From an optimization exercise on the open Yosys and OpenROAD flow, aimed at small area; shortcuts taken in it are not production practice. Function was checked by simulation only, so behaviour that the tests miss may differ from the original. Power is estimated from default activity; no workload was simulated.

### flow/design.v
module prbs_gen (
clk,
reset_n,
mode,
width,
pat,
inv,
set_err,
load, 
din,
dout
);		
parameter W_8  = 3'h0;
parameter W_10 = 3'h1;
parameter W_16 = 3'h2;
parameter W_20 = 3'h3;
parameter W_32 = 3'h4;
parameter OFF        = 3'h0;
parameter M_PAT      = 3'h1;  
parameter M_PAT_B    = 3'h2;  
parameter PRBS_7_6   = 3'h3; 
parameter PRBS_15_14 = 3'h4;
parameter PRBS_23_18 = 3'h5;
parameter PRBS_31_28 = 3'h6;
input clk;
input reset_n;
input [2:0] mode;
input [2:0] width;
input [31:0] pat;
input inv;
input set_err;
input load;
input [30:0] din;
output [31:0] dout;
reg [7:1] prbs_7_6_sh;
reg [15:1] prbs_15_14_sh;
reg [23:1] prbs_23_18_sh;
reg [31:1] prbs_31_28_sh;
reg rst_n_d1;
reg rst_n_d2;
reg rst_n_sync;
reg [7:0] dout_8;
reg [9:0] dout_10;
reg [15:0] dout_16;
reg [19:0] dout_20;
reg [31:0] dout_32;
reg [31:0] dout;
reg set_err_d;
reg pat_ptr;
reg [31:0] dout_int;
wire [31:0] dout_int_p;
wire [31:0] dout_int_p_inv;
wire [31:0] dout_int_p_err;
wire [30:0] din_rev;
always @(posedge clk or negedge reset_n)
   if(~reset_n)
     begin
       rst_n_sync <= 0;
       rst_n_d1 <= 0;
       rst_n_d2 <= 0;
     end
   else
     begin
       rst_n_d1 <= 1;
       rst_n_d2 <= rst_n_d1;
       rst_n_sync <= rst_n_d2;
    end   
always @(posedge clk)
   set_err_d <= set_err;
assign din_rev[0] = din[30];
assign din_rev[1] = din[29];
assign din_rev[2] = din[28];
assign din_rev[3] = din[27];
assign din_rev[4] = din[26];
assign din_rev[5] = din[25];
assign din_rev[6] = din[24];
assign din_rev[7] = din[23];
assign din_rev[8] = din[22];
assign din_rev[9] = din[21];
assign din_rev[10] = din[20];
assign din_rev[11] = din[19];
assign din_rev[12] = din[18];
assign din_rev[13] = din[17];
assign din_rev[14] = din[16];
assign din_rev[15] = din[15];
assign din_rev[16] = din[14];
assign din_rev[17] = din[13];
assign din_rev[18] = din[12];
assign din_rev[19] = din[11];
assign din_rev[20] = din[10];
assign din_rev[21] = din[9];
assign din_rev[22] = din[8];
assign din_rev[23] = din[7];
assign din_rev[24] = din[6];
assign din_rev[25] = din[5];
assign din_rev[26] = din[4];
assign din_rev[27] = din[3];
assign din_rev[28] = din[2];
assign din_rev[29] = din[1];
assign din_rev[30] = din[0];
wire [7:1] prbs_7_6_d32_1;
wire [7:1] prbs_7_6_d32_2;
wire [7:1] prbs_7_6_d32_3;
wire [7:1] prbs_7_6_d32_4;
always @(posedge clk)
  if (~rst_n_sync)
     begin
       prbs_7_6_sh   <= 7'h7f;
       prbs_15_14_sh <= 15'h7fff;
       prbs_23_18_sh <= 23'h7fffff;
       prbs_31_28_sh <= 31'h7fffffff;
     end
  else if(load)
    begin
       prbs_7_6_sh   <=  din_rev[30:24];
       prbs_15_14_sh <=  din_rev[30:16]; 
       prbs_23_18_sh <=  din_rev[30:8];
       prbs_31_28_sh <=  din_rev[30:0];
    end   
 else   
    begin
      case(width)
        W_8: begin
               prbs_7_6_sh   <=   prbs_7__7_6__to_8_lfsr(prbs_7_6_sh);
               prbs_15_14_sh <= prbs_15__15_14__to_8_lfsr(prbs_15_14_sh);
               prbs_23_18_sh <= prbs_23__23_18__to_8_lfsr(prbs_23_18_sh);
               prbs_31_28_sh <= prbs_31__31_28__to_8_lfsr(prbs_31_28_sh);
             end
        W_10: begin
               prbs_7_6_sh   <=   prbs_7__7_6__to_10_lfsr(prbs_7_6_sh);
               prbs_15_14_sh <= prbs_15__15_14__to_10_lfsr(prbs_15_14_sh);
               prbs_23_18_sh <= prbs_23__23_18__to_10_lfsr(prbs_23_18_sh);
               prbs_31_28_sh <= prbs_31__31_28__to_10_lfsr(prbs_31_28_sh);
             end
        W_16: begin
               prbs_7_6_sh   <=   prbs_7__7_6__to_16_lfsr(prbs_7_6_sh);
               prbs_15_14_sh <= prbs_15__15_14__to_16_lfsr(prbs_15_14_sh);
               prbs_23_18_sh <= prbs_23__23_18__to_16_lfsr(prbs_23_18_sh);
               prbs_31_28_sh <= prbs_31__31_28__to_16_lfsr(prbs_31_28_sh);
             end
        W_20: begin
               prbs_7_6_sh   <=   prbs_7__7_6__to_20_lfsr(prbs_7_6_sh);
               prbs_15_14_sh <= prbs_15__15_14__to_20_lfsr(prbs_15_14_sh);
               prbs_23_18_sh <= prbs_23__23_18__to_20_lfsr(prbs_23_18_sh);
               prbs_31_28_sh <= prbs_31__31_28__to_20_lfsr(prbs_31_28_sh);
             end
        W_32: begin
               prbs_7_6_sh   <=   prbs_7__7_6__to_32_lfsr(prbs_7_6_sh);
               prbs_15_14_sh <= prbs_15__15_14__to_32_lfsr(prbs_15_14_sh);
               prbs_23_18_sh <= prbs_23__23_18__to_32_lfsr(prbs_23_18_sh);
               prbs_31_28_sh <= prbs_31__31_28__to_32_lfsr(prbs_31_28_sh);
             end
        default: begin
               prbs_7_6_sh   <=   prbs_7__7_6__to_32_lfsr(prbs_7_6_sh);
               prbs_15_14_sh <= prbs_15__15_14__to_32_lfsr(prbs_15_14_sh);
               prbs_23_18_sh <= prbs_23__23_18__to_32_lfsr(prbs_23_18_sh);
               prbs_31_28_sh <= prbs_31__31_28__to_32_lfsr(prbs_31_28_sh);
             end
       endcase
  end
always @(posedge clk)
  if (~rst_n_sync)
     dout_8 <= 8'h0;
  else
    case(mode)
      PRBS_7_6:   dout_8 <=    prbs_7__7_6__to_8_dout(prbs_7_6_sh);
      PRBS_15_14: dout_8 <= prbs_15__15_14__to_8_dout(prbs_15_14_sh);
      PRBS_23_18: dout_8 <= prbs_23__23_18__to_8_dout(prbs_23_18_sh);
      PRBS_31_28: dout_8 <= prbs_31__31_28__to_8_dout(prbs_31_28_sh);
      default:    dout_8 <= prbs_31__31_28__to_8_dout(prbs_31_28_sh);
    endcase
always @(posedge clk)
  if (~rst_n_sync)
     dout_10 <= 10'h0;
  else
    case(mode)
      PRBS_7_6:   dout_10 <=    prbs_7__7_6__to_10_dout(prbs_7_6_sh);
      PRBS_15_14: dout_10 <= prbs_15__15_14__to_10_dout(prbs_15_14_sh);
      PRBS_23_18: dout_10 <= prbs_23__23_18__to_10_dout(prbs_23_18_sh);
      PRBS_31_28: dout_10 <= prbs_31__31_28__to_10_dout(prbs_31_28_sh);
      default:    dout_10 <= prbs_31__31_28__to_10_dout(prbs_31_28_sh);
    endcase
always @(posedge clk)
  if (~rst_n_sync)
     dout_16 <= 16'h0;
  else
    case(mode)
      PRBS_7_6:   dout_16 <=    prbs_7__7_6__to_16_dout(prbs_7_6_sh);
      PRBS_15_14: dout_16 <= prbs_15__15_14__to_16_dout(prbs_15_14_sh);
      PRBS_23_18: dout_16 <= prbs_23__23_18__to_16_dout(prbs_23_18_sh);
      PRBS_31_28: dout_16 <= prbs_31__31_28__to_16_dout(prbs_31_28_sh);
      default:    dout_16 <= prbs_31__31_28__to_16_dout(prbs_31_28_sh);
    endcase
always @(posedge clk)
  if (~rst_n_sync)
     dout_20 <= 20'h0;
  else
    case(mode)
      PRBS_7_6:   dout_20 <=    prbs_7__7_6__to_20_dout(prbs_7_6_sh);
      PRBS_15_14: dout_20 <= prbs_15__15_14__to_20_dout(prbs_15_14_sh);
      PRBS_23_18: dout_20 <= prbs_23__23_18__to_20_dout(prbs_23_18_sh);
      PRBS_31_28: dout_20 <= prbs_31__31_28__to_20_dout(prbs_31_28_sh);
      default:    dout_20 <= prbs_31__31_28__to_20_dout(prbs_31_28_sh);
    endcase
always @(posedge clk)
  if (~rst_n_sync)
     dout_32 <= 20'h0;
  else
    case(mode)
      PRBS_7_6:   dout_32 <=    prbs_7__7_6__to_32_dout(prbs_7_6_sh);
      PRBS_15_14: dout_32 <= prbs_15__15_14__to_32_dout(prbs_15_14_sh);
      PRBS_23_18: dout_32 <= prbs_23__23_18__to_32_dout(prbs_23_18_sh);
      PRBS_31_28: dout_32 <= prbs_31__31_28__to_32_dout(prbs_31_28_sh);
      default:    dout_32 <= prbs_31__31_28__to_32_dout(prbs_31_28_sh);
    endcase
always @(dout_8,dout_10,dout_16,dout_20,dout_32,width)
   case(width)
     W_8:  dout_int = {24'h0,dout_8};
     W_10: dout_int = {22'h0,dout_10};
     W_16: dout_int = {16'h0,dout_16};
     W_20: dout_int = {12'h0,dout_20};
     W_32: dout_int =        dout_32;
     default: dout_int = 32'h0;
   endcase
always @(posedge clk or negedge rst_n_sync)
   if(~rst_n_sync)
       pat_ptr <= 0;
   else
      pat_ptr <= ~pat_ptr;
assign dout_int_p  = (mode == M_PAT) ?  pat : 
                    ((mode == M_PAT_B) ? (pat_ptr ? pat : ~pat) : dout_int);
assign dout_int_p_inv = inv ? ~dout_int_p : dout_int_p;
assign dout_int_p_err = (set_err ^ set_err_d) ? {dout_int_p_inv[31:1],~dout_int_p_inv[0]} : dout_int_p_inv;
always @(posedge clk)
   dout <= dout_int_p_err;
function [7:0] prbs_7__7_6__to_8_dout;
input [7:1] x;
begin
   prbs_7__7_6__to_8_dout[0] =x[7];
   prbs_7__7_6__to_8_dout[1] =x[6];
   prbs_7__7_6__to_8_dout[2] =x[5];
   prbs_7__7_6__to_8_dout[3] =x[4];
   prbs_7__7_6__to_8_dout[4] =x[3];
   prbs_7__7_6__to_8_dout[5] =x[2];
   prbs_7__7_6__to_8_dout[6] =x[1];
   prbs_7__7_6__to_8_dout[7] =x[6]^x[7];
end
endfunction
function [7:1] prbs_7__7_6__to_8_lfsr;
input [7:1] x;
begin
   prbs_7__7_6__to_8_lfsr[1] =x[7]^x[5];
   prbs_7__7_6__to_8_lfsr[2] =x[1]^x[6]^x[7];
   prbs_7__7_6__to_8_lfsr[3] =x[2]^x[1];
   prbs_7__7_6__to_8_lfsr[4] =x[2]^x[3];
   prbs_7__7_6__to_8_lfsr[5] =x[3]^x[4];
   prbs_7__7_6__to_8_lfsr[6] =x[4]^x[5];
   prbs_7__7_6__to_8_lfsr[7] =x[6]^x[5];
end
endfunction
function [9:0] prbs_7__7_6__to_10_dout;
input [7:1] x;
begin
   prbs_7__7_6__to_10_dout[0] =x[7];
   prbs_7__7_6__to_10_dout[1] =x[6];
   prbs_7__7_6__to_10_dout[2] =x[5];
   prbs_7__7_6__to_10_dout[3] =x[4];
   prbs_7__7_6__to_10_dout[4] =x[3];
   prbs_7__7_6__to_10_dout[5] =x[2];
   prbs_7__7_6__to_10_dout[6] =x[1];
   prbs_7__7_6__to_10_dout[7] =x[6]^x[7];
   prbs_7__7_6__to_10_dout[8] =x[6]^x[5];
   prbs_7__7_6__to_10_dout[9] =x[4]^x[5];
end
endfunction
function [7:1] prbs_7__7_6__to_10_lfsr;
input [7:1] x;
begin
   prbs_7__7_6__to_10_lfsr[1] =x[3]^x[5];
   prbs_7__7_6__to_10_lfsr[2] =x[6]^x[4];
   prbs_7__7_6__to_10_lfsr[3] =x[7]^x[5];
   prbs_7__7_6__to_10_lfsr[4] =x[1]^x[6]^x[7];
   prbs_7__7_6__to_10_lfsr[5] =x[2]^x[1];
   prbs_7__7_6__to_10_lfsr[6] =x[2]^x[3];
   prbs_7__7_6__to_10_lfsr[7] =x[3]^x[4];
end
endfunction
function [15:0] prbs_7__7_6__to_16_dout;
input [7:1] x;
begin
   prbs_7__7_6__to_16_dout[0] =x[7];
   prbs_7__7_6__to_16_dout[1] =x[6];
   prbs_7__7_6__to_16_dout[2] =x[5];
   prbs_7__7_6__to_16_dout[3] =x[4];
   prbs_7__7_6__to_16_dout[4] =x[3];
   prbs_7__7_6__to_16_dout[5] =x[2];
   prbs_7__7_6__to_16_dout[6] =x[1];
   prbs_7__7_6__to_16_dout[7] =x[6]^x[7];
   prbs_7__7_6__to_16_dout[8] =x[6]^x[5];
   prbs_7__7_6__to_16_dout[9] =x[4]^x[5];
   prbs_7__7_6__to_16_dout[10] =x[3]^x[4];
   prbs_7__7_6__to_16_dout[11] =x[2]^x[3];
   prbs_7__7_6__to_16_dout[12] =x[2]^x[1];
   prbs_7__7_6__to_16_dout[13] =x[1]^x[6]^x[7];
   prbs_7__7_6__to_16_dout[14] =x[7]^x[5];
   prbs_7__7_6__to_16_dout[15] =x[6]^x[4];
end
endfunction
function [7:1] prbs_7__7_6__to_16_lfsr;
input [7:1] x;
begin
   prbs_7__7_6__to_16_lfsr[1] =x[3]^x[6]^x[4]^x[5];
   prbs_7__7_6__to_16_lfsr[2] =x[6]^x[7]^x[4]^x[5];
   prbs_7__7_6__to_16_lfsr[3] =x[1]^x[6]^x[5];
   prbs_7__7_6__to_16_lfsr[4] =x[2]^x[6]^x[7];
   prbs_7__7_6__to_16_lfsr[5] =x[3]^x[1];
   prbs_7__7_6__to_16_lfsr[6] =x[2]^x[4];
   prbs_7__7_6__to_16_lfsr[7] =x[3]^x[5];
end
endfunction
function [19:0] prbs_7__7_6__to_20_dout;
input [7:1] x;
begin
   prbs_7__7_6__to_20_dout[0] =x[7];
   prbs_7__7_6__to_20_dout[1] =x[6];
   prbs_7__7_6__to_20_dout[2] =x[5];
   prbs_7__7_6__to_20_dout[3] =x[4];
   prbs_7__7_6__to_20_dout[4] =x[3];
   prbs_7__7_6__to_20_dout[5] =x[2];
   prbs_7__7_6__to_20_dout[6] =x[1];
   prbs_7__7_6__to_20_dout[7] =x[6]^x[7];
   prbs_7__7_6__to_20_dout[8] =x[6]^x[5];
   prbs_7__7_6__to_20_dout[9] =x[4]^x[5];
   prbs_7__7_6__to_20_dout[10] =x[3]^x[4];
   prbs_7__7_6__to_20_dout[11] =x[2]^x[3];
   prbs_7__7_6__to_20_dout[12] =x[2]^x[1];
   prbs_7__7_6__to_20_dout[13] =x[1]^x[6]^x[7];
   prbs_7__7_6__to_20_dout[14] =x[7]^x[5];
   prbs_7__7_6__to_20_dout[15] =x[6]^x[4];
   prbs_7__7_6__to_20_dout[16] =x[3]^x[5];
   prbs_7__7_6__to_20_dout[17] =x[2]^x[4];
   prbs_7__7_6__to_20_dout[18] =x[3]^x[1];
   prbs_7__7_6__to_20_dout[19] =x[2]^x[6]^x[7];
end
endfunction
function [7:1] prbs_7__7_6__to_20_lfsr;
input [7:1] x;
begin
   prbs_7__7_6__to_20_lfsr[1] =x[2]^x[1]^x[7]^x[5];
   prbs_7__7_6__to_20_lfsr[2] =x[2]^x[3]^x[1]^x[6]^x[7];
   prbs_7__7_6__to_20_lfsr[3] =x[2]^x[3]^x[1]^x[4];
   prbs_7__7_6__to_20_lfsr[4] =x[2]^x[3]^x[4]^x[5];
   prbs_7__7_6__to_20_lfsr[5] =x[3]^x[6]^x[4]^x[5];
   prbs_7__7_6__to_20_lfsr[6] =x[6]^x[7]^x[4]^x[5];
   prbs_7__7_6__to_20_lfsr[7] =x[1]^x[6]^x[5];
end
endfunction
function [31:0] prbs_7__7_6__to_32_dout;
input [7:1] x;
begin
   prbs_7__7_6__to_32_dout[0] =x[7];
   prbs_7__7_6__to_32_dout[1] =x[6];
   prbs_7__7_6__to_32_dout[2] =x[5];
   prbs_7__7_6__to_32_dout[3] =x[4];
   prbs_7__7_6__to_32_dout[4] =x[3];
   prbs_7__7_6__to_32_dout[5] =x[2];
   prbs_7__7_6__to_32_dout[6] =x[1];
   prbs_7__7_6__to_32_dout[7] =x[6]^x[7];
   prbs_7__7_6__to_32_dout[8] =x[6]^x[5];
   prbs_7__7_6__to_32_dout[9] =x[4]^x[5];
   prbs_7__7_6__to_32_dout[10] =x[3]^x[4];
   prbs_7__7_6__to_32_dout[11] =x[2]^x[3];
   prbs_7__7_6__to_32_dout[12] =x[2]^x[1];
   prbs_7__7_6__to_32_dout[13] =x[1]^x[6]^x[7];
   prbs_7__7_6__to_32_dout[14] =x[7]^x[5];
   prbs_7__7_6__to_32_dout[15] =x[6]^x[4];
   prbs_7__7_6__to_32_dout[16] =x[3]^x[5];
   prbs_7__7_6__to_32_dout[17] =x[2]^x[4];
   prbs_7__7_6__to_32_dout[18] =x[3]^x[1];
   prbs_7__7_6__to_32_dout[19] =x[2]^x[6]^x[7];
   prbs_7__7_6__to_32_dout[20] =x[1]^x[6]^x[5];
   prbs_7__7_6__to_32_dout[21] =x[6]^x[7]^x[4]^x[5];
   prbs_7__7_6__to_32_dout[22] =x[3]^x[6]^x[4]^x[5];
   prbs_7__7_6__to_32_dout[23] =x[2]^x[3]^x[4]^x[5];
   prbs_7__7_6__to_32_dout[24] =x[2]^x[3]^x[1]^x[4];
   prbs_7__7_6__to_32_dout[25] =x[2]^x[3]^x[1]^x[6]^x[7];
   prbs_7__7_6__to_32_dout[26] =x[2]^x[1]^x[7]^x[5];
   prbs_7__7_6__to_32_dout[27] =x[1]^x[7]^x[4];
   prbs_7__7_6__to_32_dout[28] =x[3]^x[7];
   prbs_7__7_6__to_32_dout[29] =x[2]^x[6];
   prbs_7__7_6__to_32_dout[30] =x[1]^x[5];
   prbs_7__7_6__to_32_dout[31] =x[6]^x[7]^x[4];
end
endfunction
function [7:1] prbs_7__7_6__to_32_lfsr;
input [7:1] x;
begin
   prbs_7__7_6__to_32_lfsr[1] =x[3]^x[7]^x[4]^x[5];
   prbs_7__7_6__to_32_lfsr[2] =x[1]^x[6]^x[7]^x[4]^x[5];
   prbs_7__7_6__to_32_lfsr[3] =x[2]^x[1]^x[6]^x[5];
   prbs_7__7_6__to_32_lfsr[4] =x[2]^x[3]^x[6]^x[7];
   prbs_7__7_6__to_32_lfsr[5] =x[3]^x[1]^x[4];
   prbs_7__7_6__to_32_lfsr[6] =x[2]^x[4]^x[5];
   prbs_7__7_6__to_32_lfsr[7] =x[3]^x[6]^x[5];
end
endfunction
function [7:0] prbs_15__15_14__to_8_dout;
input [15:1] x;
begin
   prbs_15__15_14__to_8_dout[0] =x[15];
   prbs_15__15_14__to_8_dout[1] =x[14];
   prbs_15__15_14__to_8_dout[2] =x[13];
   prbs_15__15_14__to_8_dout[3] =x[12];
   prbs_15__15_14__to_8_dout[4] =x[11];
   prbs_15__15_14__to_8_dout[5] =x[10];
   prbs_15__15_14__to_8_dout[6] =x[9];
   prbs_15__15_14__to_8_dout[7] =x[8];
end
endfunction
function [15:1] prbs_15__15_14__to_8_lfsr;
input [15:1] x;
begin
   prbs_15__15_14__to_8_lfsr[1] =x[8]^x[7];
   prbs_15__15_14__to_8_lfsr[2] =x[8]^x[9];
   prbs_15__15_14__to_8_lfsr[3] =x[10]^x[9];
   prbs_15__15_14__to_8_lfsr[4] =x[10]^x[11];
   prbs_15__15_14__to_8_lfsr[5] =x[11]^x[12];
   prbs_15__15_14__to_8_lfsr[6] =x[12]^x[13];
   prbs_15__15_14__to_8_lfsr[7] =x[13]^x[14];
   prbs_15__15_14__to_8_lfsr[8] =x[14]^x[15];
   prbs_15__15_14__to_8_lfsr[9] =x[1];
   prbs_15__15_14__to_8_lfsr[10] =x[2];
   prbs_15__15_14__to_8_lfsr[11] =x[3];
   prbs_15__15_14__to_8_lfsr[12] =x[4];
   prbs_15__15_14__to_8_lfsr[13] =x[5];
   prbs_15__15_14__to_8_lfsr[14] =x[6];
   prbs_15__15_14__to_8_lfsr[15] =x[7];
end
endfunction
function [9:0] prbs_15__15_14__to_10_dout;
input [15:1] x;
begin
   prbs_15__15_14__to_10_dout[0] =x[15];
   prbs_15__15_14__to_10_dout[1] =x[14];
   prbs_15__15_14__to_10_dout[2] =x[13];
   prbs_15__15_14__to_10_dout[3] =x[12];
   prbs_15__15_14__to_10_dout[4] =x[11];
   prbs_15__15_14__to_10_dout[5] =x[10];
   prbs_15__15_14__to_10_dout[6] =x[9];
   prbs_15__15_14__to_10_dout[7] =x[8];
   prbs_15__15_14__to_10_dout[8] =x[7];
   prbs_15__15_14__to_10_dout[9] =x[6];
end
endfunction
function [15:1] prbs_15__15_14__to_10_lfsr;
input [15:1] x;
begin
   prbs_15__15_14__to_10_lfsr[1] =x[6]^x[5];
   prbs_15__15_14__to_10_lfsr[2] =x[6]^x[7];
   prbs_15__15_14__to_10_lfsr[3] =x[8]^x[7];
   prbs_15__15_14__to_10_lfsr[4] =x[8]^x[9];
   prbs_15__15_14__to_10_lfsr[5] =x[10]^x[9];
   prbs_15__15_14__to_10_lfsr[6] =x[10]^x[11];
   prbs_15__15_14__to_10_lfsr[7] =x[11]^x[12];
   prbs_15__15_14__to_10_lfsr[8] =x[12]^x[13];
   prbs_15__15_14__to_10_lfsr[9] =x[13]^x[14];
   prbs_15__15_14__to_10_lfsr[10] =x[14]^x[15];
   prbs_15__15_14__to_10_lfsr[11] =x[1];
   prbs_15__15_14__to_10_lfsr[12] =x[2];
   prbs_15__15_14__to_10_lfsr[13] =x[3];
   prbs_15__15_14__to_10_lfsr[14] =x[4];
   prbs_15__15_14__to_10_lfsr[15] =x[5];
end
endfunction
function [15:0] prbs_15__15_14__to_16_dout;
input [15:1] x;
begin
   prbs_15__15_14__to_16_dout[0] =x[15];
   prbs_15__15_14__to_16_dout[1] =x[14];
   prbs_15__15_14__to_16_dout[2] =x[13];
   prbs_15__15_14__to_16_dout[3] =x[12];
   prbs_15__15_14__to_16_dout[4] =x[11];
   prbs_15__15_14__to_16_dout[5] =x[10];
   prbs_15__15_14__to_16_dout[6] =x[9];
   prbs_15__15_14__to_16_dout[7] =x[8];
   prbs_15__15_14__to_16_dout[8] =x[7];
   prbs_15__15_14__to_16_dout[9] =x[6];
   prbs_15__15_14__to_16_dout[10] =x[5];
   prbs_15__15_14__to_16_dout[11] =x[4];
   prbs_15__15_14__to_16_dout[12] =x[3];
   prbs_15__15_14__to_16_dout[13] =x[2];
   prbs_15__15_14__to_16_dout[14] =x[1];
   prbs_15__15_14__to_16_dout[15] =x[14]^x[15];
end
endfunction
function [15:1] prbs_15__15_14__to_16_lfsr;
input [15:1] x;
begin
   prbs_15__15_14__to_16_lfsr[1] =x[13]^x[15];
   prbs_15__15_14__to_16_lfsr[2] =x[1]^x[14]^x[15];
   prbs_15__15_14__to_16_lfsr[3] =x[2]^x[1];
   prbs_15__15_14__to_16_lfsr[4] =x[2]^x[3];
   prbs_15__15_14__to_16_lfsr[5] =x[3]^x[4];
   prbs_15__15_14__to_16_lfsr[6] =x[4]^x[5];
   prbs_15__15_14__to_16_lfsr[7] =x[6]^x[5];
   prbs_15__15_14__to_16_lfsr[8] =x[6]^x[7];
   prbs_15__15_14__to_16_lfsr[9] =x[8]^x[7];
   prbs_15__15_14__to_16_lfsr[10] =x[8]^x[9];
   prbs_15__15_14__to_16_lfsr[11] =x[10]^x[9];
   prbs_15__15_14__to_16_lfsr[12] =x[10]^x[11];
   prbs_15__15_14__to_16_lfsr[13] =x[11]^x[12];
   prbs_15__15_14__to_16_lfsr[14] =x[12]^x[13];
   prbs_15__15_14__to_16_lfsr[15] =x[13]^x[14];
end
endfunction
function [19:0] prbs_15__15_14__to_20_dout;
input [15:1] x;
begin
   prbs_15__15_14__to_20_dout[0] =x[15];
   prbs_15__15_14__to_20_dout[1] =x[14];
   prbs_15__15_14__to_20_dout[2] =x[13];
   prbs_15__15_14__to_20_dout[3] =x[12];
   prbs_15__15_14__to_20_dout[4] =x[11];
   prbs_15__15_14__to_20_dout[5] =x[10];
   prbs_15__15_14__to_20_dout[6] =x[9];
   prbs_15__15_14__to_20_dout[7] =x[8];
   prbs_15__15_14__to_20_dout[8] =x[7];
   prbs_15__15_14__to_20_dout[9] =x[6];
   prbs_15__15_14__to_20_dout[10] =x[5];
   prbs_15__15_14__to_20_dout[11] =x[4];
   prbs_15__15_14__to_20_dout[12] =x[3];
   prbs_15__15_14__to_20_dout[13] =x[2];
   prbs_15__15_14__to_20_dout[14] =x[1];
   prbs_15__15_14__to_20_dout[15] =x[14]^x[15];
   prbs_15__15_14__to_20_dout[16] =x[13]^x[14];
   prbs_15__15_14__to_20_dout[17] =x[12]^x[13];
   prbs_15__15_14__to_20_dout[18] =x[11]^x[12];
   prbs_15__15_14__to_20_dout[19] =x[10]^x[11];
end
endfunction
function [15:1] prbs_15__15_14__to_20_lfsr;
input [15:1] x;
begin
   prbs_15__15_14__to_20_lfsr[1] =x[11]^x[9];
   prbs_15__15_14__to_20_lfsr[2] =x[10]^x[12];
   prbs_15__15_14__to_20_lfsr[3] =x[11]^x[13];
   prbs_15__15_14__to_20_lfsr[4] =x[12]^x[14];
   prbs_15__15_14__to_20_lfsr[5] =x[13]^x[15];
   prbs_15__15_14__to_20_lfsr[6] =x[1]^x[14]^x[15];
   prbs_15__15_14__to_20_lfsr[7] =x[2]^x[1];
   prbs_15__15_14__to_20_lfsr[8] =x[2]^x[3];
   prbs_15__15_14__to_20_lfsr[9] =x[3]^x[4];
   prbs_15__15_14__to_20_lfsr[10] =x[4]^x[5];
   prbs_15__15_14__to_20_lfsr[11] =x[6]^x[5];
   prbs_15__15_14__to_20_lfsr[12] =x[6]^x[7];
   prbs_15__15_14__to_20_lfsr[13] =x[8]^x[7];
   prbs_15__15_14__to_20_lfsr[14] =x[8]^x[9];
   prbs_15__15_14__to_20_lfsr[15] =x[10]^x[9];
end
endfunction
function [31:0] prbs_15__15_14__to_32_dout;
input [15:1] x;
begin
   prbs_15__15_14__to_32_dout[0] =x[15];
   prbs_15__15_14__to_32_dout[1] =x[14];
   prbs_15__15_14__to_32_dout[2] =x[13];
   prbs_15__15_14__to_32_dout[3] =x[12];
   prbs_15__15_14__to_32_dout[4] =x[11];
   prbs_15__15_14__to_32_dout[5] =x[10];
   prbs_15__15_14__to_32_dout[6] =x[9];
   prbs_15__15_14__to_32_dout[7] =x[8];
   prbs_15__15_14__to_32_dout[8] =x[7];
   prbs_15__15_14__to_32_dout[9] =x[6];
   prbs_15__15_14__to_32_dout[10] =x[5];
   prbs_15__15_14__to_32_dout[11] =x[4];
   prbs_15__15_14__to_32_dout[12] =x[3];
   prbs_15__15_14__to_32_dout[13] =x[2];
   prbs_15__15_14__to_32_dout[14] =x[1];
   prbs_15__15_14__to_32_dout[15] =x[14]^x[15];
   prbs_15__15_14__to_32_dout[16] =x[13]^x[14];
   prbs_15__15_14__to_32_dout[17] =x[12]^x[13];
   prbs_15__15_14__to_32_dout[18] =x[11]^x[12];
   prbs_15__15_14__to_32_dout[19] =x[10]^x[11];
   prbs_15__15_14__to_32_dout[20] =x[10]^x[9];
   prbs_15__15_14__to_32_dout[21] =x[8]^x[9];
   prbs_15__15_14__to_32_dout[22] =x[8]^x[7];
   prbs_15__15_14__to_32_dout[23] =x[6]^x[7];
   prbs_15__15_14__to_32_dout[24] =x[6]^x[5];
   prbs_15__15_14__to_32_dout[25] =x[4]^x[5];
   prbs_15__15_14__to_32_dout[26] =x[3]^x[4];
   prbs_15__15_14__to_32_dout[27] =x[2]^x[3];
   prbs_15__15_14__to_32_dout[28] =x[2]^x[1];
   prbs_15__15_14__to_32_dout[29] =x[1]^x[14]^x[15];
   prbs_15__15_14__to_32_dout[30] =x[13]^x[15];
   prbs_15__15_14__to_32_dout[31] =x[12]^x[14];
end
endfunction
function [15:1] prbs_15__15_14__to_32_lfsr;
input [15:1] x;
begin
   prbs_15__15_14__to_32_lfsr[1] =x[11]^x[12]^x[13]^x[14];
   prbs_15__15_14__to_32_lfsr[2] =x[12]^x[13]^x[14]^x[15];
   prbs_15__15_14__to_32_lfsr[3] =x[13]^x[1]^x[14];
   prbs_15__15_14__to_32_lfsr[4] =x[2]^x[14]^x[15];
   prbs_15__15_14__to_32_lfsr[5] =x[3]^x[1];
   prbs_15__15_14__to_32_lfsr[6] =x[2]^x[4];
   prbs_15__15_14__to_32_lfsr[7] =x[3]^x[5];
   prbs_15__15_14__to_32_lfsr[8] =x[6]^x[4];
   prbs_15__15_14__to_32_lfsr[9] =x[7]^x[5];
   prbs_15__15_14__to_32_lfsr[10] =x[8]^x[6];
   prbs_15__15_14__to_32_lfsr[11] =x[9]^x[7];
   prbs_15__15_14__to_32_lfsr[12] =x[10]^x[8];
   prbs_15__15_14__to_32_lfsr[13] =x[11]^x[9];
   prbs_15__15_14__to_32_lfsr[14] =x[10]^x[12];
   prbs_15__15_14__to_32_lfsr[15] =x[11]^x[13];
end
endfunction
function [7:0] prbs_23__23_18__to_8_dout;
input [23:1] x;
begin
   prbs_23__23_18__to_8_dout[0] =x[23];
   prbs_23__23_18__to_8_dout[1] =x[22];
   prbs_23__23_18__to_8_dout[2] =x[21];
   prbs_23__23_18__to_8_dout[3] =x[20];
   prbs_23__23_18__to_8_dout[4] =x[19];
   prbs_23__23_18__to_8_dout[5] =x[18];
   prbs_23__23_18__to_8_dout[6] =x[17];
   prbs_23__23_18__to_8_dout[7] =x[16];
end
endfunction
function [23:1] prbs_23__23_18__to_8_lfsr;
input [23:1] x;
begin
   prbs_23__23_18__to_8_lfsr[1] =x[11]^x[16];
   prbs_23__23_18__to_8_lfsr[2] =x[12]^x[17];
   prbs_23__23_18__to_8_lfsr[3] =x[18]^x[13];
   prbs_23__23_18__to_8_lfsr[4] =x[19]^x[14];
   prbs_23__23_18__to_8_lfsr[5] =x[20]^x[15];
   prbs_23__23_18__to_8_lfsr[6] =x[21]^x[16];
   prbs_23__23_18__to_8_lfsr[7] =x[17]^x[22];
   prbs_23__23_18__to_8_lfsr[8] =x[18]^x[23];
   prbs_23__23_18__to_8_lfsr[9] =x[1];
   prbs_23__23_18__to_8_lfsr[10] =x[2];
   prbs_23__23_18__to_8_lfsr[11] =x[3];
   prbs_23__23_18__to_8_lfsr[12] =x[4];
   prbs_23__23_18__to_8_lfsr[13] =x[5];
   prbs_23__23_18__to_8_lfsr[14] =x[6];
   prbs_23__23_18__to_8_lfsr[15] =x[7];
   prbs_23__23_18__to_8_lfsr[16] =x[8];
   prbs_23__23_18__to_8_lfsr[17] =x[9];
   prbs_23__23_18__to_8_lfsr[18] =x[10];
   prbs_23__23_18__to_8_lfsr[19] =x[11];
   prbs_23__23_18__to_8_lfsr[20] =x[12];
   prbs_23__23_18__to_8_lfsr[21] =x[13];
   prbs_23__23_18__to_8_lfsr[22] =x[14];
   prbs_23__23_18__to_8_lfsr[23] =x[15];
end
endfunction
function [9:0] prbs_23__23_18__to_10_dout;
input [23:1] x;
begin
   prbs_23__23_18__to_10_dout[0] =x[23];
   prbs_23__23_18__to_10_dout[1] =x[22];
   prbs_23__23_18__to_10_dout[2] =x[21];
   prbs_23__23_18__to_10_dout[3] =x[20];
   prbs_23__23_18__to_10_dout[4] =x[19];
   prbs_23__23_18__to_10_dout[5] =x[18];
   prbs_23__23_18__to_10_dout[6] =x[17];
   prbs_23__23_18__to_10_dout[7] =x[16];
   prbs_23__23_18__to_10_dout[8] =x[15];
   prbs_23__23_18__to_10_dout[9] =x[14];
end
endfunction
function [23:1] prbs_23__23_18__to_10_lfsr;
input [23:1] x;
begin
   prbs_23__23_18__to_10_lfsr[1] =x[9]^x[14];
   prbs_23__23_18__to_10_lfsr[2] =x[10]^x[15];
   prbs_23__23_18__to_10_lfsr[3] =x[11]^x[16];
   prbs_23__23_18__to_10_lfsr[4] =x[12]^x[17];
   prbs_23__23_18__to_10_lfsr[5] =x[18]^x[13];
   prbs_23__23_18__to_10_lfsr[6] =x[19]^x[14];
   prbs_23__23_18__to_10_lfsr[7] =x[20]^x[15];
   prbs_23__23_18__to_10_lfsr[8] =x[21]^x[16];
   prbs_23__23_18__to_10_lfsr[9] =x[17]^x[22];
   prbs_23__23_18__to_10_lfsr[10] =x[18]^x[23];
   prbs_23__23_18__to_10_lfsr[11] =x[1];
   prbs_23__23_18__to_10_lfsr[12] =x[2];
   prbs_23__23_18__to_10_lfsr[13] =x[3];
   prbs_23__23_18__to_10_lfsr[14] =x[4];
   prbs_23__23_18__to_10_lfsr[15] =x[5];
   prbs_23__23_18__to_10_lfsr[16] =x[6];
   prbs_23__23_18__to_10_lfsr[17] =x[7];
   prbs_23__23_18__to_10_lfsr[18] =x[8];
   prbs_23__23_18__to_10_lfsr[19] =x[9];
   prbs_23__23_18__to_10_lfsr[20] =x[10];
   prbs_23__23_18__to_10_lfsr[21] =x[11];
   prbs_23__23_18__to_10_lfsr[22] =x[12];
   prbs_23__23_18__to_10_lfsr[23] =x[13];
end
endfunction
function [15:0] prbs_23__23_18__to_16_dout;
input [23:1] x;
begin
   prbs_23__23_18__to_16_dout[0] =x[23];
   prbs_23__23_18__to_16_dout[1] =x[22];
   prbs_23__23_18__to_16_dout[2] =x[21];
   prbs_23__23_18__to_16_dout[3] =x[20];
   prbs_23__23_18__to_16_dout[4] =x[19];
   prbs_23__23_18__to_16_dout[5] =x[18];
   prbs_23__23_18__to_16_dout[6] =x[17];
   prbs_23__23_18__to_16_dout[7] =x[16];
   prbs_23__23_18__to_16_dout[8] =x[15];
   prbs_23__23_18__to_16_dout[9] =x[14];
   prbs_23__23_18__to_16_dout[10] =x[13];
   prbs_23__23_18__to_16_dout[11] =x[12];
   prbs_23__23_18__to_16_dout[12] =x[11];
   prbs_23__23_18__to_16_dout[13] =x[10];
   prbs_23__23_18__to_16_dout[14] =x[9];
   prbs_23__23_18__to_16_dout[15] =x[8];
end
endfunction
function [23:1] prbs_23__23_18__to_16_lfsr;
input [23:1] x;
begin
   prbs_23__23_18__to_16_lfsr[1] =x[3]^x[8];
   prbs_23__23_18__to_16_lfsr[2] =x[9]^x[4];
   prbs_23__23_18__to_16_lfsr[3] =x[10]^x[5];
   prbs_23__23_18__to_16_lfsr[4] =x[11]^x[6];
   prbs_23__23_18__to_16_lfsr[5] =x[12]^x[7];
   prbs_23__23_18__to_16_lfsr[6] =x[8]^x[13];
   prbs_23__23_18__to_16_lfsr[7] =x[9]^x[14];
   prbs_23__23_18__to_16_lfsr[8] =x[10]^x[15];
   prbs_23__23_18__to_16_lfsr[9] =x[11]^x[16];
   prbs_23__23_18__to_16_lfsr[10] =x[12]^x[17];
   prbs_23__23_18__to_16_lfsr[11] =x[18]^x[13];
   prbs_23__23_18__to_16_lfsr[12] =x[19]^x[14];
   prbs_23__23_18__to_16_lfsr[13] =x[20]^x[15];
   prbs_23__23_18__to_16_lfsr[14] =x[21]^x[16];
   prbs_23__23_18__to_16_lfsr[15] =x[17]^x[22];
   prbs_23__23_18__to_16_lfsr[16] =x[18]^x[23];
   prbs_23__23_18__to_16_lfsr[17] =x[1];
   prbs_23__23_18__to_16_lfsr[18] =x[2];
   prbs_23__23_18__to_16_lfsr[19] =x[3];
   prbs_23__23_18__to_16_lfsr[20] =x[4];
   prbs_23__23_18__to_16_lfsr[21] =x[5];
   prbs_23__23_18__to_16_lfsr[22] =x[6];
   prbs_23__23_18__to_16_lfsr[23] =x[7];
end
endfunction
function [19:0] prbs_23__23_18__to_20_dout;
input [23:1] x;
begin
   prbs_23__23_18__to_20_dout[0] =x[23];
   prbs_23__23_18__to_20_dout[1] =x[22];
   prbs_23__23_18__to_20_dout[2] =x[21];
   prbs_23__23_18__to_20_dout[3] =x[20];
   prbs_23__23_18__to_20_dout[4] =x[19];
   prbs_23__23_18__to_20_dout[5] =x[18];
   prbs_23__23_18__to_20_dout[6] =x[17];
   prbs_23__23_18__to_20_dout[7] =x[16];
   prbs_23__23_18__to_20_dout[8] =x[15];
   prbs_23__23_18__to_20_dout[9] =x[14];
   prbs_23__23_18__to_20_dout[10] =x[13];
   prbs_23__23_18__to_20_dout[11] =x[12];
   prbs_23__23_18__to_20_dout[12] =x[11];
   prbs_23__23_18__to_20_dout[13] =x[10];
   prbs_23__23_18__to_20_dout[14] =x[9];
   prbs_23__23_18__to_20_dout[15] =x[8];
   prbs_23__23_18__to_20_dout[16] =x[7];
   prbs_23__23_18__to_20_dout[17] =x[6];
   prbs_23__23_18__to_20_dout[18] =x[5];
   prbs_23__23_18__to_20_dout[19] =x[4];
end
endfunction
function [23:1] prbs_23__23_18__to_20_lfsr;
input [23:1] x;
begin
   prbs_23__23_18__to_20_lfsr[1] =x[17]^x[4]^x[22];
   prbs_23__23_18__to_20_lfsr[2] =x[18]^x[23]^x[5];
   prbs_23__23_18__to_20_lfsr[3] =x[1]^x[6];
   prbs_23__23_18__to_20_lfsr[4] =x[2]^x[7];
   prbs_23__23_18__to_20_lfsr[5] =x[3]^x[8];
   prbs_23__23_18__to_20_lfsr[6] =x[9]^x[4];
   prbs_23__23_18__to_20_lfsr[7] =x[10]^x[5];
   prbs_23__23_18__to_20_lfsr[8] =x[11]^x[6];
   prbs_23__23_18__to_20_lfsr[9] =x[12]^x[7];
   prbs_23__23_18__to_20_lfsr[10] =x[8]^x[13];
   prbs_23__23_18__to_20_lfsr[11] =x[9]^x[14];
   prbs_23__23_18__to_20_lfsr[12] =x[10]^x[15];
   prbs_23__23_18__to_20_lfsr[13] =x[11]^x[16];
   prbs_23__23_18__to_20_lfsr[14] =x[12]^x[17];
   prbs_23__23_18__to_20_lfsr[15] =x[18]^x[13];
   prbs_23__23_18__to_20_lfsr[16] =x[19]^x[14];
   prbs_23__23_18__to_20_lfsr[17] =x[20]^x[15];
   prbs_23__23_18__to_20_lfsr[18] =x[21]^x[16];
   prbs_23__23_18__to_20_lfsr[19] =x[17]^x[22];
   prbs_23__23_18__to_20_lfsr[20] =x[18]^x[23];
   prbs_23__23_18__to_20_lfsr[21] =x[1];
   prbs_23__23_18__to_20_lfsr[22] =x[2];
   prbs_23__23_18__to_20_lfsr[23] =x[3];
end
endfunction
function [31:0] prbs_23__23_18__to_32_dout;
input [23:1] x;
begin
   prbs_23__23_18__to_32_dout[0] =x[23];
   prbs_23__23_18__to_32_dout[1] =x[22];
   prbs_23__23_18__to_32_dout[2] =x[21];
   prbs_23__23_18__to_32_dout[3] =x[20];
   prbs_23__23_18__to_32_dout[4] =x[19];
   prbs_23__23_18__to_32_dout[5] =x[18];
   prbs_23__23_18__to_32_dout[6] =x[17];
   prbs_23__23_18__to_32_dout[7] =x[16];
   prbs_23__23_18__to_32_dout[8] =x[15];
   prbs_23__23_18__to_32_dout[9] =x[14];
   prbs_23__23_18__to_32_dout[10] =x[13];
   prbs_23__23_18__to_32_dout[11] =x[12];
   prbs_23__23_18__to_32_dout[12] =x[11];
   prbs_23__23_18__to_32_dout[13] =x[10];
   prbs_23__23_18__to_32_dout[14] =x[9];
   prbs_23__23_18__to_32_dout[15] =x[8];
   prbs_23__23_18__to_32_dout[16] =x[7];
   prbs_23__23_18__to_32_dout[17] =x[6];
   prbs_23__23_18__to_32_dout[18] =x[5];
   prbs_23__23_18__to_32_dout[19] =x[4];
   prbs_23__23_18__to_32_dout[20] =x[3];
   prbs_23__23_18__to_32_dout[21] =x[2];
   prbs_23__23_18__to_32_dout[22] =x[1];
   prbs_23__23_18__to_32_dout[23] =x[18]^x[23];
   prbs_23__23_18__to_32_dout[24] =x[17]^x[22];
   prbs_23__23_18__to_32_dout[25] =x[21]^x[16];
   prbs_23__23_18__to_32_dout[26] =x[20]^x[15];
   prbs_23__23_18__to_32_dout[27] =x[19]^x[14];
   prbs_23__23_18__to_32_dout[28] =x[18]^x[13];
   prbs_23__23_18__to_32_dout[29] =x[12]^x[17];
   prbs_23__23_18__to_32_dout[30] =x[11]^x[16];
   prbs_23__23_18__to_32_dout[31] =x[10]^x[15];
end
endfunction
function [23:1] prbs_23__23_18__to_32_lfsr;
input [23:1] x;
begin
   prbs_23__23_18__to_32_lfsr[1] =x[15]^x[5];
   prbs_23__23_18__to_32_lfsr[2] =x[6]^x[16];
   prbs_23__23_18__to_32_lfsr[3] =x[7]^x[17];
   prbs_23__23_18__to_32_lfsr[4] =x[18]^x[8];
   prbs_23__23_18__to_32_lfsr[5] =x[19]^x[9];
   prbs_23__23_18__to_32_lfsr[6] =x[10]^x[20];
   prbs_23__23_18__to_32_lfsr[7] =x[11]^x[21];
   prbs_23__23_18__to_32_lfsr[8] =x[12]^x[22];
   prbs_23__23_18__to_32_lfsr[9] =x[13]^x[23];
   prbs_23__23_18__to_32_lfsr[10] =x[19]^x[1]^x[14];
   prbs_23__23_18__to_32_lfsr[11] =x[2]^x[20]^x[15];
   prbs_23__23_18__to_32_lfsr[12] =x[3]^x[21]^x[16];
   prbs_23__23_18__to_32_lfsr[13] =x[17]^x[4]^x[22];
   prbs_23__23_18__to_32_lfsr[14] =x[18]^x[23]^x[5];
   prbs_23__23_18__to_32_lfsr[15] =x[1]^x[6];
   prbs_23__23_18__to_32_lfsr[16] =x[2]^x[7];
   prbs_23__23_18__to_32_lfsr[17] =x[3]^x[8];
   prbs_23__23_18__to_32_lfsr[18] =x[9]^x[4];
   prbs_23__23_18__to_32_lfsr[19] =x[10]^x[5];
   prbs_23__23_18__to_32_lfsr[20] =x[11]^x[6];
   prbs_23__23_18__to_32_lfsr[21] =x[12]^x[7];
   prbs_23__23_18__to_32_lfsr[22] =x[8]^x[13];
   prbs_23__23_18__to_32_lfsr[23] =x[9]^x[14];
end
endfunction
function [7:0] prbs_31__31_28__to_8_dout;
input [31:1] x;
begin
   prbs_31__31_28__to_8_dout[0] =x[31];
   prbs_31__31_28__to_8_dout[1] =x[30];
   prbs_31__31_28__to_8_dout[2] =x[29];
   prbs_31__31_28__to_8_dout[3] =x[28];
   prbs_31__31_28__to_8_dout[4] =x[27];
   prbs_31__31_28__to_8_dout[5] =x[26];
   prbs_31__31_28__to_8_dout[6] =x[25];
   prbs_31__31_28__to_8_dout[7] =x[24];
end
endfunction
function [31:1] prbs_31__31_28__to_8_lfsr;
input [31:1] x;
begin
   prbs_31__31_28__to_8_lfsr[1] =x[24]^x[21];
   prbs_31__31_28__to_8_lfsr[2] =x[25]^x[22];
   prbs_31__31_28__to_8_lfsr[3] =x[26]^x[23];
   prbs_31__31_28__to_8_lfsr[4] =x[24]^x[27];
   prbs_31__31_28__to_8_lfsr[5] =x[25]^x[28];
   prbs_31__31_28__to_8_lfsr[6] =x[26]^x[29];
   prbs_31__31_28__to_8_lfsr[7] =x[30]^x[27];
   prbs_31__31_28__to_8_lfsr[8] =x[31]^x[28];
   prbs_31__31_28__to_8_lfsr[9] =x[1];
   prbs_31__31_28__to_8_lfsr[10] =x[2];
   prbs_31__31_28__to_8_lfsr[11] =x[3];
   prbs_31__31_28__to_8_lfsr[12] =x[4];
   prbs_31__31_28__to_8_lfsr[13] =x[5];
   prbs_31__31_28__to_8_lfsr[14] =x[6];
   prbs_31__31_28__to_8_lfsr[15] =x[7];
   prbs_31__31_28__to_8_lfsr[16] =x[8];
   prbs_31__31_28__to_8_lfsr[17] =x[9];
   prbs_31__31_28__to_8_lfsr[18] =x[10];
   prbs_31__31_28__to_8_lfsr[19] =x[11];
   prbs_31__31_28__to_8_lfsr[20] =x[12];
   prbs_31__31_28__to_8_lfsr[21] =x[13];
   prbs_31__31_28__to_8_lfsr[22] =x[14];
   prbs_31__31_28__to_8_lfsr[23] =x[15];
   prbs_31__31_28__to_8_lfsr[24] =x[16];
   prbs_31__31_28__to_8_lfsr[25] =x[17];
   prbs_31__31_28__to_8_lfsr[26] =x[18];
   prbs_31__31_28__to_8_lfsr[27] =x[19];
   prbs_31__31_28__to_8_lfsr[28] =x[20];
   prbs_31__31_28__to_8_lfsr[29] =x[21];
   prbs_31__31_28__to_8_lfsr[30] =x[22];
   prbs_31__31_28__to_8_lfsr[31] =x[23];
end
endfunction
function [9:0] prbs_31__31_28__to_10_dout;
input [31:1] x;
begin
   prbs_31__31_28__to_10_dout[0] =x[31];
   prbs_31__31_28__to_10_dout[1] =x[30];
   prbs_31__31_28__to_10_dout[2] =x[29];
   prbs_31__31_28__to_10_dout[3] =x[28];
   prbs_31__31_28__to_10_dout[4] =x[27];
   prbs_31__31_28__to_10_dout[5] =x[26];
   prbs_31__31_28__to_10_dout[6] =x[25];
   prbs_31__31_28__to_10_dout[7] =x[24];
   prbs_31__31_28__to_10_dout[8] =x[23];
   prbs_31__31_28__to_10_dout[9] =x[22];
end
endfunction
function [31:1] prbs_31__31_28__to_10_lfsr;
input [31:1] x;
begin
   prbs_31__31_28__to_10_lfsr[1] =x[19]^x[22];
   prbs_31__31_28__to_10_lfsr[2] =x[20]^x[23];
   prbs_31__31_28__to_10_lfsr[3] =x[24]^x[21];
   prbs_31__31_28__to_10_lfsr[4] =x[25]^x[22];
   prbs_31__31_28__to_10_lfsr[5] =x[26]^x[23];
   prbs_31__31_28__to_10_lfsr[6] =x[24]^x[27];
   prbs_31__31_28__to_10_lfsr[7] =x[25]^x[28];
   prbs_31__31_28__to_10_lfsr[8] =x[26]^x[29];
   prbs_31__31_28__to_10_lfsr[9] =x[30]^x[27];
   prbs_31__31_28__to_10_lfsr[10] =x[31]^x[28];
   prbs_31__31_28__to_10_lfsr[11] =x[1];
   prbs_31__31_28__to_10_lfsr[12] =x[2];
   prbs_31__31_28__to_10_lfsr[13] =x[3];
   prbs_31__31_28__to_10_lfsr[14] =x[4];
   prbs_31__31_28__to_10_lfsr[15] =x[5];
   prbs_31__31_28__to_10_lfsr[16] =x[6];
   prbs_31__31_28__to_10_lfsr[17] =x[7];
   prbs_31__31_28__to_10_lfsr[18] =x[8];
   prbs_31__31_28__to_10_lfsr[19] =x[9];
   prbs_31__31_28__to_10_lfsr[20] =x[10];
   prbs_31__31_28__to_10_lfsr[21] =x[11];
   prbs_31__31_28__to_10_lfsr[22] =x[12];
   prbs_31__31_28__to_10_lfsr[23] =x[13];
   prbs_31__31_28__to_10_lfsr[24] =x[14];
   prbs_31__31_28__to_10_lfsr[25] =x[15];
   prbs_31__31_28__to_10_lfsr[26] =x[16];
   prbs_31__31_28__to_10_lfsr[27] =x[17];
   prbs_31__31_28__to_10_lfsr[28] =x[18];
   prbs_31__31_28__to_10_lfsr[29] =x[19];
   prbs_31__31_28__to_10_lfsr[30] =x[20];
   prbs_31__31_28__to_10_lfsr[31] =x[21];
end
endfunction
function [15:0] prbs_31__31_28__to_16_dout;
input [31:1] x;
begin
   prbs_31__31_28__to_16_dout[0] =x[31];
   prbs_31__31_28__to_16_dout[1] =x[30];
   prbs_31__31_28__to_16_dout[2] =x[29];
   prbs_31__31_28__to_16_dout[3] =x[28];
   prbs_31__31_28__to_16_dout[4] =x[27];
   prbs_31__31_28__to_16_dout[5] =x[26];
   prbs_31__31_28__to_16_dout[6] =x[25];
   prbs_31__31_28__to_16_dout[7] =x[24];
   prbs_31__31_28__to_16_dout[8] =x[23];
   prbs_31__31_28__to_16_dout[9] =x[22];
   prbs_31__31_28__to_16_dout[10] =x[21];
   prbs_31__31_28__to_16_dout[11] =x[20];
   prbs_31__31_28__to_16_dout[12] =x[19];
   prbs_31__31_28__to_16_dout[13] =x[18];
   prbs_31__31_28__to_16_dout[14] =x[17];
   prbs_31__31_28__to_16_dout[15] =x[16];
end
endfunction
function [31:1] prbs_31__31_28__to_16_lfsr;
input [31:1] x;
begin
   prbs_31__31_28__to_16_lfsr[1] =x[13]^x[16];
   prbs_31__31_28__to_16_lfsr[2] =x[14]^x[17];
   prbs_31__31_28__to_16_lfsr[3] =x[18]^x[15];
   prbs_31__31_28__to_16_lfsr[4] =x[19]^x[16];
   prbs_31__31_28__to_16_lfsr[5] =x[20]^x[17];
   prbs_31__31_28__to_16_lfsr[6] =x[18]^x[21];
   prbs_31__31_28__to_16_lfsr[7] =x[19]^x[22];
   prbs_31__31_28__to_16_lfsr[8] =x[20]^x[23];
   prbs_31__31_28__to_16_lfsr[9] =x[24]^x[21];
   prbs_31__31_28__to_16_lfsr[10] =x[25]^x[22];
   prbs_31__31_28__to_16_lfsr[11] =x[26]^x[23];
   prbs_31__31_28__to_16_lfsr[12] =x[24]^x[27];
   prbs_31__31_28__to_16_lfsr[13] =x[25]^x[28];
   prbs_31__31_28__to_16_lfsr[14] =x[26]^x[29];
   prbs_31__31_28__to_16_lfsr[15] =x[30]^x[27];
   prbs_31__31_28__to_16_lfsr[16] =x[31]^x[28];
   prbs_31__31_28__to_16_lfsr[17] =x[1];
   prbs_31__31_28__to_16_lfsr[18] =x[2];
   prbs_31__31_28__to_16_lfsr[19] =x[3];
   prbs_31__31_28__to_16_lfsr[20] =x[4];
   prbs_31__31_28__to_16_lfsr[21] =x[5];
   prbs_31__31_28__to_16_lfsr[22] =x[6];
   prbs_31__31_28__to_16_lfsr[23] =x[7];
   prbs_31__31_28__to_16_lfsr[24] =x[8];
   prbs_31__31_28__to_16_lfsr[25] =x[9];
   prbs_31__31_28__to_16_lfsr[26] =x[10];
   prbs_31__31_28__to_16_lfsr[27] =x[11];
   prbs_31__31_28__to_16_lfsr[28] =x[12];
   prbs_31__31_28__to_16_lfsr[29] =x[13];
   prbs_31__31_28__to_16_lfsr[30] =x[14];
   prbs_31__31_28__to_16_lfsr[31] =x[15];
end
endfunction
function [19:0] prbs_31__31_28__to_20_dout;
input [31:1] x;
begin
   prbs_31__31_28__to_20_dout[0] =x[31];
   prbs_31__31_28__to_20_dout[1] =x[30];
   prbs_31__31_28__to_20_dout[2] =x[29];
   prbs_31__31_28__to_20_dout[3] =x[28];
   prbs_31__31_28__to_20_dout[4] =x[27];
   prbs_31__31_28__to_20_dout[5] =x[26];
   prbs_31__31_28__to_20_dout[6] =x[25];
   prbs_31__31_28__to_20_dout[7] =x[24];
   prbs_31__31_28__to_20_dout[8] =x[23];
   prbs_31__31_28__to_20_dout[9] =x[22];
   prbs_31__31_28__to_20_dout[10] =x[21];
   prbs_31__31_28__to_20_dout[11] =x[20];
   prbs_31__31_28__to_20_dout[12] =x[19];
   prbs_31__31_28__to_20_dout[13] =x[18];
   prbs_31__31_28__to_20_dout[14] =x[17];
   prbs_31__31_28__to_20_dout[15] =x[16];
   prbs_31__31_28__to_20_dout[16] =x[15];
   prbs_31__31_28__to_20_dout[17] =x[14];
   prbs_31__31_28__to_20_dout[18] =x[13];
   prbs_31__31_28__to_20_dout[19] =x[12];
end
endfunction
function [31:1] prbs_31__31_28__to_20_lfsr;
input [31:1] x;
begin
   prbs_31__31_28__to_20_lfsr[1] =x[12]^x[9];
   prbs_31__31_28__to_20_lfsr[2] =x[10]^x[13];
   prbs_31__31_28__to_20_lfsr[3] =x[11]^x[14];
   prbs_31__31_28__to_20_lfsr[4] =x[12]^x[15];
   prbs_31__31_28__to_20_lfsr[5] =x[13]^x[16];
   prbs_31__31_28__to_20_lfsr[6] =x[14]^x[17];
   prbs_31__31_28__to_20_lfsr[7] =x[18]^x[15];
   prbs_31__31_28__to_20_lfsr[8] =x[19]^x[16];
   prbs_31__31_28__to_20_lfsr[9] =x[20]^x[17];
   prbs_31__31_28__to_20_lfsr[10] =x[18]^x[21];
   prbs_31__31_28__to_20_lfsr[11] =x[19]^x[22];
   prbs_31__31_28__to_20_lfsr[12] =x[20]^x[23];
   prbs_31__31_28__to_20_lfsr[13] =x[24]^x[21];
   prbs_31__31_28__to_20_lfsr[14] =x[25]^x[22];
   prbs_31__31_28__to_20_lfsr[15] =x[26]^x[23];
   prbs_31__31_28__to_20_lfsr[16] =x[24]^x[27];
   prbs_31__31_28__to_20_lfsr[17] =x[25]^x[28];
   prbs_31__31_28__to_20_lfsr[18] =x[26]^x[29];
   prbs_31__31_28__to_20_lfsr[19] =x[30]^x[27];
   prbs_31__31_28__to_20_lfsr[20] =x[31]^x[28];
   prbs_31__31_28__to_20_lfsr[21] =x[1];
   prbs_31__31_28__to_20_lfsr[22] =x[2];
   prbs_31__31_28__to_20_lfsr[23] =x[3];
   prbs_31__31_28__to_20_lfsr[24] =x[4];
   prbs_31__31_28__to_20_lfsr[25] =x[5];
   prbs_31__31_28__to_20_lfsr[26] =x[6];
   prbs_31__31_28__to_20_lfsr[27] =x[7];
   prbs_31__31_28__to_20_lfsr[28] =x[8];
   prbs_31__31_28__to_20_lfsr[29] =x[9];
   prbs_31__31_28__to_20_lfsr[30] =x[10];
   prbs_31__31_28__to_20_lfsr[31] =x[11];
end
endfunction
function [31:0] prbs_31__31_28__to_32_dout;
input [31:1] x;
begin
   prbs_31__31_28__to_32_dout[0] =x[31];
   prbs_31__31_28__to_32_dout[1] =x[30];
   prbs_31__31_28__to_32_dout[2] =x[29];
   prbs_31__31_28__to_32_dout[3] =x[28];
   prbs_31__31_28__to_32_dout[4] =x[27];
   prbs_31__31_28__to_32_dout[5] =x[26];
   prbs_31__31_28__to_32_dout[6] =x[25];
   prbs_31__31_28__to_32_dout[7] =x[24];
   prbs_31__31_28__to_32_dout[8] =x[23];
   prbs_31__31_28__to_32_dout[9] =x[22];
   prbs_31__31_28__to_32_dout[10] =x[21];
   prbs_31__31_28__to_32_dout[11] =x[20];
   prbs_31__31_28__to_32_dout[12] =x[19];
   prbs_31__31_28__to_32_dout[13] =x[18];
   prbs_31__31_28__to_32_dout[14] =x[17];
   prbs_31__31_28__to_32_dout[15] =x[16];
   prbs_31__31_28__to_32_dout[16] =x[15];
   prbs_31__31_28__to_32_dout[17] =x[14];
   prbs_31__31_28__to_32_dout[18] =x[13];
   prbs_31__31_28__to_32_dout[19] =x[12];
   prbs_31__31_28__to_32_dout[20] =x[11];
   prbs_31__31_28__to_32_dout[21] =x[10];
   prbs_31__31_28__to_32_dout[22] =x[9];
   prbs_31__31_28__to_32_dout[23] =x[8];
   prbs_31__31_28__to_32_dout[24] =x[7];
   prbs_31__31_28__to_32_dout[25] =x[6];
   prbs_31__31_28__to_32_dout[26] =x[5];
   prbs_31__31_28__to_32_dout[27] =x[4];
   prbs_31__31_28__to_32_dout[28] =x[3];
   prbs_31__31_28__to_32_dout[29] =x[2];
   prbs_31__31_28__to_32_dout[30] =x[1];
   prbs_31__31_28__to_32_dout[31] =x[31]^x[28];
end
endfunction
function [31:1] prbs_31__31_28__to_32_lfsr;
input [31:1] x;
begin
   prbs_31__31_28__to_32_lfsr[1] =x[25]^x[31];
   prbs_31__31_28__to_32_lfsr[2] =x[1]^x[29]^x[26];
   prbs_31__31_28__to_32_lfsr[3] =x[2]^x[30]^x[27];
   prbs_31__31_28__to_32_lfsr[4] =x[3]^x[31]^x[28];
   prbs_31__31_28__to_32_lfsr[5] =x[1]^x[4];
   prbs_31__31_28__to_32_lfsr[6] =x[2]^x[5];
   prbs_31__31_28__to_32_lfsr[7] =x[3]^x[6];
   prbs_31__31_28__to_32_lfsr[8] =x[7]^x[4];
   prbs_31__31_28__to_32_lfsr[9] =x[8]^x[5];
   prbs_31__31_28__to_32_lfsr[10] =x[9]^x[6];
   prbs_31__31_28__to_32_lfsr[11] =x[10]^x[7];
   prbs_31__31_28__to_32_lfsr[12] =x[11]^x[8];
   prbs_31__31_28__to_32_lfsr[13] =x[12]^x[9];
   prbs_31__31_28__to_32_lfsr[14] =x[10]^x[13];
   prbs_31__31_28__to_32_lfsr[15] =x[11]^x[14];
   prbs_31__31_28__to_32_lfsr[16] =x[12]^x[15];
   prbs_31__31_28__to_32_lfsr[17] =x[13]^x[16];
   prbs_31__31_28__to_32_lfsr[18] =x[14]^x[17];
   prbs_31__31_28__to_32_lfsr[19] =x[18]^x[15];
   prbs_31__31_28__to_32_lfsr[20] =x[19]^x[16];
   prbs_31__31_28__to_32_lfsr[21] =x[20]^x[17];
   prbs_31__31_28__to_32_lfsr[22] =x[18]^x[21];
   prbs_31__31_28__to_32_lfsr[23] =x[19]^x[22];
   prbs_31__31_28__to_32_lfsr[24] =x[20]^x[23];
   prbs_31__31_28__to_32_lfsr[25] =x[24]^x[21];
   prbs_31__31_28__to_32_lfsr[26] =x[25]^x[22];
   prbs_31__31_28__to_32_lfsr[27] =x[26]^x[23];
   prbs_31__31_28__to_32_lfsr[28] =x[24]^x[27];
   prbs_31__31_28__to_32_lfsr[29] =x[25]^x[28];
   prbs_31__31_28__to_32_lfsr[30] =x[26]^x[29];
   prbs_31__31_28__to_32_lfsr[31] =x[30]^x[27];
end
endfunction
endmodule
module main_machine(
	input clk,
	input reset,
	input en,
	input wlast,
	output reg [7:0]wr_iter_num,
	output reg [7:0]wr_stream_num,
	output reg [3:0]wr_burst_length,
	output [31:0]wr_addr,
	input wr_finish,
	output wr_en,
	input adr_neg,
	input [2:0]wr_sm,
	input [2:0]wr_sm_ns,
	output [31:0]rd_addr,
	output reg [7:0]rd_burst_length,
	input rd_finish,
	output reg rd_en
);
	parameter N_WRITE_STREAMS		= 'd144;
	parameter N_READ_STREAMS		= 'd12;
	parameter READ_BURST_LEN		= 'd1280;
	parameter WRITE_STREAM_MAXSIZE	= 'd230400;
	parameter WRITE_BURST_LEN 		= 'd64;
	parameter STREAM_ADDR_OFFSET = $clog2(WRITE_STREAM_MAXSIZE);
	parameter STREAM_ADDR_SHIFT = 2;
	localparam [3:0]
		S_IDLE_WR	= 8'h01,
		S_DIR_WR	= 8'h02,
		S_INC_STR_WR= 8'h03,
		S_RAND_WR	= 8'h04;
	localparam [3:0]
		S_IDLE_RD	= 8'h01,
		S_DIR_RD	= 8'h02,
		S_INC_STR_RD= 8'h03;
	(* mark_debug = "true" *)reg [7:0]wr_iter_num_d;
	(* mark_debug = "true" *)reg [7:0]wr_stream_num_d;
	(* mark_debug = "true" *)reg [11:0]wr_64b_counter;
	(* mark_debug = "true" *)wire [11:0]wr_boundary_4k;
	(* mark_debug = "true" *)wire [15:0]stream_size;
	(* mark_debug = "true" *)reg dir_wr_end;
	wire steam_wr_end;
	(* mark_debug = "true" *)wire [31:0]random;
	(* mark_debug = "true" *)reg [3:0]main_wr_sm_ns;
	(* mark_debug = "true" *)reg [3:0]main_wr_sm;
	(* mark_debug = "true" *)reg [3:0]main_rd_sm_ns;
	(* mark_debug = "true" *)reg [3:0]main_rd_sm;
	(* mark_debug = "true" *)wire stream_rd_end;
	(* mark_debug = "true" *)reg [7:0]rd_stream_num;
	(* mark_debug = "true" *)reg [7:0]rd_stream_num_d;
	(* mark_debug = "true" *)reg [15:0]rd_64b_counter;
	(* mark_debug = "true" *)wire [15:0]rd_boundary_4k;
	reg [3:0]arid;
	assign wr_en = (main_wr_sm != S_IDLE_WR) && (main_wr_sm != S_INC_STR_WR)
		&& (main_wr_sm_ns != S_INC_STR_WR)
		;
	assign steam_wr_end = wr_64b_counter == stream_size;
	assign stream_size = WRITE_STREAM_MAXSIZE / 64;  
	assign wr_boundary_4k = 16'h040 * ((wr_64b_counter) / 16'h040 + 16'h0001);
	assign wr_addr = ((wr_64b_counter * 8) << 3) | (wr_stream_num << (STREAM_ADDR_SHIFT + STREAM_ADDR_OFFSET));
	always @(posedge clk)
	begin
		if(reset)
			wr_stream_num <= 8'h0;
		else if((main_wr_sm == S_INC_STR_WR) && (wr_iter_num == 8'h0))
			wr_stream_num <= wr_stream_num + 8'h01;
		else if((main_wr_sm == S_INC_STR_WR) && (wr_iter_num != wr_iter_num_d))
			wr_stream_num <= random[6:0] + random[10:7] + random[11];
		wr_stream_num_d <= wr_stream_num;
	end
	always @(posedge clk)
	begin
		if(reset)
			dir_wr_end <= 1'b0;
		else if((main_wr_sm == S_INC_STR_WR) && (main_wr_sm_ns == S_RAND_WR))
			dir_wr_end <= 1'b1;
	end
	always @(posedge clk)
	begin
		if(reset)
			wr_burst_length <= 8'h01;
		else if(wr_finish && ((wr_boundary_4k - wr_64b_counter) <= (WRITE_BURST_LEN / 8)) && (wr_64b_counter > 0))
			wr_burst_length <= wr_boundary_4k - wr_64b_counter;
		else if(wr_finish && ((stream_size - wr_64b_counter) <= (WRITE_BURST_LEN / 8)) && (wr_64b_counter != stream_size))
			wr_burst_length <= stream_size - wr_64b_counter;
		else if(wr_finish) 
			wr_burst_length <= random[2:0] + 'd1; 
	end
	always @(posedge clk)
	begin
		if(reset)
			wr_64b_counter <= 12'h00;
		else if((main_wr_sm == S_INC_STR_WR) || steam_wr_end) 
			wr_64b_counter <= 12'h00;
		else if(wlast)
			wr_64b_counter <= wr_64b_counter + wr_burst_length;
	end
	always @(posedge clk)
	begin
		if(reset)
			wr_iter_num <= 8'h00;
		else if((main_wr_sm == S_INC_STR_WR) && (wr_stream_num == N_WRITE_STREAMS - 1))
			wr_iter_num <= wr_iter_num + 8'h01;
		wr_iter_num_d <= wr_iter_num;
	end
	always @(posedge clk)
	if(reset)
		main_wr_sm <= S_IDLE_WR;
	else
		main_wr_sm <= main_wr_sm_ns;
	always @(*)
	begin
		main_wr_sm_ns = main_wr_sm;
		case (main_wr_sm)
			S_IDLE_WR:
				if(en)
					main_wr_sm_ns = S_DIR_WR;
			S_DIR_WR:
				if(steam_wr_end)
					main_wr_sm_ns = S_INC_STR_WR;
			S_INC_STR_WR:
					main_wr_sm_ns = S_DIR_WR;
		endcase
	end
	assign stream_rd_end = ((rd_64b_counter + rd_burst_length) == stream_size) && rd_finish;
	assign rd_addr = ((rd_64b_counter * 8) << 3) | (rd_stream_num << (STREAM_ADDR_SHIFT + STREAM_ADDR_OFFSET));
	assign rd_boundary_4k = 16'h040 * ((rd_64b_counter + rd_burst_length) / 16'h040 + 16'h0001);
	always @(posedge clk)
	begin
		if(reset || (rd_stream_num != rd_stream_num_d))
			rd_burst_length <= READ_BURST_LEN / 64;
		else if(rd_finish && (rd_addr[17:0] == 18'h37F00))
			rd_burst_length <= 8'h10;
		else if(rd_finish && (rd_boundary_4k - rd_64b_counter - rd_burst_length == 'h040))
			rd_burst_length <= READ_BURST_LEN / 64;
		else if(rd_finish && ((rd_boundary_4k - rd_64b_counter - READ_BURST_LEN / 64) <= (READ_BURST_LEN / 64)) && (rd_64b_counter > 0))
			rd_burst_length <= rd_boundary_4k - rd_64b_counter - READ_BURST_LEN / 64;
	end
	always @(posedge clk)
	begin
		if(reset)
			arid <= 4'h0;
		else if(rd_finish)
			arid <= arid + 4'h1;
	end
	always @(posedge clk)
	begin
		if(reset) 
			rd_stream_num <= 8'h0;
		else if(stream_rd_end && (rd_stream_num < N_READ_STREAMS - 1))
			rd_stream_num <= rd_stream_num + 8'h01;
		else if(stream_rd_end && (rd_stream_num >= N_READ_STREAMS - 1))
			rd_stream_num <= 8'h0;
		rd_stream_num_d <= rd_stream_num;
	end
	always @(posedge clk)
	begin
		if(reset)
			rd_64b_counter <= 12'h00;
		else if((main_rd_sm == S_INC_STR_RD) || stream_rd_end)
			rd_64b_counter <= 12'h00;
		else if(rd_finish)
			rd_64b_counter <= rd_64b_counter + rd_burst_length;
	end
	always @(posedge clk)
	begin
		if(reset)
			rd_en <= 1'b0;
		else if(wr_iter_num != wr_iter_num_d)
			rd_en <= 1'b1;
	end
	always @(posedge clk)
	if(reset)
		main_rd_sm <= S_IDLE_RD;
	else
		main_rd_sm <= main_rd_sm_ns;
	always @(*)
	begin
		main_rd_sm_ns = main_rd_sm;
		case (main_rd_sm)
			S_IDLE_RD:
				if(rd_en)
					main_rd_sm_ns = S_DIR_RD;
			S_DIR_RD:
				if(stream_rd_end)
					main_rd_sm_ns = S_INC_STR_RD;
			S_INC_STR_RD:
					main_rd_sm_ns = S_DIR_RD;
		endcase
	end
	prbs_gen prbs_gen_blk (
		.clk(clk),
		.reset_n(~reset),
		.mode(3'h6),
		.width(3'h0),
		.pat(32'h0),
		.inv(1'b0),
		.set_err(1'b0),
		.load(1'b0), 
		.din(31'b0),
		.dout(random)
	);		
endmodule
module write_stream_gen(
	input clk,
	input reset,
	input en,
	output finish,
	output adr_neg,
	output reg [2:0]wr_sm,
	output reg [2:0]wr_sm_ns,
	input [31:0]addr,
	input [7:0]iter_num,
	input [7:0]stream_num,
	input [7:0]burst_length,
	input AWREADY,
	output [31:0] AWADDR,
	output [3:0]  AWID,
	output [7:0]  AWLEN,
	output [2:0]  AWSIZE,
	output [1:0]  AWBURST,
	output [1:0]  AWLOCK,
	output [3:0]  AWCACHE,
	output [2:0]  AWPROT,
	output        AWVALID,
	input WREADY,
	output [3:0]  WID,
	output [511:0] WDATA,
	output [63:0]  WSTRB,
	output        WLAST,
	output        WVALID,
	input [3:0] BID,
	input [1:0] BRESP,
	input       BVALID,
	output      BREADY
	);
	localparam [3:0]
		S_IDLE = 8'h01,
		S_ADDR = 8'h02,
		S_DATA = 8'h03,
		S_CONF = 8'h04;
	(* mark_debug = "true" *)reg [7:0]data_cnt;
	(* mark_debug = "true" *)reg [15:0]counter;
	(* mark_debug = "true" *)reg [3:0]wid_r;
	(* mark_debug = "true" *)reg [3:0]awid_r;
	(* mark_debug = "true" *)reg [7:0]bvalid_timout_cnt;
	(* mark_debug = "true" *)reg bvalid_timout;
	reg [7:0]burst_length_reg;
	always @(posedge clk)
	begin
		if(reset || (BREADY & BVALID))
			bvalid_timout <= 1'b0;
		else if(bvalid_timout > 8'h20)
			bvalid_timout <= 1'b1;
	end
	always @(posedge clk)
	begin
		if(reset || (BREADY & BVALID))
			bvalid_timout_cnt <= 1'b0;
		else if(BREADY & ~BVALID)
			bvalid_timout_cnt <= bvalid_timout_cnt + 8'h01;
	end
	always @(posedge clk)
	begin
		if(reset)
			burst_length_reg <= 8'h0;
		else if(AWVALID && AWREADY) 
			burst_length_reg <= burst_length;
	end
	assign AWLOCK = 2'b00;
	assign AWBURST = 2'b01;
	assign AWCACHE = 4'b0000;
	assign AWLEN = burst_length - 8'h01; 
	assign AWSIZE = 5'b00110;  
	assign AWPROT = 3'b000;
	assign BREADY = (wr_sm == S_CONF);
	assign AWADDR = addr;
	assign WID = wid_r;
	assign AWID = awid_r;
	assign AWVALID = (wr_sm == S_ADDR);
	assign WVALID = wr_sm == S_DATA;
	assign WSTRB = 64'hFFFF_FFFF_FFFF_FFFF;
	assign WLAST = WREADY && WVALID && (wr_sm == S_DATA) & (data_cnt == (burst_length_reg - 8'h01));
	assign WDATA = {stream_num, iter_num, counter+16'h0F, stream_num, iter_num, counter+16'h0E,
					stream_num, iter_num, counter+16'h0D, stream_num, iter_num, counter+16'h0C,
					stream_num, iter_num, counter+16'h0B, stream_num, iter_num, counter+16'h0A,
					stream_num, iter_num, counter+16'h09, stream_num, iter_num, counter+16'h08,
					stream_num, iter_num, counter+16'h07, stream_num, iter_num, counter+16'h06,
					stream_num, iter_num, counter+16'h05, stream_num, iter_num, counter+16'h04,
					stream_num, iter_num, counter+16'h03, stream_num, iter_num, counter+16'h02,
					stream_num, iter_num, counter+16'h01, stream_num, iter_num, counter+16'h00};
	assign finish = (wr_sm == S_CONF) && BREADY && BVALID;
	assign adr_neg = AWVALID && AWREADY;
	always @(posedge clk)
	begin
		if(reset)
			awid_r <= 4'h0;
		else if(BREADY && BVALID)
			awid_r <= awid_r + 4'h1;
	end
	always @(posedge clk)
	begin
		if(reset)
			wid_r <= 4'h0;
		else if(wr_sm == S_ADDR && wr_sm_ns == BVALID)
			wid_r <= awid_r;
	end
	always @(posedge clk)
	if(reset)
		wr_sm <= S_IDLE;
	else
		wr_sm <= wr_sm_ns;
	always @(*)
	begin
		wr_sm_ns = wr_sm;
		case (wr_sm)
			S_IDLE:
				if(en)
					wr_sm_ns = S_ADDR;
			S_ADDR:
				if(AWREADY && AWVALID)
					wr_sm_ns = S_DATA;
			S_DATA:
				if(WLAST && WREADY && WVALID)
					wr_sm_ns = S_CONF;
			S_CONF:
				if(BREADY && BVALID && en)
					wr_sm_ns = S_ADDR;
				else if(BREADY & BVALID & ~en)
					wr_sm_ns = S_IDLE;
		endcase
	end
	always @(posedge clk)
	begin
		if(wr_sm == S_IDLE | wr_sm == S_CONF)
			data_cnt <= 'd0;
		else if((wr_sm == S_DATA) && WREADY && WVALID)
			data_cnt <= data_cnt + 'd1;
	end
	always @(posedge clk)
	begin
		if(reset || ~en)
			counter <= 'd0;
		else if((wr_sm == S_DATA) && WREADY && WVALID)
			counter <= counter + 'h10;
	end
endmodule 
module read_stream(
	input clk,
	input reset,
	input en,
	output finish,
	input [31:0]addr,
	input [7:0]burst_length,
	input        ARREADY,
	output[31:0] ARADDR,
	output [3:0] ARID,
	output [7:0] ARLEN,
	output       ARVALID,
	output [2:0] ARSIZE,
	output [1:0] ARBURST,
	output [1:0] ARLOCK,
	output [3:0] ARCACHE,
	output [2:0] ARPROT,
	output RREADY,
	input [3:0]  RID,
	input [511:0] RDATA,
	input [1:0]  RRESP,
	input        RLAST,
	input        RVALID
);
	parameter READ_BURST_LEN = 'd1280;
	localparam [3:0]
		S_IDLE = 8'h01,
		S_ADDR = 8'h02,
		S_DATA = 8'h03,
		S_CONF = 8'h04;
	(* mark_debug = "true" *)reg [3:0]rd_sm;
	(* mark_debug = "true" *)reg [3:0]rd_sm_ns;
	reg [3:0]arid_r;
	assign finish = ARVALID && ARREADY;  
	assign ARLOCK = 2'b00;
	assign ARBURST = 2'b01;
	assign ARCACHE = 4'b0000;
	assign ARSIZE = 5'b00110;
	assign ARPROT = 3'b000;
	assign ARADDR = addr;
	assign ARLEN = burst_length - 8'h01;
	assign ARID = arid_r;
	assign ARVALID = en; 
	assign RREADY = rd_sm != S_IDLE; 
	always @(posedge clk)
	begin
		if(reset)
			arid_r <= 4'h0;
		else if(ARREADY && ARVALID)
			arid_r <= arid_r + 4'h1;
	end
	always @(posedge clk)
	if(reset)
		rd_sm <= S_IDLE;
	else
		rd_sm <= rd_sm_ns;
	always @(*)
	begin
		rd_sm_ns = rd_sm;
		case (rd_sm)
			S_IDLE:
				if(en)
					rd_sm_ns = S_ADDR;
			S_ADDR:
				if(ARREADY && ARVALID)
					rd_sm_ns = S_DATA;
			S_DATA:
				if(RREADY && RVALID && RLAST && en)
					rd_sm_ns = S_ADDR;
				else if(RREADY & RVALID & RLAST & ~en)
					rd_sm_ns = S_IDLE;
		endcase
	end
endmodule
module mon_streams(
	input clk,
	input reset,
	input[31:0] ARADDR,
	input [3:0]	ARID,
	input		ARREADY,
	input		ARVALID,
	input [3:0]	RID,
	input[511:0]RDATA,	
	input		RREADY,
	input       RLAST,
	input       RVALID,
	input [1:0] RRESP,
	input [1:0] BRESP,
	output reg	error_detect
);
	parameter WRITE_STREAM_MAXSIZE	= 'd230400;
	parameter STREAM_ADDR_OFFSET = $clog2(WRITE_STREAM_MAXSIZE);
	parameter STREAM_ADDR_SHIFT = 2;
	(* mark_debug = "true" *)reg [31:0]addr[0:15];
	reg [3:0]arid;
	reg [3:0]rid;
	reg finish_addr;
	reg [3:0]finish_arid;
	integer i;
	(* mark_debug = "true" *)reg [15:0]stream_cnt;
	(* mark_debug = "true" *)wire data_equal;
	(* mark_debug = "true" *)wire new_stream_num;
	(* mark_debug = "true" *)wire [7:0]stream_num;
	(* mark_debug = "true" *)wire [511:0]data_ok;
	(* mark_debug = "true" *)wire [7:0]iter_num;
	assign stream_num = addr[RID][STREAM_ADDR_SHIFT + STREAM_ADDR_OFFSET + 7:
		STREAM_ADDR_SHIFT + STREAM_ADDR_OFFSET];
	assign new_stream_num = (stream_cnt == 16'hE0F0) && RREADY && RVALID && RLAST;
	assign iter_num = RDATA[55:48];
	assign data_ok = {stream_num, iter_num, stream_cnt+16'h0F, stream_num, iter_num, stream_cnt+16'h0E,
					stream_num, iter_num, stream_cnt+16'h0D, stream_num, iter_num, stream_cnt+16'h0C,
					stream_num, iter_num, stream_cnt+16'h0B, stream_num, iter_num, stream_cnt+16'h0A,
					stream_num, iter_num, stream_cnt+16'h09, stream_num, iter_num, stream_cnt+16'h08,
					stream_num, iter_num, stream_cnt+16'h07, stream_num, iter_num, stream_cnt+16'h06,
					stream_num, iter_num, stream_cnt+16'h05, stream_num, iter_num, stream_cnt+16'h04,
					stream_num, iter_num, stream_cnt+16'h03, stream_num, iter_num, stream_cnt+16'h02,
					stream_num, iter_num, stream_cnt+16'h01, stream_num, iter_num, stream_cnt+16'h00};
	assign data_equal = RDATA == data_ok;
	always @(posedge clk)
	begin
		if(reset)
			arid <= 4'h0;
		else if(ARREADY && ARVALID)
			arid <= ARID;
	end
	always @(posedge clk)
	begin
		if(reset)
		begin
			finish_addr <= 1'b0;
			finish_arid <= 4'h0;
		end
		else if(ARADDR[17:0] == 18'h37F00 && ARREADY && ARVALID)
		begin
			finish_arid <= ARID;
			finish_addr <= 1'b1;
		end
		else if(ARADDR[17:0] == 18'h00000 && ARREADY && ARVALID)
			finish_addr <= 1'b0;
	end
	always @(posedge clk)
	begin
		if(reset)
		begin
			for(i = 0; i < 16; i = i + 1)
				addr[i] <= 32'h0;
		end
		else if(ARREADY && ARVALID)
			addr[ARID] <= ARADDR;
	end
	always @(posedge clk)
	begin
		if(reset)
			rid <= 4'h0;
		else if(RVALID && RREADY)
			rid <= RID;
	end
	always @(posedge clk)
	begin
		if(reset)
			stream_cnt <= 16'h0;
		else if(new_stream_num) 
			stream_cnt <= 16'h0;
		else if(RREADY && RVALID)
			stream_cnt <= stream_cnt + 16'h0010;
	end
	always @(posedge clk)
	begin
		if(reset)
			error_detect <= 1'b0;
		else if((RDATA != data_ok && RREADY && RVALID) || (RRESP != 2'b00) || (BRESP != 2'b00))
			error_detect <= 1'b1;
	end
endmodule
module ext_memory_test(
	input aclk_slow,
	input aresetn_slow,
	input en,
	input m_axi_awready,
	output [30:0] m_axi_awaddr,
	output [3:0]  m_axi_awid,
	output [7:0]  m_axi_awlen,
	output [2:0]  m_axi_awsize,
	output [1:0]  m_axi_awburst,
	output [1:0]  m_axi_awlock,
	output [3:0]  m_axi_awcache,
	output [2:0]  m_axi_awprot,
	output        m_axi_awvalid,
	input m_axi_wready,
	output [511:0] m_axi_wdata,
	output [63:0]  m_axi_wstrb,
	output        m_axi_wlast,
	output        m_axi_wvalid,
	input [3:0] m_axi_bid,
	input [1:0] m_axi_bresp,
	input       m_axi_bvalid,
	output      m_axi_bready,
	input        m_axi_arready,
	output[30:0] m_axi_araddr,
	output [3:0] m_axi_arid,
	output [7:0] m_axi_arlen,
	output       m_axi_arvalid,
	output [2:0] m_axi_arsize,
	output [1:0] m_axi_arburst,
	output [1:0] m_axi_arlock,
	output [3:0] m_axi_arcache,
	output [2:0] m_axi_arprot,
	output m_axi_rready,
	input [3:0]  m_axi_rid,
	input [511:0] m_axi_rdata,
	input [1:0]  m_axi_rresp,
	input        m_axi_rlast,
	input        m_axi_rvalid,
	output       error_detect
	);
	parameter N_WRITE_STREAMS		= 'd12;
	parameter N_READ_STREAMS		= 'd12;
	parameter READ_BURST_LEN		= 'd1280;
	parameter WRITE_STREAM_MAXSIZE	= 'd230400;
	parameter WRITE_BURST_LEN 		= 'd64;
	wire [31:0]wr_addr;
	wire [31:0]rd_addr;
	wire wr_en;
	wire rd_en;
	wire wr_finish;
	wire rd_finish;
	wire [7:0]wr_iter_num;
	wire [7:0]wr_stream_num;
	wire [3:0]wr_burst_length;
	wire [7:0]rd_burst_length;
	wire adr_neg;
	wire [2:0]wr_sm;
	wire [2:0]wr_sm_ns;
  	wire AWREADY;
	wire [31:0] AWADDR;
	wire [3:0]  AWID;
	wire [7:0]  AWLEN;
	wire [2:0]  AWSIZE;
	wire [1:0]  AWBURST;
	wire [1:0]  AWLOCK;
	wire [3:0]  AWCACHE;
	wire [2:0]  AWPROT;
	wire        AWVALID;
	wire WREADY;
	wire [3:0]  WID;
	wire [511:0] WDATA;
	wire [63:0]  WSTRB;
	wire        WLAST;
	wire        WVALID;
	wire [3:0] BID;
	wire [1:0] BRESP;
	wire       BVALID;
	wire      BREADY;
	wire        ARREADY;
	wire[31:0] ARADDR;
	wire [3:0] ARID;
	wire [7:0] ARLEN;
	wire       ARVALID;
	wire [2:0] ARSIZE;
	wire [1:0] ARBURST;
	wire [1:0] ARLOCK;
	wire [3:0] ARCACHE;
	wire [2:0] ARPROT;
	wire RREADY;
	wire [3:0]  RID;
	wire [511:0] RDATA;
	wire [1:0]  RRESP;
	wire        RLAST;
	wire        RVALID;
main_machine #(
	.N_WRITE_STREAMS(N_WRITE_STREAMS),
	.N_READ_STREAMS(N_READ_STREAMS),
	.READ_BURST_LEN(READ_BURST_LEN),
	.WRITE_STREAM_MAXSIZE(WRITE_STREAM_MAXSIZE),
	.WRITE_BURST_LEN(WRITE_BURST_LEN))
main_machine_blk(
	.clk(aclk_slow),
	.reset(~aresetn_slow),
	.en(en),
	.wlast(WLAST),
	.wr_iter_num(wr_iter_num),
	.wr_stream_num(wr_stream_num),
	.wr_burst_length(wr_burst_length),
	.wr_en(wr_en),
	.wr_finish(wr_finish),
	.wr_addr(wr_addr),
	.adr_neg(adr_neg),
	.wr_sm(wr_sm),
	.wr_sm_ns(wr_sm_ns),
	.rd_en(rd_en),
	.rd_finish(rd_finish),
	.rd_burst_length(rd_burst_length),
	.rd_addr(rd_addr)
);
	assign AWREADY = m_axi_awready;
	assign m_axi_awaddr = AWADDR;
	assign m_axi_awid = AWID;
	assign m_axi_awlen = AWLEN;
	assign m_axi_awsize = AWSIZE;
	assign m_axi_awburst = AWBURST;
	assign m_axi_awlock = AWLOCK;
	assign m_axi_awcache = AWCACHE;
	assign m_axi_awprot = AWPROT;
	assign m_axi_awvalid = AWVALID;
	assign WREADY = m_axi_wready;
	assign m_axi_wdata = WDATA;
	assign m_axi_wstrb = WSTRB;
	assign m_axi_wlast = WLAST;
	assign m_axi_wvalid = WVALID;
	assign BID = m_axi_bid;
	assign BRESP = m_axi_bresp;
	assign BVALID = m_axi_bvalid;
	assign m_axi_bready = BREADY;
	assign ARREADY = m_axi_arready;
	assign m_axi_araddr = ARADDR;
	assign m_axi_arid = ARID;
	assign m_axi_arlen = ARLEN;
	assign m_axi_arvalid = ARVALID;
	assign m_axi_arsize = ARSIZE;
	assign m_axi_arburst = ARBURST;
	assign m_axi_arlock = ARLOCK;
	assign m_axi_arcache = ARCACHE;
	assign m_axi_arprot = ARPROT;
	assign m_axi_rready = RREADY;
	assign RID = m_axi_rid;
	assign RDATA = m_axi_rdata;
	assign RRESP = m_axi_rresp;
	assign RLAST = m_axi_rlast;
	assign RVALID = m_axi_rvalid;
write_stream_gen write_stream_gen_blk(
	.clk(aclk_slow),
	.reset(~aresetn_slow),
	.en(wr_en),
	.finish(wr_finish),
	.addr(wr_addr),
	.iter_num(wr_iter_num),
	.stream_num(wr_stream_num),
	.burst_length({4'h0, wr_burst_length}),
	.adr_neg(adr_neg),
	.wr_sm(wr_sm),
	.wr_sm_ns(wr_sm_ns),
	.AWREADY(AWREADY),
	.AWADDR(AWADDR),
	.AWID(AWID),
	.AWLEN(AWLEN),
	.AWSIZE(AWSIZE),
	.AWBURST(AWBURST),
	.AWLOCK(AWLOCK),
	.AWCACHE(AWCACHE),
	.AWPROT(AWPROT),
	.AWVALID(AWVALID),
	.WREADY(WREADY),
	.WID(WID),
	.WDATA(WDATA),
	.WSTRB(WSTRB),
	.WLAST(WLAST),
	.WVALID(WVALID),
	.BID(BID),
	.BRESP(BRESP),
	.BVALID(BVALID),
	.BREADY(BREADY)
);
read_stream #(
	.READ_BURST_LEN(READ_BURST_LEN))
read_stream_blk(
	.clk(aclk_slow),
	.reset(~aresetn_slow),
	.en(rd_en),
	.finish(rd_finish),
	.addr(rd_addr),
	.burst_length(rd_burst_length),
	.ARREADY(ARREADY),
	.ARADDR(ARADDR),
	.ARID(ARID),
	.ARLEN(ARLEN),
	.ARVALID(ARVALID),
	.ARSIZE(ARSIZE),
	.ARBURST(ARBURST),
	.ARLOCK(ARLOCK),
	.ARCACHE(ARCACHE),
	.ARPROT(ARPROT),
	.RREADY(RREADY),
	.RID(RID),
	.RDATA(RDATA),
	.RRESP(RRESP),
	.RLAST(RLAST),
	.RVALID(RVALID)
);
  mon_streams mon_streams_blk(
    .clk(aclk_slow),
    .reset(~aresetn_slow),
    .ARADDR(ARADDR),
    .ARID(ARID),
    .ARREADY(ARREADY),
    .ARVALID(ARVALID),
    .RID(RID),
    .RDATA(RDATA),
    .RREADY(RREADY),
    .RLAST(RLAST),
    .RVALID(RVALID),
    .RRESP(RRESP),
    .BRESP(BRESP),
    .error_detect(error_detect)
  );
endmodule
### flow/run.sh
#!/bin/bash
# synth_recipe.tcl (not shown) runs the flow's synth.tcl, then flattens the netlist and writes it again
# the make line also repeats each setting of config.mk as NAME=value (left out here)
make -C /OpenROAD-flow-scripts/flow DESIGN_CONFIG=/design/flow/config.mk WORK_HOME=/design/flow/orfs CLKGATE_MAP_FILE= SYNTH_SCRIPT=/design/flow/synth_recipe.tcl finish
### flow/config.mk
export PLATFORM = sky130hd
export DESIGN_NAME = ext_memory_test
export DESIGN_NICKNAME = ext_memory_test
export VERILOG_FILES = /design/flow/design.v
export SDC_FILE = /design/flow/constraint.sdc
export NUM_CORES = 4
export LEC_CHECK = 0
export CAP_MARGIN = 20
export CORE_AREA = 5 5 355 355
export DIE_AREA = 0 0 360 360
export SLEW_MARGIN = 20
### flow/constraint.sdc
create_clock -name core_clock -period 6.0 [get_ports {aclk_slow}]
set_input_delay 1.2000 -clock core_clock [delete_from_list [all_inputs] [get_ports {aclk_slow}]]
set_output_delay 1.2000 -clock core_clock [all_outputs]
set_load 0.01 [all_outputs]
Figure 1. Full-chip view from the flow's report step.
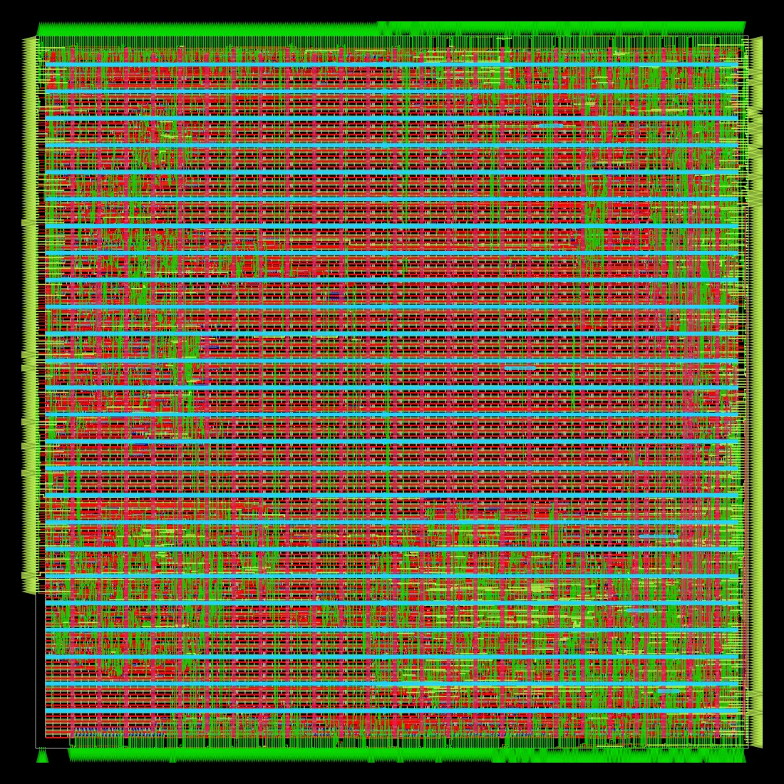
# rows: 128
final core occ: 0.2908
DIE AREA: 129600 um2

Figure 2. Routed clock nets over the placement.
Scale bar: 100 um.
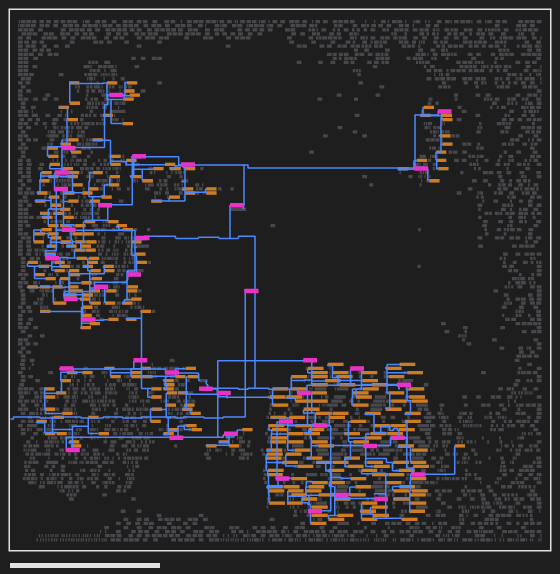
clock wires -> blue  # length 4850 um
clock drivers -> magenta  # count 39
flip-flops -> orange  # count 315
routed clock nets = 40

==> results.txt <==
initial core utilization 0.2101; non-clock buffer count 1116; # clk buffers 58; reg2reg end main_machine_blk.rd_burst_length[6]$_SDFFE_PP0P_; Placed Cells 5092; Area after DPL 34070 um2; sw power 0.001480 W; share of Yosys cell area claimed by the top area cell type 0.1840; fmax 0.1814 GHz; core area 121700 um2; crit path buf inv count 3; Slew HR 0.2901; critical path arrival 5.97 ns; hpwl dp 105300 um; WHS 0.3229 ns; Total Power 0.005688 W; TritonCTS clock tree done; post-CTS setup buffers 0; Final Hold Vio Count 0; Largest register FFs 128; FF+latch count 315; outcome timing/DRC/antenna clean; register bit count reported by yosys 315; prevailing post-synth register cell dfxtp_1; Peak VDD IR 0.1784 mV; post-layout min period 5.513 ns; sequential share of the synthesized area 0.2972; Crit path depth 23; Non-clock buffering overhead 0.3104; final instance area 35400 um2; Post-Route WL 127100 um; drt first pass iters 5; H-tree Lvls 2; fraction of layout instances using a drive strength above 1 0.06216; cell taking the most area after synthesis buf_4; Worst Setup SP main_machine_blk.rd_burst_length[0]$_SDFFE_PP0P_; Finished Layout Cells 5180; largest cells by area after synthesis buf_4 (18%), edfxtp_1 (15%), dfxtp_1 (14%); Hold Path Sink main_machine_blk.prbs_gen_blk.dout[6]$_DFF_P_; Syn Inst Count 2931; WL per Instance 24.53 um; r2r setup slk 0.49 ns; DR iter-0 viols 1661; Worst Path Required 6.46 ns; CTS Sinks 315; largest net degree at the start of global routing 40; antenna violations before repair 41; Max-Cap Viols 0; warnings from Yosys 5; Port Buf Inserts 1049; Hold Path Depth 0; multiplexer share of the synthesized area 0.07112; worst path cell trace ha_1 > inv_1 > fa_1 > nor2b_1 > o21a_1 > o21ai_0 > nand2b_1 > a21oi_1 > xnor2_1 > inv_1 > ha_1 > or3b_2 > o21bai_1 > xnor2_1 > inv_1 > ha_1 > a21oi_1 > o21ai_0 > nand2b_1 > xor2_1 > and4b_1 > or3_1 > nor3_1; clock skew 0.03177 ns; maximum clock path buffer count 3
Figure 3. Sequential cells colored by netlist name.
Other sequential cells in the stronger gray, the rest of the logic in the fainter gray.
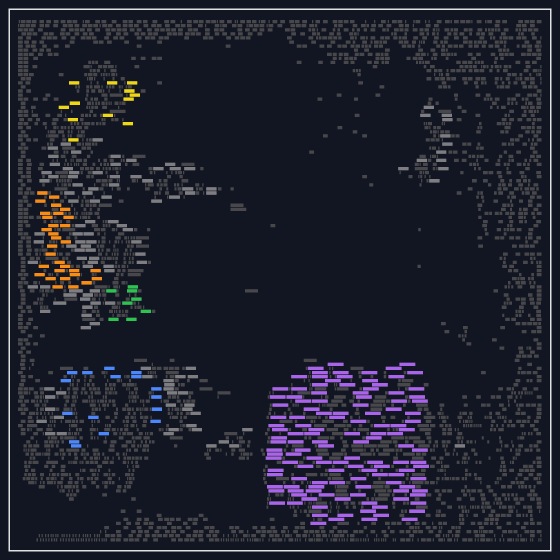
`main_machine_blk.wr_64b_counter` -> yellow  # placed flops 12, where north-west
`main_machine_blk.prbs_gen_blk.prbs_31_28_sh` -> orange  # placed flops 31, where west
`main_machine_blk.wr_iter_num` -> green  # placed flops 8, where west
`main_machine_blk.rd_64b_counter` -> blue  # placed flops 16
`mon_streams_blk.addr` -> purple  # placed flops 128
not colored = 120
fraction of area in registers: 0.2151
seq pwr: 0.00234 W
Reg area: 7614 um2

Figure 4. Hierarchy map of the flops.
Other cells in gray.
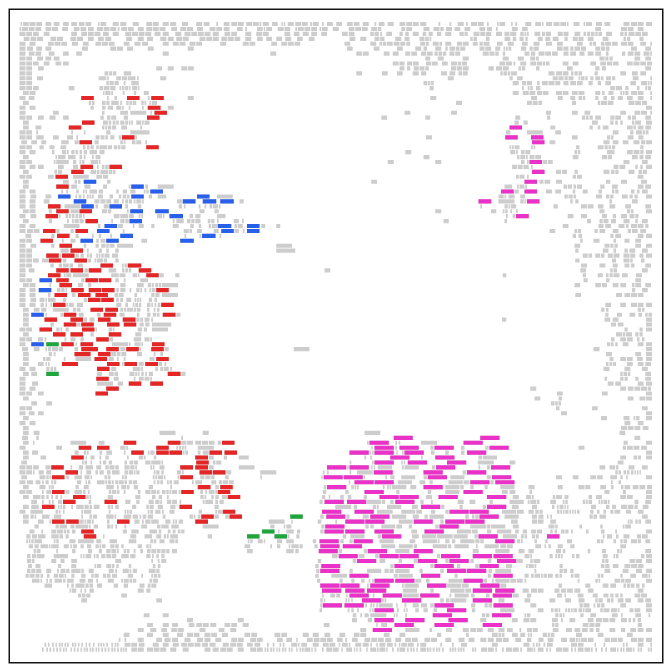
`write_stream_gen_blk` -> blue  # placed flops 31
`main_machine_blk` -> red  # placed flops 137
`read_stream_blk` -> green  # placed flops 6
`mon_streams_blk` -> magenta  # placed flops 141

==> power groups by stage <==
stage / Combinational, W / Sequential, W / Clock [W]
finish: 0.00101 / 0.00234 / 0.00234
global route: 0.00107 / 0.00235 / 0.00251
CTS: 0.00101 / 0.00234 / 0.00242
detailed placement: 0.00100 / 0.00238 / 0
global placement: 0.000996 / 0.00238 / 0
floorplan: 0.000510 / 0.00236 / 0
==> per-layer routing <==
metal,vias up,global-route usage,part of all wire
met1,11170,0.2083,0.38
li1,10788,-,-
met3,185,0.03878,0.062
met2,1035,0.3299,0.51
met5,-,0,0.00049
met4,10,0.08331,0.051
==> Yosys cell counts (20+ instances only) <==
cell type  instances
nand2b_1          32
xnor2_1          124
and3_1           157
ha_1              63
o22ai_1           25
a21oi_1           86
nor2_1           189
a31oi_1           20
clkbuf_1         100
buf_4            627
nand3_1           93
mux2i_1           58
nor4_1            53
and2_1            48
o21ai_0           68
nor3_1            89
mux4_2            51
inv_1             75
a211oi_1          23
or3_1             38
nand4_1           68
or4_1             35
nand2_1          147
dfxtp_1          184
edfxtp_1         128
xor2_1           109

==> port drivers added, routing unchanged <==
How much do the figures lean on ideal ports? The routed layout below was timed once more, with nothing changed but the port constraints. Step 1 sets driving cells, clkbuf_16 on the clock port and buf_2 on the other inputs (assumed; they add their load-dependent delay and slew). Step 2 times the ports against the registers' clock, not the clock port: input delays grow and output delays shrink by t, the midpoint of the rising clock arrivals with the driver on. Slacks: ideal ports / drivers / drivers and shift; pairs: ideal ports / drivers.
shift t [ns]: 0.610
setup slack, ns: 0.487 / 0.487 / 0.487
worst register clock-pin slew, ns: 0.06 / 0.06
After both steps this run still meets setup and hold. The setup slack of this run moves by 0.000 ns with the drivers and by 0.000 ns with both steps.
